Context: an optimization exercise on an open-source flow, tuned for a short achievable clock period and few clock cycles. The choices shown serve that exercise and are no tape-out recipe.
Where RTL was checked, it was by simulation tests only, not by an equivalence proof against the original.
Some runs may be left out. An edit can pass the tests and still lose a function that they never use.
Only the layout flow was run in run 2; the RTL was not checked for function there.
Power figures rest on the tool's default switching activity, not on a simulated workload.

===== design/flow/run.sh =====
#!/bin/bash
# synth_recipe.tcl (not shown) runs the flow's synth.tcl, then flattens the netlist and writes it again
# the make line also repeats each setting of config.mk as NAME=value (left out here)
make -C /OpenROAD-flow-scripts/flow DESIGN_CONFIG=/design/flow/config.mk WORK_HOME=/design/flow/orfs CLKGATE_MAP_FILE= SYNTH_SCRIPT=/design/flow/synth_recipe.tcl finish

===== design/flow/config.mk =====
export PLATFORM = sky130hd
export DESIGN_NAME = top
export DESIGN_NICKNAME = top
export VERILOG_FILES = /design/flow/design.v
export SDC_FILE = /design/flow/constraint.sdc
export NUM_CORES = 4
export LEC_CHECK = 0
export CAP_MARGIN = 40
export CORE_MARGIN = 2
export CORE_UTILIZATION = 25
export SLEW_MARGIN = 20

===== design/flow/constraint.sdc =====
create_clock -name core_clock -period 13.0 [get_ports {clk}]
set_input_delay 2.6000 -clock core_clock [delete_from_list [all_inputs] [get_ports {clk}]]
set_output_delay 2.6000 -clock core_clock [all_outputs]
set_load 0.01 [all_outputs]

===== design/flow/design.v =====
`timescale 1ns / 1ps
module alu8(input [7:0] a, input [7:0] b, input [2:0] sel,
                    output [7:0] f, output ovf, output take_branch);
    reg [1:0] t_branch;
    reg oflow;
    reg [7:0] out;
    always @(*) begin
        out = 8'd0;
        oflow = 1'b0;
        t_branch = 2'b00;
        case (sel) 
            3'd0: begin      
                out = a + b;
                if ((a[7] == b[7]) && (a[7] != out[7])) begin
                    oflow = 1;
                end else begin
                    oflow = 0;
                end
            end
            3'd1: out = ~b;      
            3'd2: out = a & b;   
            3'd3: out = a | b;   
            3'd4: out = {a[7], a[7], a[6], a[5], a[4], a[3], a[2], a[1]};    
            3'd5: out = {a[6], a[5], a[4], a[3], a[2], a[1], a[0], 1'b0};    
            3'd6: begin              
                out = 8'd0;
                if (a == b) begin
                    t_branch = 2'b01;
                end else begin
                    t_branch = 2'b00;
                end
            end
            3'd7: begin              
                out = 8'd0;
                if (a != b) begin
                    t_branch = 2'b10;
                end else begin
                    t_branch = 2'b00;
                end
            end
        endcase
    end
    assign ovf = oflow & ~sel[2] & ~sel[1] & ~sel[0];
    assign take_branch = (t_branch[0] & sel[2] & sel[1] & ~sel[0]) |
                         (t_branch[1] & sel[2] & sel[1] &  sel[0]);
    assign f = out;
endmodule
`timescale 1ns / 1ps
module reg_file(input clk, input rst, input wr_en, 
    input [1:0] wr_addr, input [8:0] wr_data,
    input [1:0] rd0_addr, input [1:0] rd1_addr, 
    output [8:0] rd0_data, output [8:0] rd1_data);
    reg [8:0] reg0;
    reg [8:0] reg1;
    reg [8:0] reg2;
    reg [8:0] reg3;
    assign rd0_data = (rd0_addr[1] == 0) ? (rd0_addr[0] == 0 ? reg0 : reg1) : 
                                           (rd0_addr[0] == 0 ? reg2 : reg3);
    assign rd1_data = (rd1_addr[1] == 0) ? (rd1_addr[0] == 0 ? reg0 : reg1) :
                                           (rd1_addr[0] == 0 ? reg2 : reg3);
    always @(posedge rst, posedge clk) begin
        if (rst) begin
            reg0 <= 9'd0;
            reg1 <= 9'd0;
            reg2 <= 9'd0;
            reg3 <= 9'd0;
        end else if (wr_en) begin
            case (wr_addr)
                2'd0: reg0 <= wr_data;
                2'd1: reg1 <= wr_data;
                2'd2: reg2 <= wr_data;
                2'd3: reg3 <= wr_data;
            endcase
        end
    end
endmodule
`timescale 1ns / 1ps
module alu_regfile(input clk, input rst, input wr_en, 
                   input [1:0] wr_addr, input [8:0] wr_data,
                   input [1:0] rd0_addr, input [1:0] rd1_addr, 
                   input [7:0] instr_i, input [2:0] alu_op, 
                   input alu_s0, input alu_s1,
                   output [7:0] f, output ovf, output take_branch,
                   output [7:0] alu_in0, output [7:0] alu_in1,
		           output [8:0] ReadData1, output [8:0] ReadData2
    );
    wire [8:0] rd0_data;
    wire [8:0] rd1_data;
    reg [7:0] in0;
    reg [7:0] in1;
    assign alu_in0 = in0;
    assign alu_in1 = in1;
    assign ReadData1 = rd0_data;
    assign ReadData2 = rd1_data;
    reg_file regFile (.clk(clk), .rst(rst), .wr_en(wr_en), .wr_addr(wr_addr), .wr_data(wr_data), 
            .rd0_addr(rd0_addr), .rd1_addr(rd1_addr), .rd0_data(rd0_data), .rd1_data(rd1_data));
    always @(*) begin
        case (alu_s0) 
            0: in0 = rd0_data[7:0];
            1: in0 = 8'd0;
        endcase
        case (alu_s1)
            0: in1 = rd1_data[7:0];
            1: in1 = instr_i;
        endcase
    end
    alu8 alu (.a(alu_in0), .b(alu_in1), .sel(alu_op), .f(f), .ovf(ovf), .take_branch(take_branch));
endmodule
`timescale 1ns / 1ps
module data_memory(input clk, input rst, input we,
    input [7:0] a, input [8:0] d, output [8:0] spo);
    reg [8:0] mem [255:0];
    assign spo = mem[a];
    genvar i;
    generate
        for (i=0; i<256; i=i+1) begin : word
            always @(posedge rst, posedge clk) begin
                if (rst) begin
                    mem[i] <= 9'd0;
                end else if (we && (a == i)) begin
                    mem[i] <= d;
                end
            end
        end
    endgenerate
endmodule
`timescale 1ns / 1ps
module instr_decoder(input [15:0] instruction, output RegWrite, output RegDst, 
                     output [7:0] instr_i, output ALUSrc1, output ALUSrc2, output [2:0] ALUOp, 
                     output MemWrite, output [3:0] opcode, output MemToReg, 
                     output [1:0] rs_addr, output [1:0] rt_addr, output [1:0] rd_addr
    );
    reg [22:0] settings; 
    assign RegDst = settings[22];
    assign RegWrite = settings[21];
    assign instr_i = settings[20:13];
    assign ALUSrc1 = settings[12];
    assign ALUSrc2 = settings[11];
    assign ALUOp = settings[10:8];
    assign MemWrite = settings[7];
    assign MemToReg = settings[6];
    assign rs_addr = settings[5:4];
    assign rt_addr = settings[3:2];
    assign rd_addr = settings[1:0];
    assign opcode = instruction [15:12];
    always @(*) begin
        settings = 23'd0;
        case (instruction[15:12])
            4'b0000: begin
                settings[22:21] = 2'b01;
                settings[20:13] = instruction[7:0];
                settings[12:6] = 7'b01_000_01;
                settings[5:0] = {instruction[11:8], 2'b00};
            end
            4'b0001: begin
                settings[22:21] = 2'b00;
                settings[20:13] = instruction[7:0];
                settings[12:6] = 7'b01_000_10;
                settings[5:0] = {instruction[11:8], 2'b00};
            end
            4'b0010: begin
                settings[22:21] = 2'b11;
                settings[20:13] = 8'b0;
                settings[12:6] = 7'b00_000_00;
                settings[5:0] = instruction[11:6];
            end
            4'b0011: begin
                settings[22:21] = 2'b01;
                settings[20:13] = instruction[7:0];
                settings[12:6] = 7'b01_000_00;
                settings[5:0] = {instruction[11:8], 2'b00};
            end
            4'b0100: begin
                settings[22:21] = 2'b11;
                settings[20:13] = 8'b0;
                settings[12:6] = 7'b10_001_00;
                settings[5:0] = instruction[11:6];
            end
            4'b0101: begin
                settings[22:21] = 2'b11;
                settings[20:13] = 8'b0;
                settings[12:6] = 7'b00_010_00;
                settings[5:0] = instruction[11:6];
            end
            4'b0110: begin
                settings[22:21] = 2'b01;
                settings[20:13] = instruction[7:0];
                settings[12:6] = 7'b01_010_00;
                settings[5:0] = {instruction[11:8], 2'b00};
            end
            4'b0111: begin
                settings[22:21] = 2'b11;
                settings[20:13] = 8'b0;
                settings[12:6] = 7'b00_011_00;
                settings[5:0] = instruction[11:6];
            end
            4'b1000: begin
                settings[22:21] = 2'b01;
                settings[20:13] = instruction[7:0];
                settings[12:6] = 7'b01_011_00;
                settings[5:0] = {instruction[11:8], 2'b00};
            end
            4'b1001: begin
                settings[22:21] = 2'b01;
                settings[20:13] = instruction[7:0];
                settings[12:6] = 7'b01_100_00;
                settings[5:0] = {instruction[11:8], 2'b00};
            end
            4'b1010: begin
                settings[22:21] = 2'b01;
                settings[20:13] = instruction[7:0];
                settings[12:6] = 7'b01_101_00;
                settings[5:0] = {instruction[11:8], 2'b00};
            end
            4'b1011: begin
                settings[22:21] = 2'b00;
                settings[20:13] = instruction[7:0];
                settings[12:6] = 7'b00_110_00;
                settings[5:0] = {instruction[11:8], 2'b00};
            end
            4'b1100: begin
                settings[22:21] = 2'b00;
                settings[20:13] = instruction[7:0];
                settings[12:6] = 7'b00_111_00;
                settings[5:0] = {instruction[11:8], 2'b00};
            end
            4'b1101: begin
                settings[22:21] = 2'b01;
                settings[20:13] = 8'b0;
                settings[12:6] = 7'b10_010_00;
                settings[5:0] = instruction[11:6];
            end
        endcase
    end
endmodule
`timescale 1ns / 1ps
module programcounter(input clk, input rst, input [7:0] immediate, 
	     	      input take_branch, output [7:0] pc
	);
	reg [7:0] pcount; 
	assign pc = pcount;
	always @(posedge clk, posedge rst) begin
		if (rst) begin
			pcount <= 8'b0;
		end
		else if (take_branch) begin
			pcount <= pcount + immediate;
		end
		else begin
			pcount <= pcount + 1;
		end
	end
endmodule
`timescale 1ns / 1ps
module top (
		input wire clk,
		input wire rst,
		output wire [7:0] imem_addr,
		input wire [15:0] imem_data,
		output reg 	  tr_rf_we,
		output reg [1:0]  tr_rf_addr,
		output reg [8:0]  tr_rf_data,
		output reg 	  tr_dm_we,
		output reg [7:0]  tr_dm_addr,
		output reg [8:0]  tr_dm_data
	);
	wire [7:0] ALU_in1, ALU_in2;
	wire [7:0] ALU_out;
	wire [2:0] ALU_op;
	wire 	   ALU_ovf;
	wire 	   ALU_tb;
	wire [15:0] instruction;
	wire [3:0] opcode;
	wire [1:0] rs_addr;
	wire [1:0] rt_addr;
	wire [1:0] rd_addr;
	wire [7:0] immediate;
	wire RegDst;
	wire RegWrite;
	wire ALUSrc1;
	wire ALUSrc2;
	wire MemWrite;
	wire MemToReg;
	wire [1:0] rf_waddr;
	wire [8:0] rf_wdata;
	wire [8:0] rf_rdata1;
	wire [8:0] rf_rdata2;
	wire [8:0] data_mem_out;
	wire [7:0] pc;
	alu_regfile ALU_RegFile (
		.clk(clk), .rst(rst), .wr_en(RegWrite),
		.wr_addr(rf_waddr), .wr_data(rf_wdata), 
		.rd0_addr(rs_addr), .rd1_addr(rt_addr), .instr_i(immediate),
		.alu_op(ALU_op), .alu_s0(ALUSrc1), .alu_s1(ALUSrc2),
		.f(ALU_out), .ovf(ALU_ovf), .take_branch(ALU_tb),
		.alu_in0(ALU_in1), .alu_in1(ALU_in2), 
		.ReadData1(rf_rdata1), .ReadData2(rf_rdata2)
	);
	data_memory DataMem (
		.clk(clk), .rst(rst), .we(MemWrite),
		.a(ALU_out), .d(rf_rdata2), .spo(data_mem_out)
	);
	assign imem_addr = pc;
	assign instruction = imem_data;
	instr_decoder InstrDec (
		.instruction(instruction), .RegWrite(RegWrite), .RegDst(RegDst),
		.instr_i(immediate), 
		.ALUSrc1(ALUSrc1), .ALUSrc2(ALUSrc2), .ALUOp(ALU_op),
		.MemWrite(MemWrite), .opcode(opcode), .MemToReg(MemToReg),
		.rs_addr(rs_addr), .rt_addr(rt_addr), .rd_addr(rd_addr)
	);
	programcounter PCount (
		.clk(clk), .rst(rst),
		.immediate(immediate), .take_branch(ALU_tb), .pc(pc)
	);
	reg [8:0] WriteData;
	reg [1:0] WriteAddr;
	assign rf_wdata = WriteData;
	assign rf_waddr = WriteAddr;
	always @(*) begin
		case (MemToReg)
			1'b0: WriteData = {ALU_ovf, ALU_out};
			1'b1: WriteData = data_mem_out;
		endcase
	end
	always @(*) begin
		case (RegDst)
			1'b0: WriteAddr = rt_addr;
			1'b1: WriteAddr = rd_addr;
		endcase
	end
	always @(posedge clk, posedge rst) begin
		if (rst) begin
			tr_rf_we <= 1'b0;
			tr_rf_addr <= 2'd0;
			tr_rf_data <= 9'd0;
			tr_dm_we <= 1'b0;
			tr_dm_addr <= 8'd0;
			tr_dm_data <= 9'd0;
		end else begin
			tr_rf_we <= RegWrite;
			tr_rf_addr <= WriteAddr;
			tr_rf_data <= WriteData;
			tr_dm_we <= MemWrite;
			tr_dm_addr <= ALU_out;
			tr_dm_data <= rf_rdata2;
		end
	end
endmodule

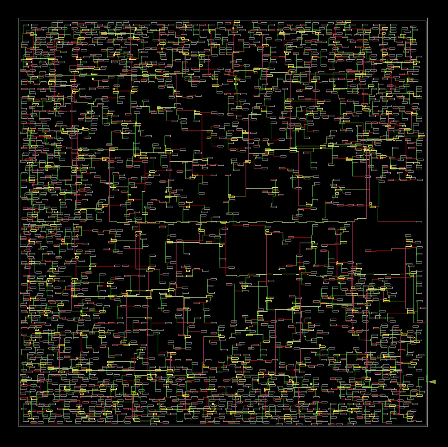
**Above:** run 1 (clock nets).
CLK BUF: 443
Clock Sinks: 2378
Power Clock: 9.15 mW
Num CTS Buffers: 312

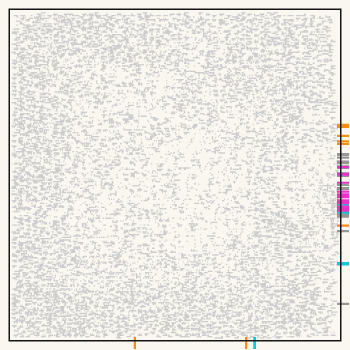
**Above:** run 1 (pin map).
Drawn at 0.5 px/µm. Pins as bars across the die edge, other pins in gray.
`tr_dm_addr` -> orange  # pins 8, direction output, edge 6 right, 2 bottom
`imem_data` -> magenta  # pins 16, direction input, edge right
`tr_dm_data` -> cyan  # pins 9, direction output, edge 7 right, 2 bottom
all pins by edge = 52 right, 4 bottom

==> impl_metrics.py, run 1 <==
metrics = {
    "worst_setup_path": {
        "critPathBufInv": 12,
        "cp-start-kind": "primary input",
        "arrival_ns": 12.53,
        "cp_common_cell": "buf_4",
    },
    "power_and_ir_drop": {
        "power.total_mw": 27.6,
        "powerDensity_nw_per_um2": 198,
        "ir_drop_mv": 0.167,
    },
    "final_layout": {
        "final_cell_mix": "2867 x nand2_1, 2423 x o21ai_0, 2378 x dfrtp_1, 1290 x buf_4, 371 x a22oi_1",
        "finalInstanceArea_um2": 140000,
        "num-nets-final": 12800,
        "nFillCells": 44900,
        "area_growth_syn_to_layout_pct": 29.7,
        "final_cells": 19000,
    },
    "clock_tree": {
        "htreeDepth": 5,
        "cts_tree": "yes",
        "post_cts_buffers": 0,
        "clk_pin_slew_ns": 0.06,
        "cts_resized": 0,
        "clk-insertion-delay-late_ns": 1.12,
        "clockBufferDepth": 4,
    },
    "drt": {
        "dr_wl_met2_um": 461000,
        "topRoutingLayerUsed": "met5",
        "drtIter0Drc": 22100,
        "routed_wirelength_um": 1200000,
        "drc": 0,
    },
    "die": {
        "core-area_um2": 428000,
        "die_w_um": 660,
        "die_area_um2": 436000,
    },
    "status": {
        "status": "finished clean",
    },
    "logic_synthesis": {
        "yosys.area.top_type": "dfrtp_1",
        "synth.ff_latch_count": 2378,
        "syn-num-nets": 11800,
        "synth_edf_count": 0,
        "yosys_warnings": 8,
    },
    "global_route": {
        "grt_max_degree": 163,
        "antenna_found_initial": 335,
        "grt_overflow_total": 0,
    },
    "sta": {
        "finalCritPeriodShare": 0.894,
        "drv_slew": 0,
        "hold_viol": 0,
        "worst_slew_margin_rel": 0.0979,
        "fin_skew_ns": 0.0845,
    },
    "placed_design": {
        "place_area_um2": 128000,
        "dp_hpwl_um": 913000,
        "dpl_worst_slack_ns": 0.826,
    },
}
Testbench counts for the RTL of run 1, summed over its fixed seeds: cycles 57,457.
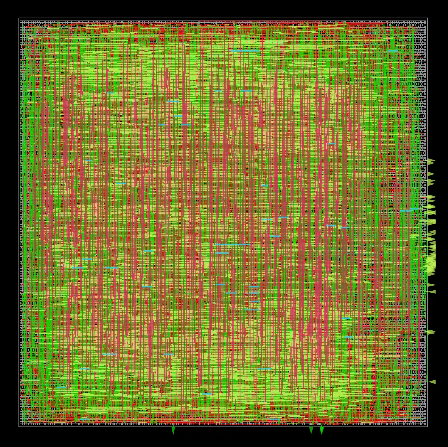
**Above:** run 1 (wires after detailed routing).
via count: 123k
met3 WL: 153000 µm

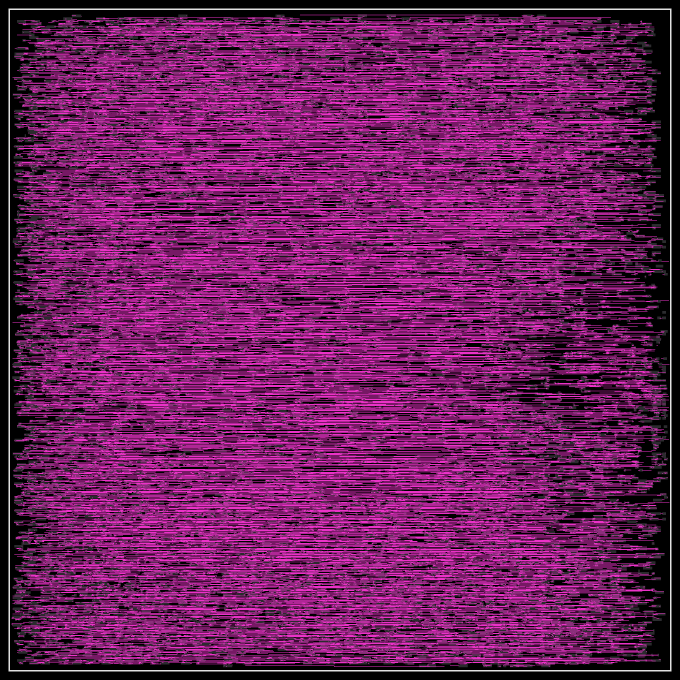
**Above:** run 1 (met1 routing).
Drawn at 1 px/µm.
main direction = horizontal
share of all routed wire = 38%
wire length on this layer = 448 mm
nets with wire on the layer = 12297
longest straight run = 211 µm

==> run 1: worst paths after layout <==
path                       cells after the start                     endpoint                        start
max                                           31  ALU_RegFile.regFile.reg3[1]                imem_data[14]
min                                            2          DataMem.mem[119][4]          DataMem.mem[119][4]
max reg2reg                                   27  ALU_RegFile.regFile.reg3[1]  ALU_RegFile.regFile.reg0[2]
min reg2reg                                    2          DataMem.mem[119][4]          DataMem.mem[119][4]
max in group asynchronous                      5          DataMem.mem[181][3]                          rst
min in group asynchronous                      2                tr_dm_data[8]                          rst
==> run 1: layer usage <==
layer / global-route usage / vias to the layer above
li1: - / 44200
met1: 0.638 / 63000
met2: 0.705 / 11800
met3: 0.246 / 3541
met4: 0.506 / 86
met5: 0.00299 / -
==> run 1: kinds of logic after synthesis <==
group,count (synthesis),share of synthesized area
and+or+nand+nor,4173,0.165
AOI/OAI and AO/OA,3952,0.223
DFF,2378,0.553
buffers and inverters,1051,0.0404
muxes,159,0.0157
adders and majority gates,25,0.00305
xor gates and xnor gates,8,0.000651
==> run 1: final cells by class <==
type,instances,area (µm²),area share
clock buffer,443,9030,0.0647
inverter,63,260,0.00186
tap,5687,7120,0.0510
multi-input combinational,8317,45600,0.326
antenna,326,816,0.00585
sequential,2378,59500,0.426
timing repair buffer,1651,16000,0.115
clock inverter,101,1240,0.00888
==> run 1: registers in the layout, summed over array words and instances (netlist names) <==
signal / cells
tr_rf_we: 1
tr_dm_we: 1
PCount.pcount: 8
ALU_RegFile.regFile.reg0: 9
ALU_RegFile.regFile.reg3: 9
tr_dm_addr: 8
DataMem.mem: 2304
ALU_RegFile.regFile.reg2: 9
tr_dm_data: 9
ALU_RegFile.regFile.reg1: 9
tr_rf_addr: 2
tr_rf_data: 9
==> run 1: power by group <==
group / switching (mW) / leakage [nW] / total, mW / internal [mW]
sequential: 0.390 / 33.1 / 8.12 / 7.73
clock: 3.98 / 5.06 / 9.15 / 5.17
combinational: 8.50 / 20.7 / 10.3 / 1.81
total: 12.9 / 58.8 / 27.6 / 14.7
==> run 1: worst register-to-register path, delay by kind of cell (launching register included) <==
kind / cells / cell delay (ns)
flip-flops: 1 / 0.50
buffers and inverters: 9 / 2.36
adder cells (fa/ha/maj): 1 / 0.37
AND/OR/NAND/NOR: 8 / 2.64
AO/OA/AOI/OAI: 9 / 3.04
**Run 1: port wiring**

Drawn at 1 px/µm.
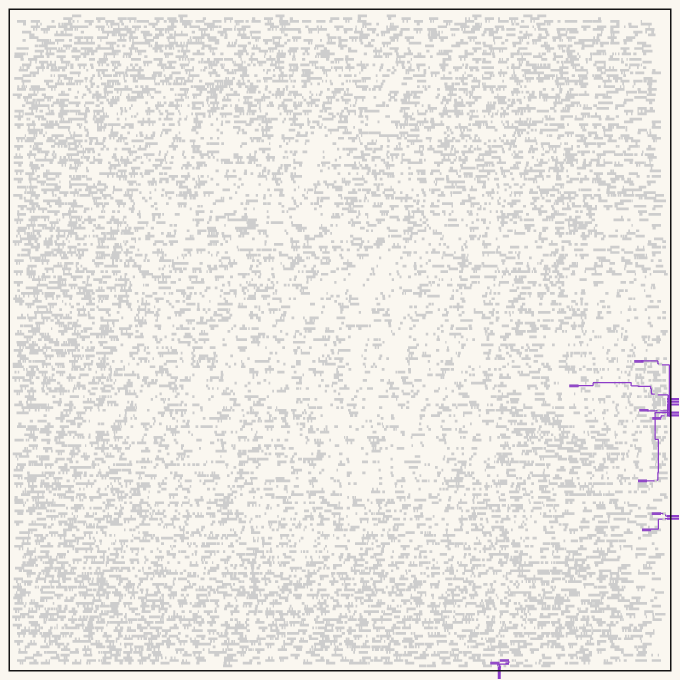

==> run 2: changes to the inputs <==
==> design/flow/design.v (replaced) <==
`timescale 1ns / 1ps
module top (
		input wire clk,
		input wire rst,
		output wire [7:0] imem_addr,
		input wire [15:0] imem_data,
		output reg 	  tr_rf_we,
		output reg [1:0]  tr_rf_addr,
		output reg [8:0]  tr_rf_data,
		output reg 	  tr_dm_we,
		output reg [7:0]  tr_dm_addr,
		output reg [8:0]  tr_dm_data
	);
	reg [7:0] pc;
	assign imem_addr = pc;
	wire [3:0] f_op   = imem_data[15:12];
	wire       f_br   = (f_op == 4'hB) | (f_op == 4'hC);
	wire       f_pred = f_br & imem_data[7];
	wire [7:0] f_pc1  = pc + 8'd1;
	wire [7:0] f_tgt  = pc + imem_data[7:0];
	reg        x_v;
	reg [15:0] x_ir;
	reg        x_pred;
	reg [7:0]  x_alt;
	wire [3:0] op  = x_ir[15:12];
	wire [1:0] rs  = x_ir[11:10];
	wire [1:0] rt  = x_ir[9:8];
	wire [1:0] rd  = x_ir[7:6];
	wire [7:0] imm = x_ir[7:0];
	reg [8:0] r0, r1, r2, r3;
	reg [8:0] rs_v, rt_v;
	always @(*) begin
		case (rs)
			2'd0: rs_v = r0;
			2'd1: rs_v = r1;
			2'd2: rs_v = r2;
			default: rs_v = r3;
		endcase
		case (rt)
			2'd0: rt_v = r0;
			2'd1: rt_v = r1;
			2'd2: rt_v = r2;
			default: rt_v = r3;
		endcase
	end
	wire [7:0] a = rs_v[7:0];
	wire [7:0] b = rt_v[7:0];
	wire [7:0] maddr = a + imm;
	reg  [8:0] mem [0:255];
	wire [8:0] l1 [0:63];
	wire [8:0] l2 [0:15];
	wire [8:0] l3 [0:3];
	genvar g;
	generate
		for (g = 0; g < 64; g = g + 1) begin : rd1
			assign l1[g] = maddr[1] ? (maddr[0] ? mem[4*g+3] : mem[4*g+2])
			                        : (maddr[0] ? mem[4*g+1] : mem[4*g]);
		end
		for (g = 0; g < 16; g = g + 1) begin : rd2
			assign l2[g] = maddr[3] ? (maddr[2] ? l1[4*g+3] : l1[4*g+2])
			                        : (maddr[2] ? l1[4*g+1] : l1[4*g]);
		end
		for (g = 0; g < 4; g = g + 1) begin : rd3
			assign l3[g] = maddr[5] ? (maddr[4] ? l2[4*g+3] : l2[4*g+2])
			                        : (maddr[4] ? l2[4*g+1] : l2[4*g]);
		end
	endgenerate
	wire [8:0] mrd = maddr[7] ? (maddr[6] ? l3[3] : l3[2])
	                          : (maddr[6] ? l3[1] : l3[0]);
	wire mwe = x_v & (op == 4'h1);
	generate
		for (g = 0; g < 256; g = g + 1) begin : word
			always @(posedge clk, posedge rst) begin
				if (rst)
					mem[g] <= 9'd0;
				else if (mwe && (maddr == g))
					mem[g] <= rt_v;
			end
		end
	endgenerate
	wire [7:0] addb = (op == 4'h2) ? b : imm;
	wire [7:0] sum  = a + addb;
	wire       ovf  = (a[7] == addb[7]) && (a[7] != sum[7]);
	reg [8:0] wdata;
	reg       wen;
	reg       use_rd;
	always @(*) begin
		wdata = 9'd0;
		wen = 1'b1;
		use_rd = 1'b0;
		case (op)
			4'h0: wdata = mrd;
			4'h1: wen = 1'b0;
			4'h2: begin wdata = {ovf, sum}; use_rd = 1'b1; end
			4'h3: wdata = {ovf, sum};
			4'h4: begin wdata = {1'b0, ~b}; use_rd = 1'b1; end
			4'h5: begin wdata = {1'b0, a & b}; use_rd = 1'b1; end
			4'h6: wdata = {1'b0, a & imm};
			4'h7: begin wdata = {1'b0, a | b}; use_rd = 1'b1; end
			4'h8: wdata = {1'b0, a | imm};
			4'h9: wdata = {1'b0, a[7], a[7:1]};
			4'hA: wdata = {1'b0, a[6:0], 1'b0};
			4'hD: wdata = 9'd0;
			default: wen = 1'b0;
		endcase
	end
	wire [1:0] waddr = use_rd ? rd : rt;
	wire       rwe   = x_v & wen;
	wire eq    = (a == b);
	wire x_br  = (op == 4'hB) | (op == 4'hC);
	wire taken = (op == 4'hB) ? eq : ~eq;
	wire x_mis = x_v & x_br & (taken ^ x_pred);
	always @(posedge clk, posedge rst) begin
		if (rst) begin
			pc <= 8'd0;
			x_v <= 1'b0;
			r0 <= 9'd0;
			r1 <= 9'd0;
			r2 <= 9'd0;
			r3 <= 9'd0;
			tr_rf_we <= 1'b0;
			tr_dm_we <= 1'b0;
		end else begin
			if (x_mis) begin
				pc <= x_alt;
				x_v <= 1'b0;
			end else begin
				pc <= f_pred ? f_tgt : f_pc1;
				x_v <= 1'b1;
			end
			if (rwe) begin
				case (waddr)
					2'd0: r0 <= wdata;
					2'd1: r1 <= wdata;
					2'd2: r2 <= wdata;
					default: r3 <= wdata;
				endcase
			end
			tr_rf_we <= rwe;
			tr_dm_we <= mwe;
		end
	end
	always @(posedge clk) begin
		x_ir <= imem_data;
		x_pred <= f_pred;
		x_alt <= f_pred ? f_pc1 : f_tgt;
		tr_rf_addr <= waddr;
		tr_rf_data <= wdata;
		tr_dm_addr <= maddr;
		tr_dm_data <= rt_v;
	end
endmodule
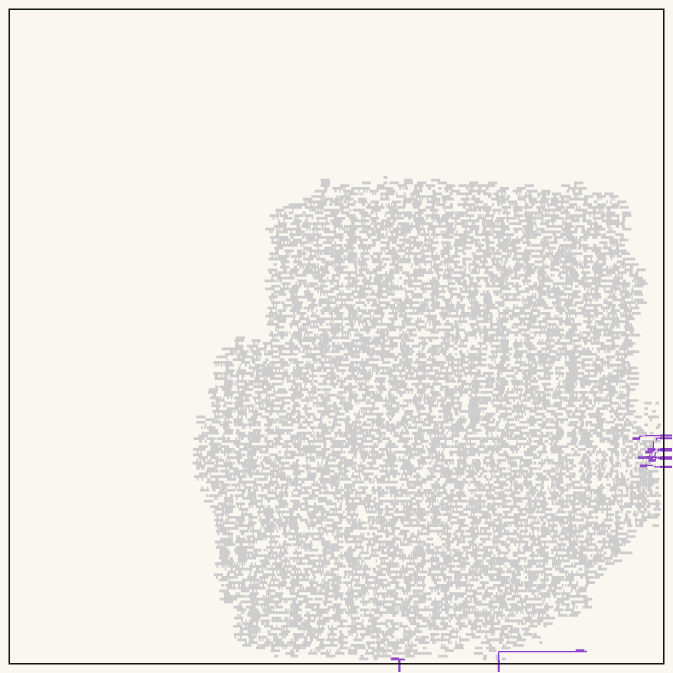
**Above:** run 2 (port wiring).
Drawn at 1 px/µm.
`tr_dm_data` -> purple  # direction output, edge 7 right, 2 bottom, end cells 9, buffers 9, wire 211 µm

==> impl_metrics.py, run 2 <==
metrics = {
    "worst_setup_path": {
        "cp-start-kind": "register",
        "arrival_ns": 7.63,
        "cp_common_cell": "buf_4",
        "critPathKind": "register to register",
    },
    "sta": {
        "finalCritPeriodShare": 0.527,
        "hold_viol": 0,
        "worst_slew_margin_rel": 0.219,
        "drv_slew": 0,
    },
    "logic_synthesis": {
        "yosys_warnings": 2,
        "synth.ff_latch_count": 2404,
        "syn-num-nets": 9569,
        "synth_edf_count": 0,
        "yosys.area.top_type": "dfrtp_1",
    },
    "clock_tree": {
        "htreeDepth": 4,
        "clk_pin_slew_ns": 0.07,
        "cts_root_buf": "clkbuf_16",
        "cts_tree": "yes",
        "clk-insertion-delay-late_ns": 0.91,
        "clockBufferDepth": 3,
        "post_cts_buffers": 0,
        "cts_resized": 0,
    },
    "drt": {
        "ant_nets": 0,
        "routedWlPerCell_um": 19.9,
        "drc": 0,
        "routed_wirelength_um": 298000,
        "via_count": 71300,
        "drtIter0Drc": 6418,
        "vias_per_cell": 4.77,
    },
    "placed_design": {
        "place_area_um2": 112000,
        "dp_hpwl_um": 181000,
    },
    "final_layout": {
        "largest-register": "mem",
        "finalInstanceArea_um2": 120000,
        "final_cell_mix": "2650 x nand2_1, 2351 x dfrtp_1, 2183 x o21ai_0, 684 x mux4_2, 241 x clkbuf_16",
        "reg_top3": "mem: 2304 flops, x_ir: 16 flops",
        "final_cells": 14900,
        "largest_reg_flops": 2304,
        "num-nets-final": 9257,
        "area_growth_syn_to_layout_pct": 14.1,
    },
    "global_route": {
        "grt_max_degree": 170,
        "grt_overflow_total": 0,
        "antenna_found_initial": 12,
        "grtUsageTotal": 0.139,
    },
    "die": {
        "die_area_um2": 426000,
        "die_w_um": 653,
        "core-area_um2": 420000,
    },
    "status": {
        "status": "finished clean",
    },
    "power_and_ir_drop": {
        "p_leak_nw": 50.1,
        "powerDensity_nw_per_um2": 183,
        "ir_drop_mv": 0.262,
    },
}
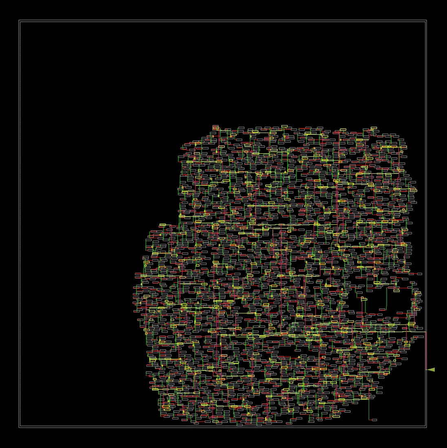
**Above:** run 2 (clock nets).
Clock Sinks: 2404
clock skew: 0.0444 ns
Seq cells: 2404
Num CTS Buffers: 240
CLK BUF: 375

==> run 2: cell types whose count changed after synthesis, moves of 144 or more <==
cell | previous run | this run
a22oi_1 | 374 | 45
nor3_1 | 161 | 12
nor2_1 | 220 | 35
nand4_1 | 162 | 9
nand2_1 | 3004 | 2651
mux4_2 | 3 | 684
o21ai_0 | 2435 | 2184
a21oi_1 | 203 | 24
nand3_1 | 325 | 30
o21ai_1 | 18 | 162
==> run 2: cells by family after synthesis <==
kind of cell,Yosys count,share of synthesized area
AOI/OAI and AO/OA,2596,0.129
buffers and inverters,796,0.0295
muxes,829,0.161
and+or+nand+nor,2839,0.105
xor gates and xnor gates,33,0.00289
adders and majority gates,28,0.00349
DFF,2404,0.569
==> run 2: layout make-up <==
cell class,count,area (µm²)
fill,43100,300000
sequential,2404,59900
multi-input combinational,6325,42700
clock buffer,375,7150
tap,5520,6910
timing repair buffer,209,2400
clock inverter,67,933
inverter,33,135
antenna,3,7.51
==> run 2: path summary, 6_finish.rpt <==
path / start / endpoint / slack (ns) / cells past startpoint
worst max-delay path: x_ir[10] / r3[6] / 6.14 / 13
worst min-delay path: x_alt[2] / pc[2] / 0.46 / 1
worst max register to register: x_ir[10] / r3[6] / 6.14 / 13
worst min register to register: x_alt[2] / pc[2] / 0.46 / 1
max in group asynchronous: rst / mem[38][6] / 8.56 / 6
min in group asynchronous: rst / pc[5] / 2.08 / 2
==> run 2: power by group <==
part | total [mW] | switching (mW) | internal, mW
logic | 6.83 | 4.83 | 2.00
registers | 8.00 | 0.196 | 7.81
clock network | 7.13 | 3.06 | 4.08
==> run 2: routing by layer <==
metal  track usage  vias to the layer above  part of all wire
li1              -                    32900                 -
met1         0.201                    36100              0.46
met2         0.211                     1922              0.45
met3        0.0256                      401             0.064
met4        0.0403                        0             0.028
met5             0                        -                 0
==> run 2: worst max-delay path, delay by kind of cell, from the launching register on <==
kind | cells | cell delay (ns)
multiplexers | 2 | 0.85
adder cells (fa/ha/maj) | 2 | 1.34
AO/OA/AOI/OAI | 3 | 1.24
AND/OR/NAND/NOR | 2 | 0.78
buffers and inverters | 4 | 1.73
flip-flops | 1 | 0.69
==> run 2: per-stage QoR <==
step           total power, mW  setup WS, ns
3_3_place_gp              14.7          6.36
2_1_floorplan             12.2        -22.27
5_1_grt                   22.7          5.91
3_5_place_dp              14.9          6.30
6_report                  22.0          6.14
4_1_cts                   22.0          6.28
**Run 2: pin map**

Drawn at 0.5 px/µm. Pins as bars across the die edge, other pins in gray.
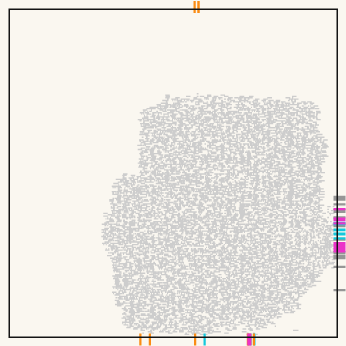

==> run 3: a larger rewrite; changed files in full <==
removed: design/flow/run.sh
==> design/flow/design.v <==
`timescale 1ns / 1ps
module top (
		input wire clk,
		input wire rst,
		output wire [7:0] imem_addr,
		input wire [15:0] imem_data,
		output reg 	  tr_rf_we,
		output reg [1:0]  tr_rf_addr,
		output reg [8:0]  tr_rf_data,
		output reg 	  tr_dm_we,
		output reg [7:0]  tr_dm_addr,
		output reg [8:0]  tr_dm_data
	);
	reg [8:0] r0, r1, r2, r3;
	reg [7:0] pc;
	assign imem_addr = pc;
	wire [3:0] f_op  = imem_data[15:12];
	wire [1:0] f_rs  = imem_data[11:10];
	wire [1:0] f_rt  = imem_data[9:8];
	wire [1:0] f_rd  = imem_data[7:6];
	wire [7:0] f_imm = imem_data[7:0];
	wire f_ld    = (f_op == 4'h0);
	wire f_st    = (f_op == 4'h1);
	wire f_rrr   = (f_op == 4'h2) | (f_op == 4'h4) | (f_op == 4'h5) | (f_op == 4'h7);
	wire f_wr    = ~f_st & (f_op != 4'hB) & (f_op != 4'hC) & (f_op != 4'hE) & (f_op != 4'hF);
	wire f_pred  = (f_op == 4'hC) | ((f_op == 4'hB) & f_imm[7]);
	wire [7:0] f_pc1 = pc + 8'd1;
	wire [7:0] f_tgt = pc + f_imm;
	reg        x_v;
	reg [15:0] x_ir;
	reg        x_pred;
	reg [7:0]  x_alt;
	reg [7:0]  x_addr;
	reg        x_ld, x_st, x_wr;
	reg [1:0]  x_dst;
	wire [3:0] op  = x_ir[15:12];
	wire [1:0] rs  = x_ir[11:10];
	wire [1:0] rt  = x_ir[9:8];
	wire [7:0] imm = x_ir[7:0];
	reg [8:0] rs_v, rt_v;
	always @(*) begin
		case (rs)
			2'd0: rs_v = r0;
			2'd1: rs_v = r1;
			2'd2: rs_v = r2;
			default: rs_v = r3;
		endcase
		case (rt)
			2'd0: rt_v = r0;
			2'd1: rt_v = r1;
			2'd2: rt_v = r2;
			default: rt_v = r3;
		endcase
	end
	wire [7:0] a = rs_v[7:0];
	wire [7:0] b = rt_v[7:0];
	wire [7:0] addb = (op == 4'h2) ? b : imm;
	wire [7:0] sum  = a + addb;
	wire       ovf  = (a[7] == addb[7]) && (a[7] != sum[7]);
	reg [8:0] alu_res;
	always @(*) begin
		case (op)
			4'h2, 4'h3: alu_res = {ovf, sum};
			4'h4: alu_res = {1'b0, ~b};
			4'h5: alu_res = {1'b0, a & b};
			4'h6: alu_res = {1'b0, a & imm};
			4'h7: alu_res = {1'b0, a | b};
			4'h8: alu_res = {1'b0, a | imm};
			4'h9: alu_res = {1'b0, a[7], a[7:1]};
			4'hA: alu_res = {1'b0, a[6:0], 1'b0};
			default: alu_res = 9'd0;
		endcase
	end
	reg        mem_clr;
	reg  [8:0] mem [0:255];
	wire [8:0] l1 [0:63];
	wire [8:0] l2 [0:15];
	wire [8:0] l3 [0:3];
	genvar g;
	generate
		for (g = 0; g < 64; g = g + 1) begin : rd1
			assign l1[g] = x_addr[1] ? (x_addr[0] ? mem[4*g+3] : mem[4*g+2])
			                         : (x_addr[0] ? mem[4*g+1] : mem[4*g]);
		end
		for (g = 0; g < 16; g = g + 1) begin : rd2
			assign l2[g] = x_addr[3] ? (x_addr[2] ? l1[4*g+3] : l1[4*g+2])
			                         : (x_addr[2] ? l1[4*g+1] : l1[4*g]);
		end
		for (g = 0; g < 4; g = g + 1) begin : rd3
			assign l3[g] = x_addr[5] ? (x_addr[4] ? l2[4*g+3] : l2[4*g+2])
			                         : (x_addr[4] ? l2[4*g+1] : l2[4*g]);
		end
	endgenerate
	wire [8:0] mrd = x_addr[7] ? (x_addr[6] ? l3[3] : l3[2])
	                           : (x_addr[6] ? l3[1] : l3[0]);
	wire mwe = x_v & x_st;
	generate
		for (g = 0; g < 256; g = g + 1) begin : word
			always @(posedge clk) begin
				if (mem_clr)
					mem[g] <= 9'd0;
				else if (mwe && (x_addr == g))
					mem[g] <= rt_v;
			end
		end
	endgenerate
	always @(posedge clk, posedge rst) begin
		if (rst)
			mem_clr <= 1'b1;
		else
			mem_clr <= 1'b0;
	end
	wire [8:0] wdata = x_ld ? mrd : alu_res;
	wire       rwe   = x_v & x_wr;
	wire eq    = (a == b);
	wire x_br  = (op == 4'hB) | (op == 4'hC);
	wire taken = (op == 4'hB) ? eq : ~eq;
	wire x_mis = x_v & x_br & (taken ^ x_pred);
	reg [8:0] f_base_rf;
	always @(*) begin
		case (f_rs)
			2'd0: f_base_rf = r0;
			2'd1: f_base_rf = r1;
			2'd2: f_base_rf = r2;
			default: f_base_rf = r3;
		endcase
	end
	wire       f_fwd   = x_v & x_wr & (x_dst == f_rs);
	wire [7:0] f_base  = f_fwd ? alu_res[7:0] : f_base_rf[7:0];
	wire [7:0] f_addr  = f_base + f_imm;
	wire       f_stall = f_fwd & x_ld & (f_ld | f_st);
	always @(posedge clk, posedge rst) begin
		if (rst) begin
			pc <= 8'd0;
			x_v <= 1'b0;
			r0 <= 9'd0;
			r1 <= 9'd0;
			r2 <= 9'd0;
			r3 <= 9'd0;
			tr_rf_we <= 1'b0;
			tr_dm_we <= 1'b0;
		end else begin
			if (x_mis) begin
				pc <= x_alt;
				x_v <= 1'b0;
			end else if (f_stall) begin
				x_v <= 1'b0;
			end else begin
				pc <= f_pred ? f_tgt : f_pc1;
				x_v <= 1'b1;
			end
			if (rwe) begin
				case (x_dst)
					2'd0: r0 <= wdata;
					2'd1: r1 <= wdata;
					2'd2: r2 <= wdata;
					default: r3 <= wdata;
				endcase
			end
			tr_rf_we <= rwe;
			tr_dm_we <= mwe;
		end
	end
	always @(posedge clk) begin
		x_ir <= imem_data;
		x_pred <= f_pred;
		x_alt <= f_pred ? f_pc1 : f_tgt;
		x_addr <= f_addr;
		x_ld <= f_ld;
		x_st <= f_st;
		x_wr <= f_wr;
		x_dst <= f_rrr ? f_rd : f_rt;
		tr_rf_addr <= x_dst;
		tr_rf_data <= wdata;
		tr_dm_addr <= x_addr;
		tr_dm_data <= rt_v;
	end
endmodule
==> design/flow/flow/run.sh <==
#!/bin/bash
# The standard layout, with timing repair aimed at a setup slack of
# SETUP_SLACK_MARGIN ns instead of 0, so that repair keeps improving paths
# well below the 13 ns clock period.
set -euo pipefail
bash standard.sh SETUP_SLACK_MARGIN=8.5 finish > standard.log 2>&1
==> design/flow/standard.sh <==
#!/bin/bash
# synth_recipe.tcl (not shown) runs the flow's synth.tcl, then flattens the netlist and writes it again
# the make line also repeats each setting of config.mk as NAME=value (left out here)
make -C /OpenROAD-flow-scripts/flow DESIGN_CONFIG=/design/flow/config.mk WORK_HOME=/design/flow/orfs CLKGATE_MAP_FILE= SYNTH_SCRIPT=/design/flow/synth_recipe.tcl "${@:-finish}"
==> design/flow/config.mk <==
export PLATFORM = sky130hd
export DESIGN_NAME = top
export DESIGN_NICKNAME = top
export VERILOG_FILES = /design/flow/design.v
export SDC_FILE = /design/flow/constraint.sdc
export NUM_CORES = 4
export LEC_CHECK = 0
export ABC_CLOCK_PERIOD_IN_PS = 4000
export CAP_MARGIN = 40
export CORE_MARGIN = 2
export CORE_UTILIZATION = 40
export SLEW_MARGIN = 20
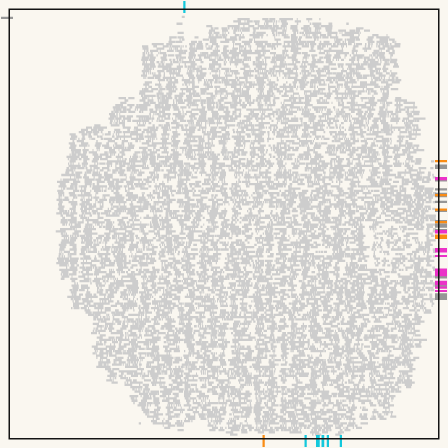
**Above:** run 3 (pin map).
Pins as bars across the die edge, other pins in gray.
`tr_dm_data` -> cyan  # pins 9, direction output, edge 8 bottom, 1 top
`tr_dm_addr` -> orange  # pins 8, direction output, edge 7 right, 1 bottom
`imem_data` -> magenta  # pins 16, direction input, edge right

==> impl_metrics.py, run 3 <==
metrics = {
    "placed_design": {
        "place_area_um2": 108000,
        "dp_hpwl_um": 250000,
    },
    "final_layout": {
        "finalInstanceArea_um2": 117000,
        "reg_top3": "mem: 2304 flops, x_ir: 16 flops",
        "final_cell_mix": "3659 x nand2_1, 2360 x dfxtp_1, 2247 x a21oi_1, 1366 x nor2_1, 637 x mux4_2",
        "largest-register": "mem",
    },
    "worst_setup_path": {
        "crit-reg2reg-capture": "mem[205][1]",
        "rr_startpoint": "x_addr[3]",
        "arrival_ns": 5.49,
        "critPathKind": "register to register",
    },
    "drt": {
        "routed-wl-met3_um": 53400,
        "topRoutingLayerUsed": "met5",
        "wl_met1_um": 157000,
    },
    "sta": {
        "worst_slew_margin_rel": 0.113,
        "fin_skew_ns": 0.0512,
        "drv_slew": 0,
    },
    "status": {
        "status": "finished clean",
    },
    "power_and_ir_drop": {
        "swShare": 0.351,
        "switchingPower_mw": 7.17,
        "pwr-share-clk": 0.355,
        "p_leak_nw": 38.5,
        "largestPowerGroup": "registers",
        "ir_drop_mv": 0.201,
        "p_int_mw": 13.2,
    },
    "global_route": {
        "grt_max_degree": 239,
        "busiest_layer": "met2",
    },
    "logic_synthesis": {
        "synthAdderAreaFrac": 0.00320,
        "synth_xor_area_frac": 0.00309,
        "synth_top_family_by_area": "simple AND/OR/NAND/NOR gates",
    },
    "die": {
        "core-area_um2": 260000,
    },
    "clock_tree": {
        "htreeDepth": 4,
    },
}
Testbench counts for the RTL of run 3, summed over its fixed seeds: cycles 59,091.
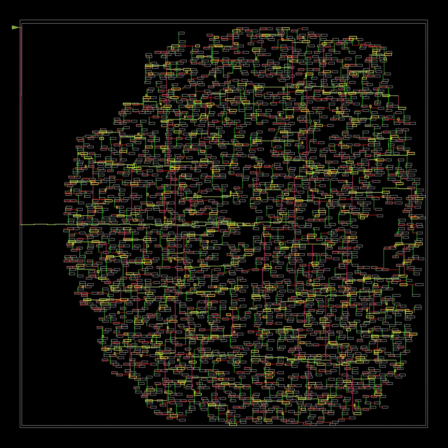
**Above:** run 3 (clock nets).
Num CTS Buffers: 241
Seq cells: 2418
worst skew pair latency: 0.90 ns

[run 3: cell types whose count changed in the layout (fill, tap and decap cells not counted), sizes merged, moves of 111 or more]
cell | before | now
nand2 | 2654 | 3671
o21ai | 2346 | 106
a21oi | 24 | 2250
dfrtp | 2351 | 47
mux2i | 104 | 215
dfxtp | 53 | 2370
nor2 | 35 | 1517
[run 3: cells by family after synthesis]
kind of cell	after synthesis
muxes	878
and+or+nand+nor	5354
DFF	2418
other	1
AOI/OAI and AO/OA	2595
xor gates and xnor gates	37
adders and majority gates	25
buffers and inverters	929
[run 3: area by class of cell]
type | count | area, µm² | area share
Clock inverter | 86 | 997 | 0.00849
Clock buffer | 362 | 7190 | 0.0612
Timing Repair Buffer | 298 | 3430 | 0.0292
Tap cell | 3496 | 4370 | 0.0373
Inverter | 41 | 234 | 0.00199
Antenna cell | 11 | 27.5 | 0.000234
Sequential cell | 2418 | 48700 | 0.415
Multi-Input combinational cell | 8890 | 52500 | 0.447
[run 3: worst min-delay path by stage]
stage	from	to	slack [ns]	cells past startpoint
finish	x_alt[1]	pc[1]	0.44	2
global route	x_dst[0]	tr_rf_addr[0]	0.45	0
CTS	x_dst[0]	tr_rf_addr[0]	0.44	0
detailed placement	x_dst[0]	tr_rf_addr[0]	0.43	0
global placement	x_dst[0]	tr_rf_addr[0]	0.42	0
floorplan	x_addr[1]	tr_dm_addr[1]	0.33	0
[run 3: per-stage QoR]
| step | hold WS (ns) | instances | power (mW) | setup WS [ns] | utilization |
|---|---|---|---|---|---|
| after floorplan | 0.326 | 12200 | 10.8 | 8.08 | - |
| after global placement | 0.422 | 15100 | 12.7 | 6.48 | 0.414 |
| after detailed placement | 0.426 | 15100 | 12.8 | 6.78 | 0.416 |
| after CTS | 0.443 | 15600 | 20.1 | 8.38 | 0.449 |
| after global routing | 0.454 | 15600 | 20.8 | 8.36 | 0.452 |
| final | 0.441 | 15600 | 20.4 | 8.34 | 0.452 |
[run 3: what timing repair did]
action                     CTS  global route
buffers inserted            15            11
setup endpoints to repair  114           110
pin swaps                    0             4
gates cloned                 4             5
gates resized for setup     74            54
[run 3: critical path, cell delays in order (launching register included)]
cell	delay [ns]
dfxtp_4	0.73
buf_4	0.53
buf_6	0.41
and2_1	0.51
buf_4	0.56
nand2_2	0.25
buf_4	0.46
nor2_1	0.72
nand2_1	0.13
a21oi_1	0.15
**Run 3: met1 routing**

Drawn at 1 px/µm.
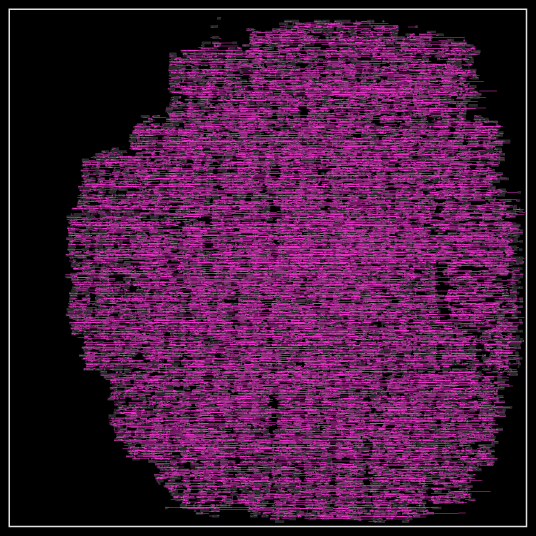

==> run 4: a larger rewrite; changed files in full <==
==> design/flow/design.v <==
`timescale 1ns / 1ps
module top (
		input wire clk,
		input wire rst,
		output wire [7:0] imem_addr,
		input wire [15:0] imem_data,
		output reg 	  tr_rf_we,
		output reg [1:0]  tr_rf_addr,
		output reg [8:0]  tr_rf_data,
		output reg 	  tr_dm_we,
		output reg [7:0]  tr_dm_addr,
		output reg [8:0]  tr_dm_data
	);
	function [7:0] add8;
		input [7:0] x, y;
		reg [7:0] g0, p0, g1, p1, g2, p2, g3;
		begin
			g0 = x & y;
			p0 = x ^ y;
			g1 = g0 | (p0 & {g0[6:0], 1'b0});
			p1 = p0 & {p0[6:0], 1'b0};
			g2 = g1 | (p1 & {g1[5:0], 2'b0});
			p2 = p1 & {p1[5:0], 2'b0};
			g3 = g2 | (p2 & {g2[3:0], 4'b0});
			add8 = p0 ^ {g3[6:0], 1'b0};
		end
	endfunction
	reg [8:0] r0, r1, r2, r3;
	reg [7:0] pc;
	assign imem_addr = pc;
	wire [3:0] f_op  = imem_data[15:12];
	wire [1:0] f_rs  = imem_data[11:10];
	wire [1:0] f_rt  = imem_data[9:8];
	wire [1:0] f_rd  = imem_data[7:6];
	wire [7:0] f_imm = imem_data[7:0];
	wire f_ld     = (f_op == 4'h0);
	wire f_st     = (f_op == 4'h1);
	wire f_rrr    = (f_op == 4'h2) | (f_op == 4'h4) | (f_op == 4'h5) | (f_op == 4'h7);
	wire f_beq    = (f_op == 4'hB);
	wire f_bne    = (f_op == 4'hC);
	wire f_wr     = ~f_st & ~f_beq & ~f_bne & (f_op != 4'hE) & (f_op != 4'hF);
	wire f_useimm = (f_op == 4'h3) | (f_op == 4'h6) | (f_op == 4'h8);
	reg        x_v;
	reg [3:0]  x_alo;     
	reg [15:0] x_dlo;     
	reg        x_c4;      
	reg [3:0]  x_bhi;     
	reg [3:0]  x_ihi;     
	reg [7:0]  x_a;       
	reg [8:0]  x_b;       
	reg [7:0]  x_opb;     
	reg        x_ld, x_st, x_wr;
	reg        k_add, k_not, k_and, k_or, k_sra, k_sll;
	reg [1:0]  x_dst;
	wire [7:0] sum = add8(x_a, x_opb);
	wire       ovf = (x_a[7] == x_opb[7]) && (x_a[7] != sum[7]);
	wire [7:0] lres = ({8{k_not}} & ~x_opb)
	                | ({8{k_and}} & (x_a & x_opb))
	                | ({8{k_or}}  & (x_a | x_opb))
	                | ({8{k_sra}} & {x_a[7], x_a[7:1]})
	                | ({8{k_sll}} & {x_a[6:0], 1'b0});
	wire [8:0] alu_res = k_add ? {ovf, sum} : {1'b0, lres};
	wire [3:0]  x_ahi = x_bhi + x_ihi + {3'b000, x_c4};
	wire [7:0]  maddr = {x_ahi, x_alo};
	wire [15:0] x_dhi = 16'd1 << x_ahi;
	reg        mem_clr;
	reg  [8:0] mem [0:255];
	wire [8:0] grp [0:15];
	genvar g, h;
	generate
		for (g = 0; g < 16; g = g + 1) begin : rdg
			wire [8:0] t [0:15];
			for (h = 0; h < 16; h = h + 1) begin : rdw
				assign t[h] = {9{x_dlo[h]}} & mem[16*g+h];
			end
			assign grp[g] = {9{x_dhi[g]}} &
				(((t[0] | t[1]) | (t[2] | t[3])) | ((t[4] | t[5]) | (t[6] | t[7])) |
				 ((t[8] | t[9]) | (t[10] | t[11])) | ((t[12] | t[13]) | (t[14] | t[15])));
		end
	endgenerate
	wire [8:0] mrd = ((grp[0] | grp[1]) | (grp[2] | grp[3])) | ((grp[4] | grp[5]) | (grp[6] | grp[7])) |
	                 ((grp[8] | grp[9]) | (grp[10] | grp[11])) | ((grp[12] | grp[13]) | (grp[14] | grp[15]));
	wire mwe = x_v & x_st;
	generate
		for (g = 0; g < 256; g = g + 1) begin : word
			always @(posedge clk) begin
				if (mem_clr)
					mem[g] <= 9'd0;
				else if (mwe && x_dlo[g % 16] && x_dhi[g / 16])
					mem[g] <= x_b;
			end
		end
	endgenerate
	always @(posedge clk, posedge rst) begin
		if (rst)
			mem_clr <= 1'b1;
		else
			mem_clr <= 1'b0;
	end
	wire [8:0] wdata = x_ld ? mrd : alu_res;
	wire       rwe   = x_v & x_wr;
	reg [8:0] rf_s, rf_t;
	always @(*) begin
		case (f_rs)
			2'd0: rf_s = r0;
			2'd1: rf_s = r1;
			2'd2: rf_s = r2;
			default: rf_s = r3;
		endcase
		case (f_rt)
			2'd0: rf_t = r0;
			2'd1: rf_t = r1;
			2'd2: rf_t = r2;
			default: rf_t = r3;
		endcase
	end
	wire       fwd_s = rwe & (x_dst == f_rs);
	wire       fwd_t = rwe & (x_dst == f_rt);
	wire [8:0] f_s   = fwd_s ? wdata : rf_s;
	wire [8:0] f_t   = fwd_t ? wdata : rf_t;
	wire e01, e02, e03, e12, e13, e23;
	wire [3:0] ea;
	brcmp cmp (.r0(r0[7:0]), .r1(r1[7:0]), .r2(r2[7:0]), .r3(r3[7:0]),
	           .a(x_a), .b(x_opb), .k_add(k_add), .lres(lres),
	           .e01(e01), .e02(e02), .e03(e03), .e12(e12), .e13(e13), .e23(e23), .ea(ea));
	reg e_rf;
	always @(*) begin
		case ({f_rs, f_rt})
			4'b0001, 4'b0100: e_rf = e01;
			4'b0010, 4'b1000: e_rf = e02;
			4'b0011, 4'b1100: e_rf = e03;
			4'b0110, 4'b1001: e_rf = e12;
			4'b0111, 4'b1101: e_rf = e13;
			4'b1011, 4'b1110: e_rf = e23;
			default: e_rf = 1'b1;
		endcase
	end
	wire       f_same    = (f_rs == f_rt);
	wire       f_eq_rf   = f_same | (~fwd_s & ~fwd_t & e_rf);
	wire [1:0] f_ea_idx  = fwd_s ? f_rt : f_rs;
	wire [3:0] f_sel_ea  = {4{~f_same & (fwd_s | fwd_t)}} & (4'd1 << f_ea_idx);
	wire [7:0] f_pc1 = pc + 8'd1;
	wire [7:0] f_tgt = add8(pc, f_imm);
	wire [7:0] f_base = fwd_s ? alu_res[7:0] : rf_s[7:0];
	wire [4:0] f_alo  = {1'b0, f_base[3:0]} + {1'b0, f_imm[3:0]};
	wire f_stall = x_v & x_ld & ((fwd_s & (f_ld | f_st | f_beq | f_bne)) |
	                             (fwd_t & (f_beq | f_bne)));
	wire [7:0] f_pc_eq = f_stall ? pc : (f_beq ? f_tgt : f_pc1);
	wire [7:0] f_pc_ne = f_stall ? pc : (f_bne ? f_tgt : f_pc1);
	wire [7:0] f_pc_next;
	pcsel psel (.ea(ea), .sel_ea(f_sel_ea), .eq_rf(f_eq_rf),
	            .pc_eq(f_pc_eq), .pc_ne(f_pc_ne), .pc_next(f_pc_next));
	always @(posedge clk, posedge rst) begin
		if (rst) begin
			pc <= 8'd0;
			x_v <= 1'b0;
			r0 <= 9'd0;
			r1 <= 9'd0;
			r2 <= 9'd0;
			r3 <= 9'd0;
			tr_rf_we <= 1'b0;
			tr_dm_we <= 1'b0;
		end else begin
			pc <= f_pc_next;
			x_v <= ~f_stall;
			if (rwe) begin
				case (x_dst)
					2'd0: r0 <= wdata;
					2'd1: r1 <= wdata;
					2'd2: r2 <= wdata;
					default: r3 <= wdata;
				endcase
			end
			tr_rf_we <= rwe;
			tr_dm_we <= mwe;
		end
	end
	always @(posedge clk) begin
		x_alo <= f_alo[3:0];
		x_dlo <= 16'd1 << f_alo[3:0];
		x_c4 <= f_alo[4];
		x_bhi <= f_base[7:4];
		x_ihi <= f_imm[7:4];
		x_a <= f_s[7:0];
		x_b <= f_t;
		x_opb <= f_useimm ? f_imm : f_t[7:0];
		x_ld <= f_ld;
		x_st <= f_st;
		x_wr <= f_wr;
		k_add <= (f_op == 4'h2) | (f_op == 4'h3);
		k_not <= (f_op == 4'h4);
		k_and <= (f_op == 4'h5) | (f_op == 4'h6);
		k_or  <= (f_op == 4'h7) | (f_op == 4'h8);
		k_sra <= (f_op == 4'h9);
		k_sll <= (f_op == 4'hA);
		x_dst <= f_rrr ? f_rd : f_rt;
		tr_rf_addr <= x_dst;
		tr_rf_data <= wdata;
		tr_dm_addr <= maddr;
		tr_dm_data <= x_b;
	end
endmodule
module brcmp (
		input wire [7:0] r0, r1, r2, r3,
		input wire [7:0] a, b, lres,
		input wire k_add,
		output wire e01, e02, e03, e12, e13, e23,
		output wire [3:0] ea
	);
	function sum_eq;
		input [7:0] x, y, k;
		reg [7:0] c;
		begin
			c = {(x[6:0] & y[6:0]) | ((x[6:0] | y[6:0]) & ~k[6:0]), 1'b0};
			sum_eq = ~|(x ^ y ^ k ^ c);
		end
	endfunction
	assign e01 = (r0 == r1);
	assign e02 = (r0 == r2);
	assign e03 = (r0 == r3);
	assign e12 = (r1 == r2);
	assign e13 = (r1 == r3);
	assign e23 = (r2 == r3);
	assign ea = k_add ? {sum_eq(a, b, r3), sum_eq(a, b, r2), sum_eq(a, b, r1), sum_eq(a, b, r0)}
	                  : {lres == r3, lres == r2, lres == r1, lres == r0};
endmodule
module pcsel (
		input wire [3:0] ea, sel_ea,
		input wire eq_rf,
		input wire [7:0] pc_eq, pc_ne,
		output wire [7:0] pc_next
	);
	wire eq = eq_rf | (|(ea & sel_ea));
	assign pc_next = eq ? pc_eq : pc_ne;
endmodule
==> design/flow/flow/run.sh <==
#!/bin/bash
# The standard layout, with timing repair aimed at a setup slack of
# SETUP_SLACK_MARGIN ns instead of 0, so that repair keeps improving paths
# well below the 13 ns clock period.
set -euo pipefail
bash standard.sh SETUP_SLACK_MARGIN=9.5 finish > standard.log 2>&1
==> design/flow/config.mk <==
export PLATFORM = sky130hd
export DESIGN_NAME = top
export DESIGN_NICKNAME = top
export VERILOG_FILES = /design/flow/design.v
export SDC_FILE = /design/flow/constraint.sdc
export NUM_CORES = 4
export LEC_CHECK = 0
export ABC_CLOCK_PERIOD_IN_PS = 1500
export CAP_MARGIN = 40
export CORE_MARGIN = 2
export CORE_UTILIZATION = 50
export CTS_CLUSTER_DIAMETER = 60
export CTS_CLUSTER_SIZE = 20
export SLEW_MARGIN = 20
export SYNTH_HIERARCHICAL = 1
export SYNTH_MINIMUM_KEEP_SIZE = 0
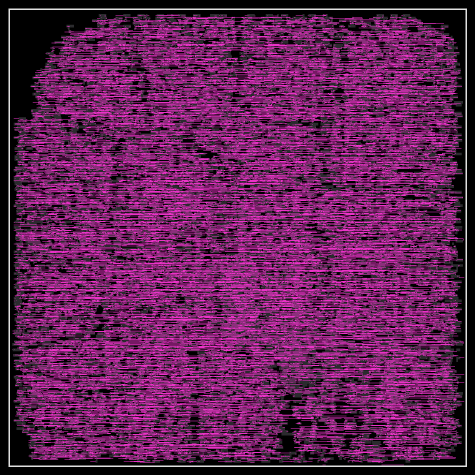
**Above:** run 4 (met1 routing).
Drawn at 1 px/µm.
share of all routed wire = 38%
main direction = horizontal
via count: 103k
met1 usage: 0.563
DRT Wirelength: 465000 µm

==> impl_metrics.py, run 4 <==
metrics = {
    "status": {
        "status": "finished clean",
    },
    "min_path": {
        "holdPathEnd": "tr_dm_addr[1]",
        "min_from": "x_alo[1]",
        "min_path_cells": 0,
    },
    "global_route": {
        "grtUsageTotal": 0.423,
        "grt_max_degree": 179,
        "grt_overflow_total": 0,
    },
    "clock_tree": {
        "clk-insertion-delay-late_ns": 0.91,
        "clk_pin_slew_ns": 0.08,
        "cts.sinks": 2445,
    },
    "die": {
        "die_w_um": 455,
        "core-area_um2": 202000,
    },
    "logic_synthesis": {
        "yosys.area.top_type": "dfxtp_1",
        "synth.area.mux_share": 0.00777,
        "synth_compound_area_frac": 0.232,
        "syn-num-nets": 13200,
        "synthAdderAreaFrac": 0.0102,
        "synth_xor_area_frac": 0.0123,
        "synth_edf_count": 0,
    },
    "worst_setup_path": {
        "crit-reg2reg-capture": "r3[0]",
        "rr_startpoint": "x_bhi[0]",
        "arrival_ns": 1.46,
        "ff2ff_setup_slack_ns": 9.22,
        "cp-start-kind": "register",
        "path_cells": "buf_6",
        "critPathBufInv": 1,
    },
    "drt": {
        "routedWlPerCell_um": 29.6,
        "ant_nets": 0,
        "drc": 0,
        "drtIter0Drc": 15200,
    },
    "power_and_ir_drop": {
        "p_leak_nw": 37.3,
        "powerDensity_nw_per_um2": 181,
    },
    "placed_design": {
        "dpl_worst_slack_ns": 7.41,
        "dp_hpwl_um": 272000,
    },
    "final_layout": {
        "reg_top3": "mem: 2304 flops, x_dlo: 16 flops",
        "num-nets-final": 13000,
    },
    "sta": {
        "fin_skew_ns": 0.0483,
        "worst_slew_margin_rel": 0.185,
        "finalCritPeriodShare": 0.312,
        "fin_ws_ns": 8.94,
        "hold_viol": 0,
    },
}
Testbench counts for the RTL of run 4, summed over its fixed seeds: cycles 58,269.
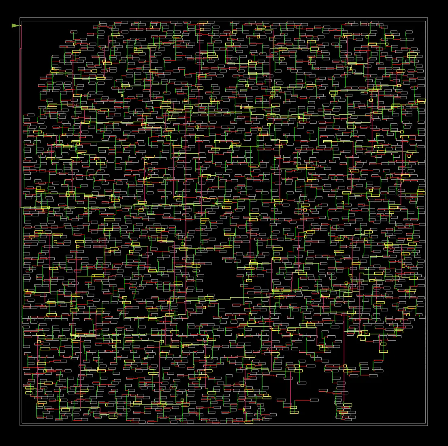
**Above:** run 4 (clock nets).
Num CTS Buffers: 177
Power Clock: 6.22 mW

-- run 4: changes by cell type after synthesis, sizes merged, moves of 99 or more --
cell / delta
nand2: +1321
nor2: -1214
mux4: -619
a22o: +533
a221oi: +518
mux2i: -209
clkbuf: +159
nand4: +153
a21oi: +99
-- run 4: worst max path at each step --
| stage | start | end | slack, ns | cells past startpoint |
|---|---|---|---|---|
| finish | pc[1] | imem_addr[1] | 8.94 | 1 |
| global route | pc[1] | imem_addr[1] | 8.92 | 1 |
| CTS | pc[1] | imem_addr[1] | 8.90 | 1 |
| detailed placement | imem_data[11] | x_dlo[10] | 7.41 | 12 |
| global placement | imem_data[13] | pc[6] | 7.33 | 9 |
| floorplan | imem_data[10] | x_dlo[2] | 8.41 | 13 |
-- run 4: cells by family after synthesis --
logic type / Yosys count
AOI/OAI and AO/OA: 3765
xor gates and xnor gates: 138
adders and majority gates: 63
buffers and inverters: 1018
DFF: 2445
muxes: 53
other: 1
and+or+nand+nor: 5640
-- run 4: cell type report --
class / count / area, µm²
Fill cell: 18300 / 84800
Multi-Input combinational cell: 9660 / 51600
Sequential cell: 2445 / 49300
Timing Repair Buffer: 539 / 6660
Clock buffer: 206 / 4800
Tap cell: 2672 / 3340
Clock inverter: 114 / 1490
Inverter: 66 / 254
Antenna cell: 18 / 45.0
-- run 4: repair_timing --
action	in CTS	in global routing
cloned	22	9
endpoints found under the setup margin	2249	1516
pin swaps	107	84
resized for setup	686	295
hold buffers	0	0
buffers inserted	130	49
-- run 4: routing by layer --
layer	vias to the layer above	track usage	part of all wire
li1	44700	-	-
met2	7177	0.609	0.42
met5	-	0	0.00036
met1	49500	0.563	0.38
met3	1609	0.120	0.13
met4	22	0.252	0.070
-- run 4: metrics by stage --
| stage | cells | utilization |
|---|---|---|
| floorplan | 13100 | - |
| global placement | 15100 | 0.515 |
| detailed placement | 15200 | 0.519 |
| CTS | 15600 | 0.571 |
| global route | 15700 | 0.581 |
| finish | 15700 | 0.581 |
-- run 4: report_power, final --
part / internal, mW / switching, mW
registers: 7.67 / 0.685
clock network: 3.10 / 3.12
logic: 1.96 / 4.71
total: 12.7 / 8.51
-- run 4: Yosys stat by module, one instance, submodules excluded --
module  cells inside  area, µm²  copies in the design
brcmp            252       2210                     1
top            12900      99600                     1
pcsel             11        111                     1
**Run 4: wires after detailed routing**

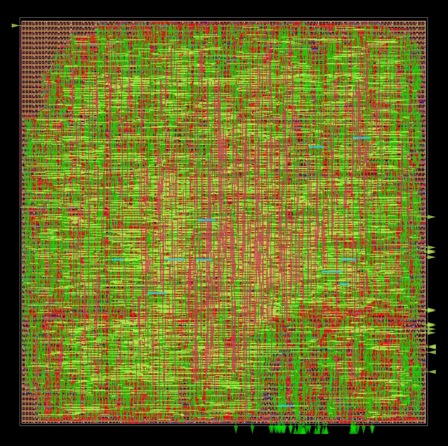

==> run 5: changes to the inputs <==
--- a/design/flow/config.mk
+++ b/design/flow/config.mk
@@ -9,5 +9,5 @@
 export CAP_MARGIN = 40
 export CORE_MARGIN = 2
-export CORE_UTILIZATION = 50
+export CORE_UTILIZATION = 40
 export CTS_CLUSTER_DIAMETER = 60
 export CTS_CLUSTER_SIZE = 20
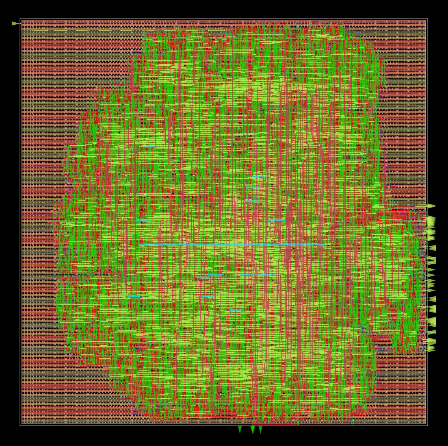
**Above:** run 5 (wires after detailed routing).
all-layer global routing usage: 0.341
DRT Wirelength: 466000 µm
met3 WL: 61400 µm
met2 WL: 193000 µm
routed len/inst: 28.3 µm

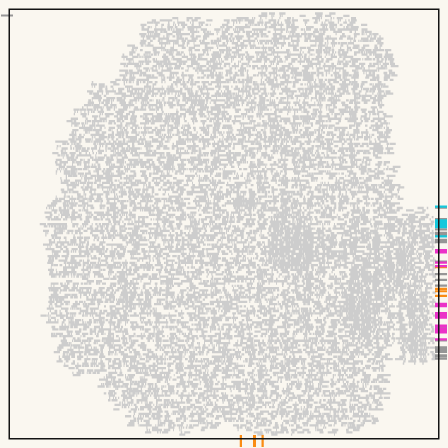
**Above:** run 5 (pin map).
Pins as bars across the die edge, other pins in gray.
Die Wd: 509 µm
Chip Height: 509 µm
number of I/O port buffers: 55

==> impl_metrics.py, run 5 <==
metrics = {
    "status": {
        "status": "finished clean",
    },
    "clock_tree": {
        "clk_pin_slew_ns": 0.09,
        "clockBufferDepth": 3,
        "clk-insertion-delay-late_ns": 0.91,
        "numCtsBuffers": 176,
        "cts_root_buf": "clkbuf_16",
        "cts_tree": "yes",
        "htreeDepth": 4,
    },
    "drt": {
        "via_count": 102000,
        "drtIter0Drc": 15900,
        "drc": 0,
        "vias_per_cell": 6.18,
        "ant_nets": 0,
    },
    "sta": {
        "worst_slew_margin_rel": 0.112,
        "fin_skew_ns": 0.0504,
        "finalCritPeriodShare": 0.312,
        "hold_viol": 0,
        "drv_slew": 0,
    },
    "logic_synthesis": {
        "synth_edf_count": 0,
        "synth_area_per_cell_um2": 7.76,
        "synth.ff_latch_count": 2445,
        "yosys_warnings": 9,
        "syn-num-nets": 13200,
        "yosys.area.top_type": "dfxtp_1",
        "synth_ff_type": "dfxtp_1",
    },
    "final_layout": {
        "nFillCells": 24600,
        "seq_area_um2": 49300,
        "multi_input_area_um2": 51700,
        "reg_top3": "mem: 2304 flops, x_dlo: 16 flops",
        "final_cells": 16400,
        "largest_reg_flops": 2304,
        "area_growth_syn_to_layout_pct": 16.6,
        "final_util": 0.468,
        "largest-register": "mem",
        "num-nets-final": 13000,
        "finalInstanceArea_um2": 119000,
        "final_cell_mix": "4967 x nand2_1, 2348 x dfxtp_1, 2326 x a21oi_1, 535 x a22o_1, 466 x a221oi_1",
    },
    "placed_design": {
        "placed_cells_incl_taps": 15800,
        "place_area_um2": 106000,
        "dp_hpwl_um": 262000,
    },
    "worst_setup_path": {
        "critPathBufInv": 1,
        "critPathMaxStageDelay_ns": 0.43,
        "ff2ff_setup_slack_ns": 9.22,
        "arrival_ns": 1.46,
        "crit_slowest_cell": "dfxtp_4",
        "cp_top_family": "flip-flops",
        "critPathKind": "register to output port",
        "cp-start-kind": "register",
        "path_cells": "buf_6",
    },
    "global_route": {
        "grt_overflow_total": 0,
        "grt_max_degree": 210,
        "antenna_found_initial": 30,
    },
    "die": {
        "die_area_um2": 259000,
        "core-area_um2": 254000,
    },
    "power_and_ir_drop": {
        "ir_drop_mv": 0.189,
        "powerDensity_nw_per_um2": 180,
        "p_leak_nw": 37.4,
    },
}
run 5: cell counts after synthesis:
No cell type changed its count.
run 5: final timing paths:
| kind | depth (start not counted) | from | to |
|---|---|---|---|
| min in group asynchronous | 3 | rst | pc[7] |
| min reg2reg | 0 | x_alo[2] | tr_dm_addr[2] |
| min | 0 | x_alo[2] | tr_dm_addr[2] |
| max | 1 | tr_dm_addr[5] | tr_dm_addr[5] |
| max reg2reg | 16 | x_ihi[0] | r3[7] |
| max in group asynchronous | 3 | rst | pc[0] |
run 5: metrics by stage:
step / hold slack, ns / setup WS, ns / total power [mW]
floorplan: 0.310 / 8.41 / 10.9
global placement: 0.312 / 7.18 / 13.2
detailed placement: 0.312 / 7.54 / 13.3
CTS: 0.327 / 8.91 / 20.4
global route: 0.329 / 8.94 / 21.6
finish: 0.327 / 8.94 / 21.4
run 5: cell type report:
class                           count  area share
Tap cell                         3366      0.0354
Multi-Input combinational cell   9662       0.435
Antenna cell                       12    0.000253
Timing Repair Buffer              572      0.0610
Clock buffer                      203      0.0397
Clock inverter                    110      0.0112
Sequential cell                  2445       0.415
Inverter                           66     0.00214
run 5: logic make-up after synthesis:
logic type	count (synthesis)	synth area share
other	1	0.0000368
DFF	2445	0.483
buffers and inverters	1018	0.0387
xor gates and xnor gates	138	0.0123
and+or+nand+nor	5640	0.216
AOI/OAI and AO/OA	3765	0.232
muxes	53	0.00777
adders and majority gates	63	0.0102
run 5: repair_timing:
action                     4_1_cts  5_1_grt
hold buffers                     0        0
pin swaps                      112      119
resized for setup              648      367
gates cloned                    26        9
setup buffers                  144       73
setup endpoints to repair     2290     1982
run 5: Yosys stat by module (local to each module, per instance):
| module | flip-flops and latches | cells | copies in the design | cell area [µm²] |
|---|---|---|---|---|
| pcsel | 0 | 11 | 1 | 111 |
| brcmp | 0 | 252 | 1 | 2210 |
| top | 2445 | 12900 | 1 | 99600 |
run 5: power breakdown:
part | total [mW] | internal [mW] | switching (mW)
registers | 8.29 | 7.68 | 0.617
clock network | 6.07 | 2.94 | 3.13
logic | 7.00 | 2.07 | 4.93
run 5: per-layer routing:
| metal | global-route usage | share of wire | vias to the layer above |
|---|---|---|---|
| met5 | 0 | 0.00090 | - |
| met3 | 0.0901 | 0.13 | 1442 |
| li1 | - | - | 44800 |
| met4 | 0.205 | 0.069 | 28 |
| met1 | 0.461 | 0.38 | 48300 |
| met2 | 0.486 | 0.41 | 7023 |
**Run 5: logic cells by family**

Drawn at 1.5 px/µm.
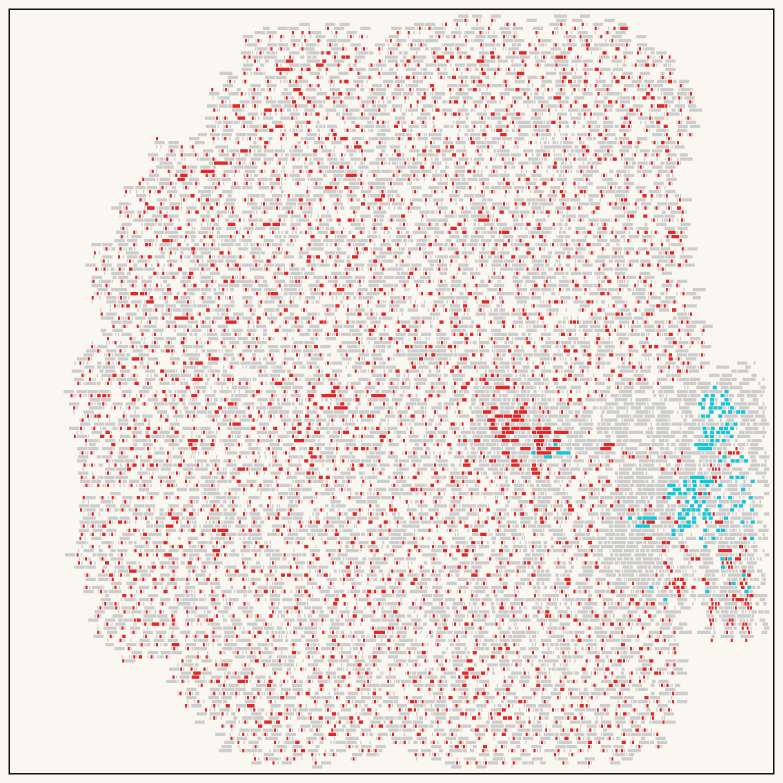

==> run 6: changes to the inputs <==
--- a/design/flow/config.mk
+++ b/design/flow/config.mk
@@ -9,5 +9,5 @@
 export CAP_MARGIN = 40
 export CORE_MARGIN = 2
-export CORE_UTILIZATION = 40
+export CORE_UTILIZATION = 60
 export CTS_CLUSTER_DIAMETER = 60
 export CTS_CLUSTER_SIZE = 20
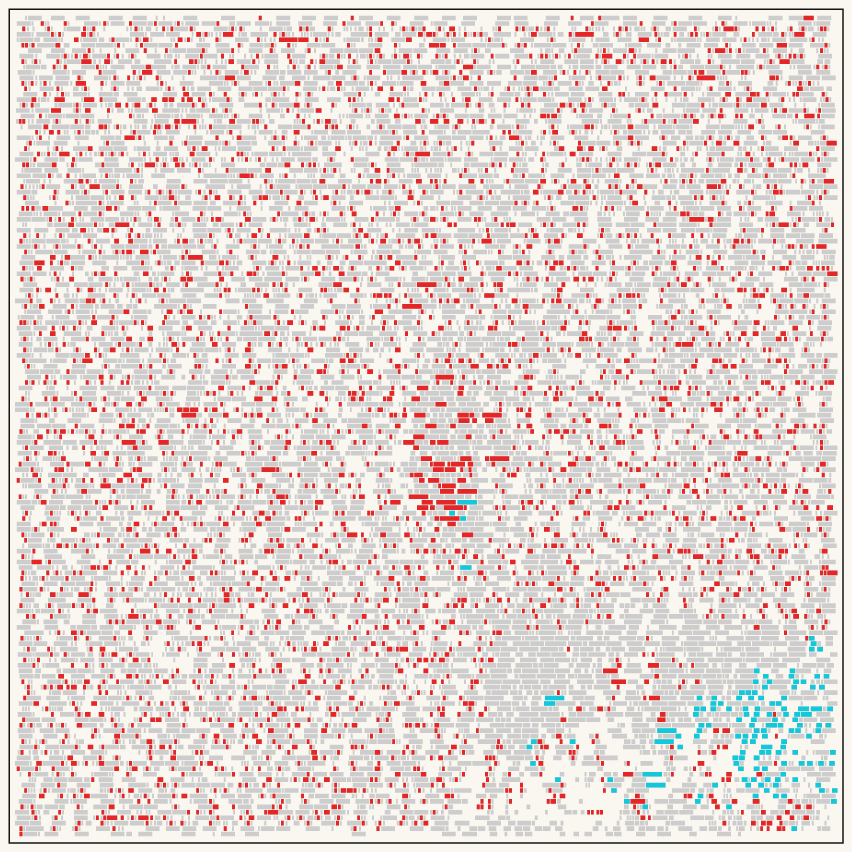
**Above:** run 6 (logic cells by family).
Drawn at 2 px/µm.
inverting AOI/OAI gates -> red  # cells 3164, most used a21oi_1, where all over the die
XOR/XNOR gates -> cyan  # cells 138, most used xnor2_1, where bottom right
most common cell after layout, fill and taps aside: nand2_1
multi-input gate share of total cell area: 0.444

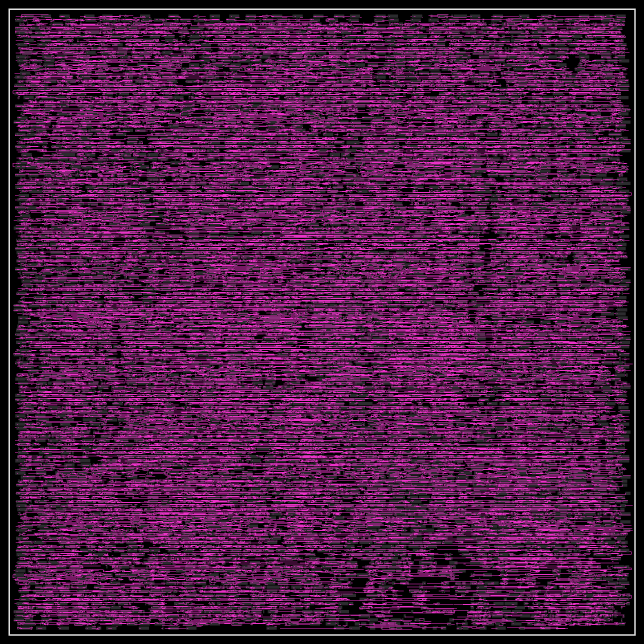
**Above:** run 6 (met1 routing).
Drawn at 1.5 px/µm.
via count: 105k
met1 usage: 0.625
DRT Wirelength: 452000 µm

==> impl_metrics.py, run 6 <==
metrics = {
    "sta": {
        "fin_skew_ns": 0.0528,
        "hold_viol": 0,
        "fin_ws_ns": 8.97,
        "worst_slew_margin_rel": 0.184,
        "hold_ws_ns": 0.341,
        "drv_slew": 0,
        "finalCritPeriodShare": 0.310,
    },
    "clock_tree": {
        "clockBufferDepth": 3,
        "clk-insertion-delay-late_ns": 0.90,
        "cts_tree": "yes",
        "htreeDepth": 4,
        "cts_hold_buffers": 0,
    },
    "logic_synthesis": {
        "yosys.area.top_type": "dfxtp_1",
        "syn-num-nets": 13200,
        "synth_ff_type": "dfxtp_1",
        "synth_edf_count": 0,
    },
    "power_and_ir_drop": {
        "pwr-share-clk": 0.270,
        "p_seq_frac": 0.409,
        "p_int_mw": 12.3,
        "swShare": 0.404,
        "power.total_mw": 20.6,
        "p_leak_nw": 36.8,
        "switchingPower_mw": 8.31,
        "comb_power_share": 0.321,
        "powerDensity_nw_per_um2": 178,
        "ir_drop_mv": 0.185,
    },
    "status": {
        "status": "finished clean",
    },
    "worst_setup_path": {
        "crit_slowest_cell": "dfrtp_2",
        "critPathKind": "register to output port",
        "arrival_ns": 1.43,
        "path_cells": "buf_6",
        "cp_top_family": "flip-flops",
        "critPathBufInv": 1,
        "cp-start-kind": "register",
    },
    "placed_design": {
        "place_area_um2": 104000,
        "io_buffers": 55,
        "dp_hpwl_um": 260000,
        "dpl_worst_slack_ns": 7.17,
    },
    "drt": {
        "drtIter0Drc": 18300,
        "vias_per_cell": 6.88,
        "routedWlPerCell_um": 29.7,
    },
    "final_layout": {
        "final_cells": 15200,
        "largest-register": "mem",
        "final_util": 0.685,
        "largest_reg_flops": 2304,
        "area_growth_syn_to_layout_pct": 13.7,
    },
    "global_route": {
        "antenna_found_initial": 28,
        "grtUsageTotal": 0.496,
        "grt_overflow_total": 0,
    },
}
==> run 6: timing repair <==
item / CTS / global route
setup endpoints to repair: 2159 / 1381
pin swaps: 98 / 66
buffers inserted: 136 / 43
cloned: 26 / 4
gates resized for setup: 627 / 289
==> run 6: worst paths after layout <==
kind                          start             to  slack, ns  depth (start not counted)
max reg2reg                x_dlo[1]          r1[0]       9.19                          7
max                           pc[4]   imem_addr[4]       8.97                          1
min in group asynchronous       rst       tr_rf_we       2.30                          3
min                        x_alo[2]  tr_dm_addr[2]       0.34                          0
min reg2reg                x_alo[2]  tr_dm_addr[2]       0.34                          0
max in group asynchronous       rst          pc[3]      10.18                          3
==> run 6: cell families after synthesis <==
group,after synthesis,synth area share
AOI/OAI and AO/OA,3765,0.232
xor gates and xnor gates,138,0.0123
adders and majority gates,63,0.0102
buffers and inverters,1018,0.0387
DFF,2445,0.483
muxes,53,0.00777
other,1,0.0000368
and+or+nand+nor,5640,0.216
==> run 6: routing by layer <==
metal	GRT usage	vias to the layer above	part of all wire
met5	0.00639	-	0.00055
met4	0.377	24	0.089
met3	0.174	2175	0.16
met2	0.693	8591	0.40
met1	0.625	49300	0.35
li1	-	44600	-
==> run 6: area by class of cell <==
cell class | count | area, µm²
sequential | 2445 | 49300
antenna | 15 | 37.5
clock buffer | 200 | 4480
fill | 14000 | 53300
clock inverter | 82 | 896
tap | 2218 | 2780
timing repair buffer | 527 | 6630
timing repair inverter | 1 | 8.76
inverter | 66 | 268
multi-input combinational | 9661 | 51400
==> run 6: modules after synthesis, one instance, submodules excluded <==
| module | flip-flops and latches | cells |
|---|---|---|
| pcsel | 0 | 11 |
| top | 2445 | 12900 |
| brcmp | 0 | 252 |
==> run 6: power by group through the flow <==
stage	clock, mW	sequential, mW	combinational [mW]
6_report	5.57	8.42	6.60
5_1_grt	5.79	8.40	6.52
4_1_cts	5.52	8.39	5.76
3_5_place_dp	0	8.69	4.47
3_3_place_gp	0	8.71	4.32
2_1_floorplan	0	7.98	2.97
**Run 6: clock nets**

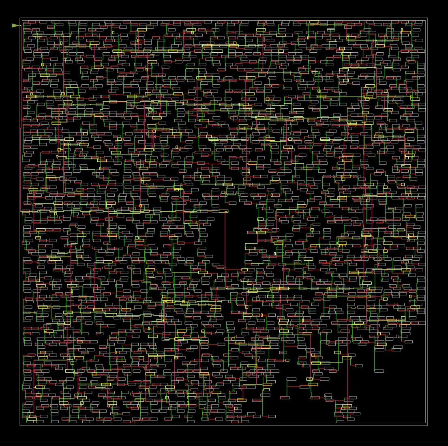

==> run 7: changes to the inputs <==
--- a/design/flow/config.mk
+++ b/design/flow/config.mk
@@ -9,7 +9,7 @@
 export CAP_MARGIN = 40
 export CORE_MARGIN = 2
-export CORE_UTILIZATION = 60
+export CORE_UTILIZATION = 50
 export CTS_CLUSTER_DIAMETER = 60
-export CTS_CLUSTER_SIZE = 20
+export CTS_CLUSTER_SIZE = 40
 export SLEW_MARGIN = 20
 export SYNTH_HIERARCHICAL = 1
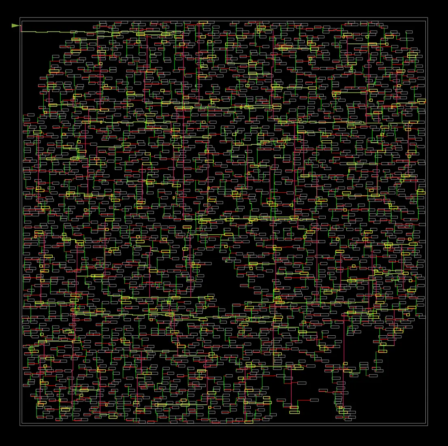
**Above:** run 7 (clock nets).
CLK BUF: 191
worst skew pair latency: 0.91 ns

==> impl_metrics.py, run 7 <==
metrics = {
    "worst_setup_path": {
        "critPathCapture": "imem_addr[1]",
        "crit_slowest_cell": "dfrtp_2",
        "crit-reg2reg-capture": "r3[0]",
        "arrival_ns": 1.46,
        "worstSetupStartpoint": "pc[1]",
        "critPathKind": "register to output port",
    },
    "sta": {
        "hold_viol": 0,
        "drv_slew": 0,
        "hold_ws_ns": 0.341,
        "fin_ws_ns": 8.94,
        "finalCritPeriodShare": 0.312,
    },
    "die": {
        "die_area_um2": 207000,
        "core-area_um2": 202000,
    },
    "clock_tree": {
        "cts_root_buf": "clkbuf_16",
        "cts_tree": "yes",
        "htreeDepth": 4,
        "numCtsBuffers": 171,
    },
    "final_layout": {
        "area_growth_syn_to_layout_pct": 15.7,
        "multi_input_area_um2": 51800,
        "largest_reg_flops": 2304,
        "final_common_cell": "nand2_1",
        "largest-register": "mem",
        "num-nets-final": 13000,
    },
    "global_route": {
        "grt_overflow_total": 0,
        "met3_usage": 0.121,
        "use_met1": 0.561,
        "grt_util_met2": 0.608,
        "antenna_found_initial": 22,
    },
    "drt": {
        "routed_wirelength_um": 462000,
    },
    "logic_synthesis": {
        "synth_edf_count": 0,
        "synth_xor_area_frac": 0.0123,
        "synth_top_family_by_area": "compound AO/OA/AOI/OAI gates",
        "synth_compound_area_frac": 0.232,
        "yosys.area.top_type": "dfxtp_1",
        "synth_area_per_cell_um2": 7.76,
    },
    "status": {
        "status": "finished clean",
    },
    "placed_design": {
        "place_area_um2": 105000,
    },
    "power_and_ir_drop": {
        "ir_drop_mv": 0.223,
    },
}
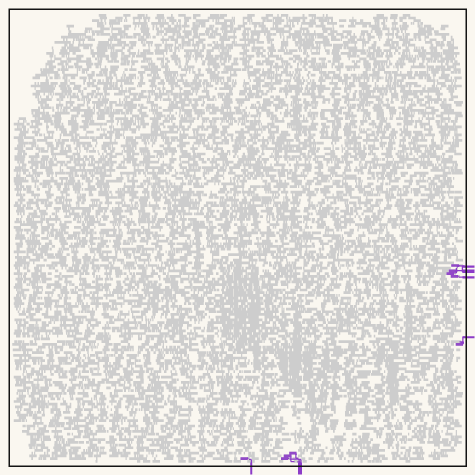
**Above:** run 7 (port wiring).
Drawn at 1 px/µm.
`tr_dm_data` -> purple  # direction output, edge 5 right, 4 bottom, end cells 9, buffers 9, wire 114 µm
# IOs: 56

run 7: worst min-delay path by stage:
stage / start / endpoint / slack [ns] / depth (start not counted)
after floorplan: x_alo[0] / tr_dm_addr[0] / 0.31 / 0
after global placement: x_alo[2] / tr_dm_addr[2] / 0.32 / 0
after detailed placement: x_alo[0] / tr_dm_addr[0] / 0.33 / 0
after CTS: x_alo[1] / tr_dm_addr[1] / 0.34 / 0
after global routing: x_alo[1] / tr_dm_addr[1] / 0.34 / 0
final: x_alo[1] / tr_dm_addr[1] / 0.34 / 0
run 7: report_power, final:
part | internal [mW] | switching, mW
logic | 2.03 | 4.70
registers | 7.68 | 0.676
clock network | 2.89 | 3.21
total | 12.6 | 8.59
run 7: per-layer routing:
metal	vias up	wire length (µm)	part of all wire
met5	-	158	0.00034
met3	1552	61500	0.13
met1	49100	176000	0.38
li1	44700	-	-
met4	24	32400	0.070
met2	7043	192000	0.42
run 7: timing repair:
| action | 4_1_cts | 5_1_grt |
|---|---|---|
| endpoints found under the hold margin | 0 | 0 |
| setup endpoints to repair | 2285 | 1380 |
| cloned | 21 | 9 |
| pin swaps | 120 | 92 |
| resized for setup | 739 | 332 |
| setup buffers | 145 | 68 |
| hold buffers | 0 | 0 |
run 7: cells by family (layout without fill, tap and decap cells):
group / count (synthesis) / after routing
AO/OA/AOI/OAI: 3765 / 3765
flip-flops: 2445 / 2445
XOR/XNOR: 138 / 138
other: 1 / 12
AND/OR/NAND/NOR: 5640 / 5640
adder cells (fa/ha/maj): 63 / 63
multiplexers: 53 / 53
buffers and inverters: 1018 / 951
run 7: through the flow:
stage	util	power, mW	std cells
after floorplan	-	10.9	13100
after global placement	0.515	13.3	15100
after detailed placement	0.519	13.3	15200
after CTS	0.571	20.4	15600
after global routing	0.583	21.5	15700
final	0.583	21.2	15700
run 7: area by class of cell:
cell class	count	area share
diodes	11	0.000233
flip-flops and latches	2445	0.418
clock inverters	124	0.0139
repair buffers	570	0.0592
inverters	66	0.00224
clock buffers	191	0.0384
multi-input cells	9660	0.439
well taps	2672	0.0284
run 7: modules after synthesis (local to each module, per instance):
module / cells / flip-flops and latches / copies in the design
brcmp: 252 / 0 / 1
pcsel: 11 / 0 / 1
top: 12900 / 2445 / 1
**Run 7: wires after detailed routing**

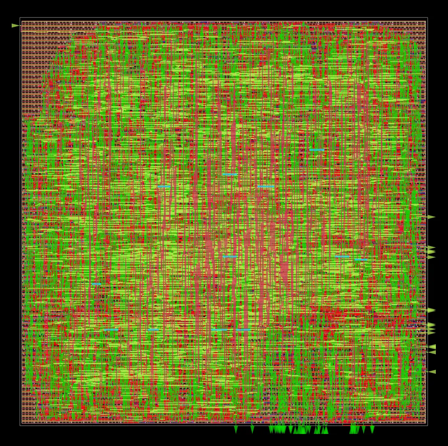

==> run 8: changes to the inputs <==
--- a/design/flow/design.v
+++ b/design/flow/design.v
@@ -27,5 +27,6 @@
 	endfunction
 	reg [8:0] r0, r1, r2, r3;
-	reg [7:0] pc;
+	reg [7:0] pc, pc_n;
+	wire [7:0] pc_i = ~pc_n;
 	assign imem_addr = pc;
 	wire [3:0] f_op  = imem_data[15:12];
@@ -140,12 +141,12 @@
 	wire [1:0] f_ea_idx  = fwd_s ? f_rt : f_rs;
 	wire [3:0] f_sel_ea  = {4{~f_same & (fwd_s | fwd_t)}} & (4'd1 << f_ea_idx);
-	wire [7:0] f_pc1 = pc + 8'd1;
-	wire [7:0] f_tgt = add8(pc, f_imm);
+	wire [7:0] f_pc1 = pc_i + 8'd1;
+	wire [7:0] f_tgt = add8(pc_i, f_imm);
 	wire [7:0] f_base = fwd_s ? alu_res[7:0] : rf_s[7:0];
 	wire [4:0] f_alo  = {1'b0, f_base[3:0]} + {1'b0, f_imm[3:0]};
 	wire f_stall = x_v & x_ld & ((fwd_s & (f_ld | f_st | f_beq | f_bne)) |
 	                             (fwd_t & (f_beq | f_bne)));
-	wire [7:0] f_pc_eq = f_stall ? pc : (f_beq ? f_tgt : f_pc1);
-	wire [7:0] f_pc_ne = f_stall ? pc : (f_bne ? f_tgt : f_pc1);
+	wire [7:0] f_pc_eq = f_stall ? pc_i : (f_beq ? f_tgt : f_pc1);
+	wire [7:0] f_pc_ne = f_stall ? pc_i : (f_bne ? f_tgt : f_pc1);
 	wire [7:0] f_pc_next;
 	pcsel psel (.ea(ea), .sel_ea(f_sel_ea), .eq_rf(f_eq_rf),
@@ -154,4 +155,5 @@
 		if (rst) begin
 			pc <= 8'd0;
+			pc_n <= 8'hff;
 			x_v <= 1'b0;
 			r0 <= 9'd0;
@@ -163,4 +165,5 @@
 		end else begin
 			pc <= f_pc_next;
+			pc_n <= ~f_pc_next;
 			x_v <= ~f_stall;
 			if (rwe) begin
--- a/design/flow/config.mk
+++ b/design/flow/config.mk
@@ -11,5 +11,5 @@
 export CORE_UTILIZATION = 50
 export CTS_CLUSTER_DIAMETER = 60
-export CTS_CLUSTER_SIZE = 40
+export CTS_CLUSTER_SIZE = 20
 export SLEW_MARGIN = 20
 export SYNTH_HIERARCHICAL = 1
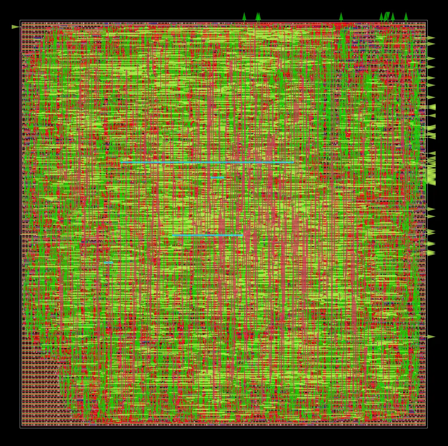
**Above:** run 8 (wires after detailed routing).
DR top layer: met5
all-layer global routing usage: 0.428
met3 WL: 63900 µm
routed len/inst: 29.6 µm
via count: 103k

==> impl_metrics.py, run 8 <==
metrics = {
    "status": {
        "status": "finished clean",
    },
    "worst_setup_path": {
        "crit_slowest_cell": "dfrtp_1",
        "rr_startpoint": "x_c4",
        "crit-reg2reg-capture": "r3[1]",
        "worstSetupStartpoint": "pc[2]",
        "critPathBufInv": 1,
    },
    "power_and_ir_drop": {
        "comb_power_share": 0.332,
        "switchingPower_mw": 8.88,
        "ir_drop_mv": 0.171,
        "p_seq_frac": 0.381,
        "powerDensity_nw_per_um2": 184,
        "pwr-share-clk": 0.287,
    },
    "drt": {
        "drtIter0Drc": 15900,
        "ant_nets": 0,
        "vias_per_cell": 6.49,
        "drc": 0,
    },
    "min_path": {
        "holdPathEnd": "tr_dm_addr[2]",
        "min_from": "x_alo[2]",
    },
    "placed_design": {
        "place_area_um2": 105000,
        "dp_hpwl_um": 270000,
    },
    "sta": {
        "finalCritPeriodShare": 0.308,
        "drv_slew": 0,
        "fin_ws_ns": 9.00,
        "hold_ws_ns": 0.328,
    },
    "final_layout": {
        "final_cells": 15900,
        "finalInstanceArea_um2": 119000,
        "final_common_cell": "nand2_1",
        "final_util": 0.584,
        "reg_top3": "mem: 2304 flops, x_dlo: 16 flops",
        "largest_reg_flops": 2304,
        "nFillCells": 18400,
    },
    "clock_tree": {
        "htreeDepth": 4,
        "cts_root_buf": "clkbuf_16",
        "cts_tree": "yes",
        "numCtsBuffers": 181,
    },
    "die": {
        "die_area_um2": 209000,
        "die_h_um": 457,
    },
    "logic_synthesis": {
        "yosys_warnings": 9,
        "yosys.area.top_type": "dfxtp_1",
        "synth_edf_count": 0,
    },
}
Testbench counts for the RTL of run 8, summed over its fixed seeds: cycles 58,269.
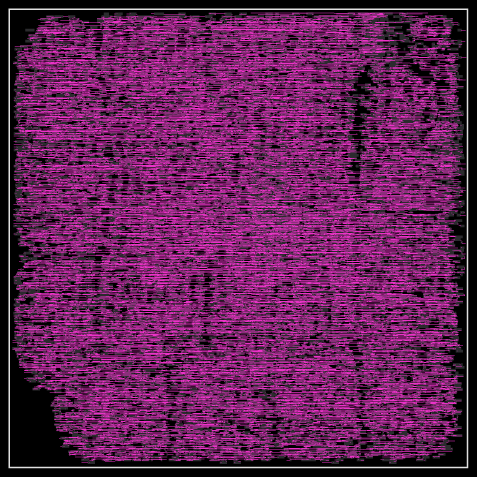
**Above:** run 8 (met1 routing).
Drawn at 1 px/µm.
main direction = horizontal
nets with wire on the layer = 12563
wire length on this layer = 178 mm
DRT Wirelength: 472000 µm
met1 usage: 0.563

==> run 8: cell count changes in the layout (fill, tap and decap cells not counted), sizes merged, moves of 37 or more <==
cell | before | now
a22oi | 141 | 449
o22ai | 9 | 46
nor3 | 29 | 69
a221oi | 525 | 365
nand2 | 4992 | 5072
a22o | 548 | 377
==> run 8: worst max-delay path by stage <==
stage / cells past startpoint / to / slack [ns]
after global placement: 10 / pc[1] / 7.10
after floorplan: 12 / x_dlo[2] / 8.43
after CTS: 1 / imem_addr[7] / 8.95
final: 1 / imem_addr[2] / 9.00
after global routing: 9 / r3[4] / 8.88
after detailed placement: 10 / pc[7] / 7.16
==> run 8: power by group through the flow <==
stage	combinational [mW]	sequential, mW	clock (mW)
floorplan	3.07	8.02	0
global placement	4.75	8.72	0
detailed placement	4.91	8.65	0
CTS	6.30	8.36	6.30
global route	7.28	8.36	6.58
finish	7.30	8.36	6.30
==> run 8: cell families (layout without fill, tap and decap cells) <==
family / count (synthesis) / after routing / synth area share
other cells: 1 / 19 / 0.0000366
flops: 2453 / 2453 / 0.482
fa+ha+maj: 63 / 63 / 0.0101
xor+xnor: 138 / 138 / 0.0122
buf+inv: 1040 / 986 / 0.0397
simple gates: 5761 / 5762 / 0.221
mux: 46 / 46 / 0.00687
compound gates: 3769 / 3769 / 0.228
==> run 8: modules after synthesis (local to each module, per instance) <==
module,copies in the design,area (µm²),flip-flops and latches,cells
pcsel,1,111,0,11
top,1,100000,2453,13000
brcmp,1,2210,0,252
==> run 8: metal layers <==
metal | wire (µm) | GRT usage
met5 | 290 | 0
met4 | 34800 | 0.270
met3 | 63900 | 0.124
met2 | 195000 | 0.614
met1 | 178000 | 0.563
==> run 8: cell type report <==
cell class | count | area, µm² | area share
antenna | 18 | 45.0 | 0.000378
inverter | 83 | 322 | 0.00270
timing repair inverter | 2 | 15.0 | 0.000126
timing repair buffer | 574 | 7390 | 0.0620
multi-input combinational | 9779 | 52000 | 0.437
clock inverter | 126 | 1640 | 0.0137
tap | 2688 | 3360 | 0.0282
clock buffer | 201 | 4790 | 0.0402
sequential | 2453 | 49500 | 0.416
==> run 8: timing repair <==
action | CTS | global route
buffers inserted | 136 | 89
gates cloned | 36 | 11
gates resized for setup | 670 | 441
setup endpoints to repair | 2443 | 1537
pin swaps | 92 | 103

static timing again, ports no longer ideal:
In the flow no input, the clock included, has a driving cell. The finished layouts below were timed again as built, in two steps. Step 1 (the two cells are an assumption about what drives the block):
set clk [get_ports {clk}]
set_driving_cell -lib_cell sky130_fd_sc_hd__clkbuf_16 $clk
set_driving_cell -lib_cell sky130_fd_sc_hd__buf_2 [delete_from_list [all_inputs] $clk]
Step 2 moves the port delays by t, midway between the first and last clock arrival at a register: inputs arrive t later, outputs are due t later. That takes back most of the time a late clock gives input paths. Three values: no drivers, after step 1, after step 2; two values: the first two.
| run | t, ns | setup WS [ns] | hold slack, ns | clock arrival spread, ns | worst slew at a driven data input, ns |
|---|---|---|---|---|---|
| run 1 | 1.185 | 1.375 / 1.460 / 0.274 | 0.473 / 0.473 / 0.473 | 0.084 / 0.085 | 0.05 |
| run 2 | 0.979 | 6.144 / 6.144 / 6.144 | 0.461 / 0.461 / 0.461 | 0.046 / 0.046 | 0.04 |
| run 3 | 0.988 | 8.340 / 8.340 / 7.748 | 0.441 / 0.441 / 0.441 | 0.077 / 0.077 | 0.03 |
| run 4 | 0.972 | 8.940 / 8.854 / 8.188 | 0.338 / 0.338 / 0.338 | 0.049 / 0.048 | 0.05 |
| run 5 | 0.993 | 8.943 / 8.832 / 8.173 | 0.327 / 0.327 / 0.327 | 0.054 / 0.055 | 0.07 |
| run 6 | 0.951 | 8.971 / 8.885 / 8.084 | 0.341 / 0.341 / 0.341 | 0.067 / 0.067 | 0.11 |
| run 7 | 0.977 | 8.939 / 8.835 / 8.195 | 0.341 / 0.341 / 0.341 | 0.068 / 0.068 | 0.05 |
| run 8 | 0.968 | 9.001 / 8.909 / 8.153 | 0.328 / 0.328 / 0.328 | 0.048 / 0.048 | 0.06 |
After both steps every run listed still meets setup and hold. The setup slack of run 1, which loses most, moves by +0.085 ns with the drivers and by -1.101 ns with both steps.
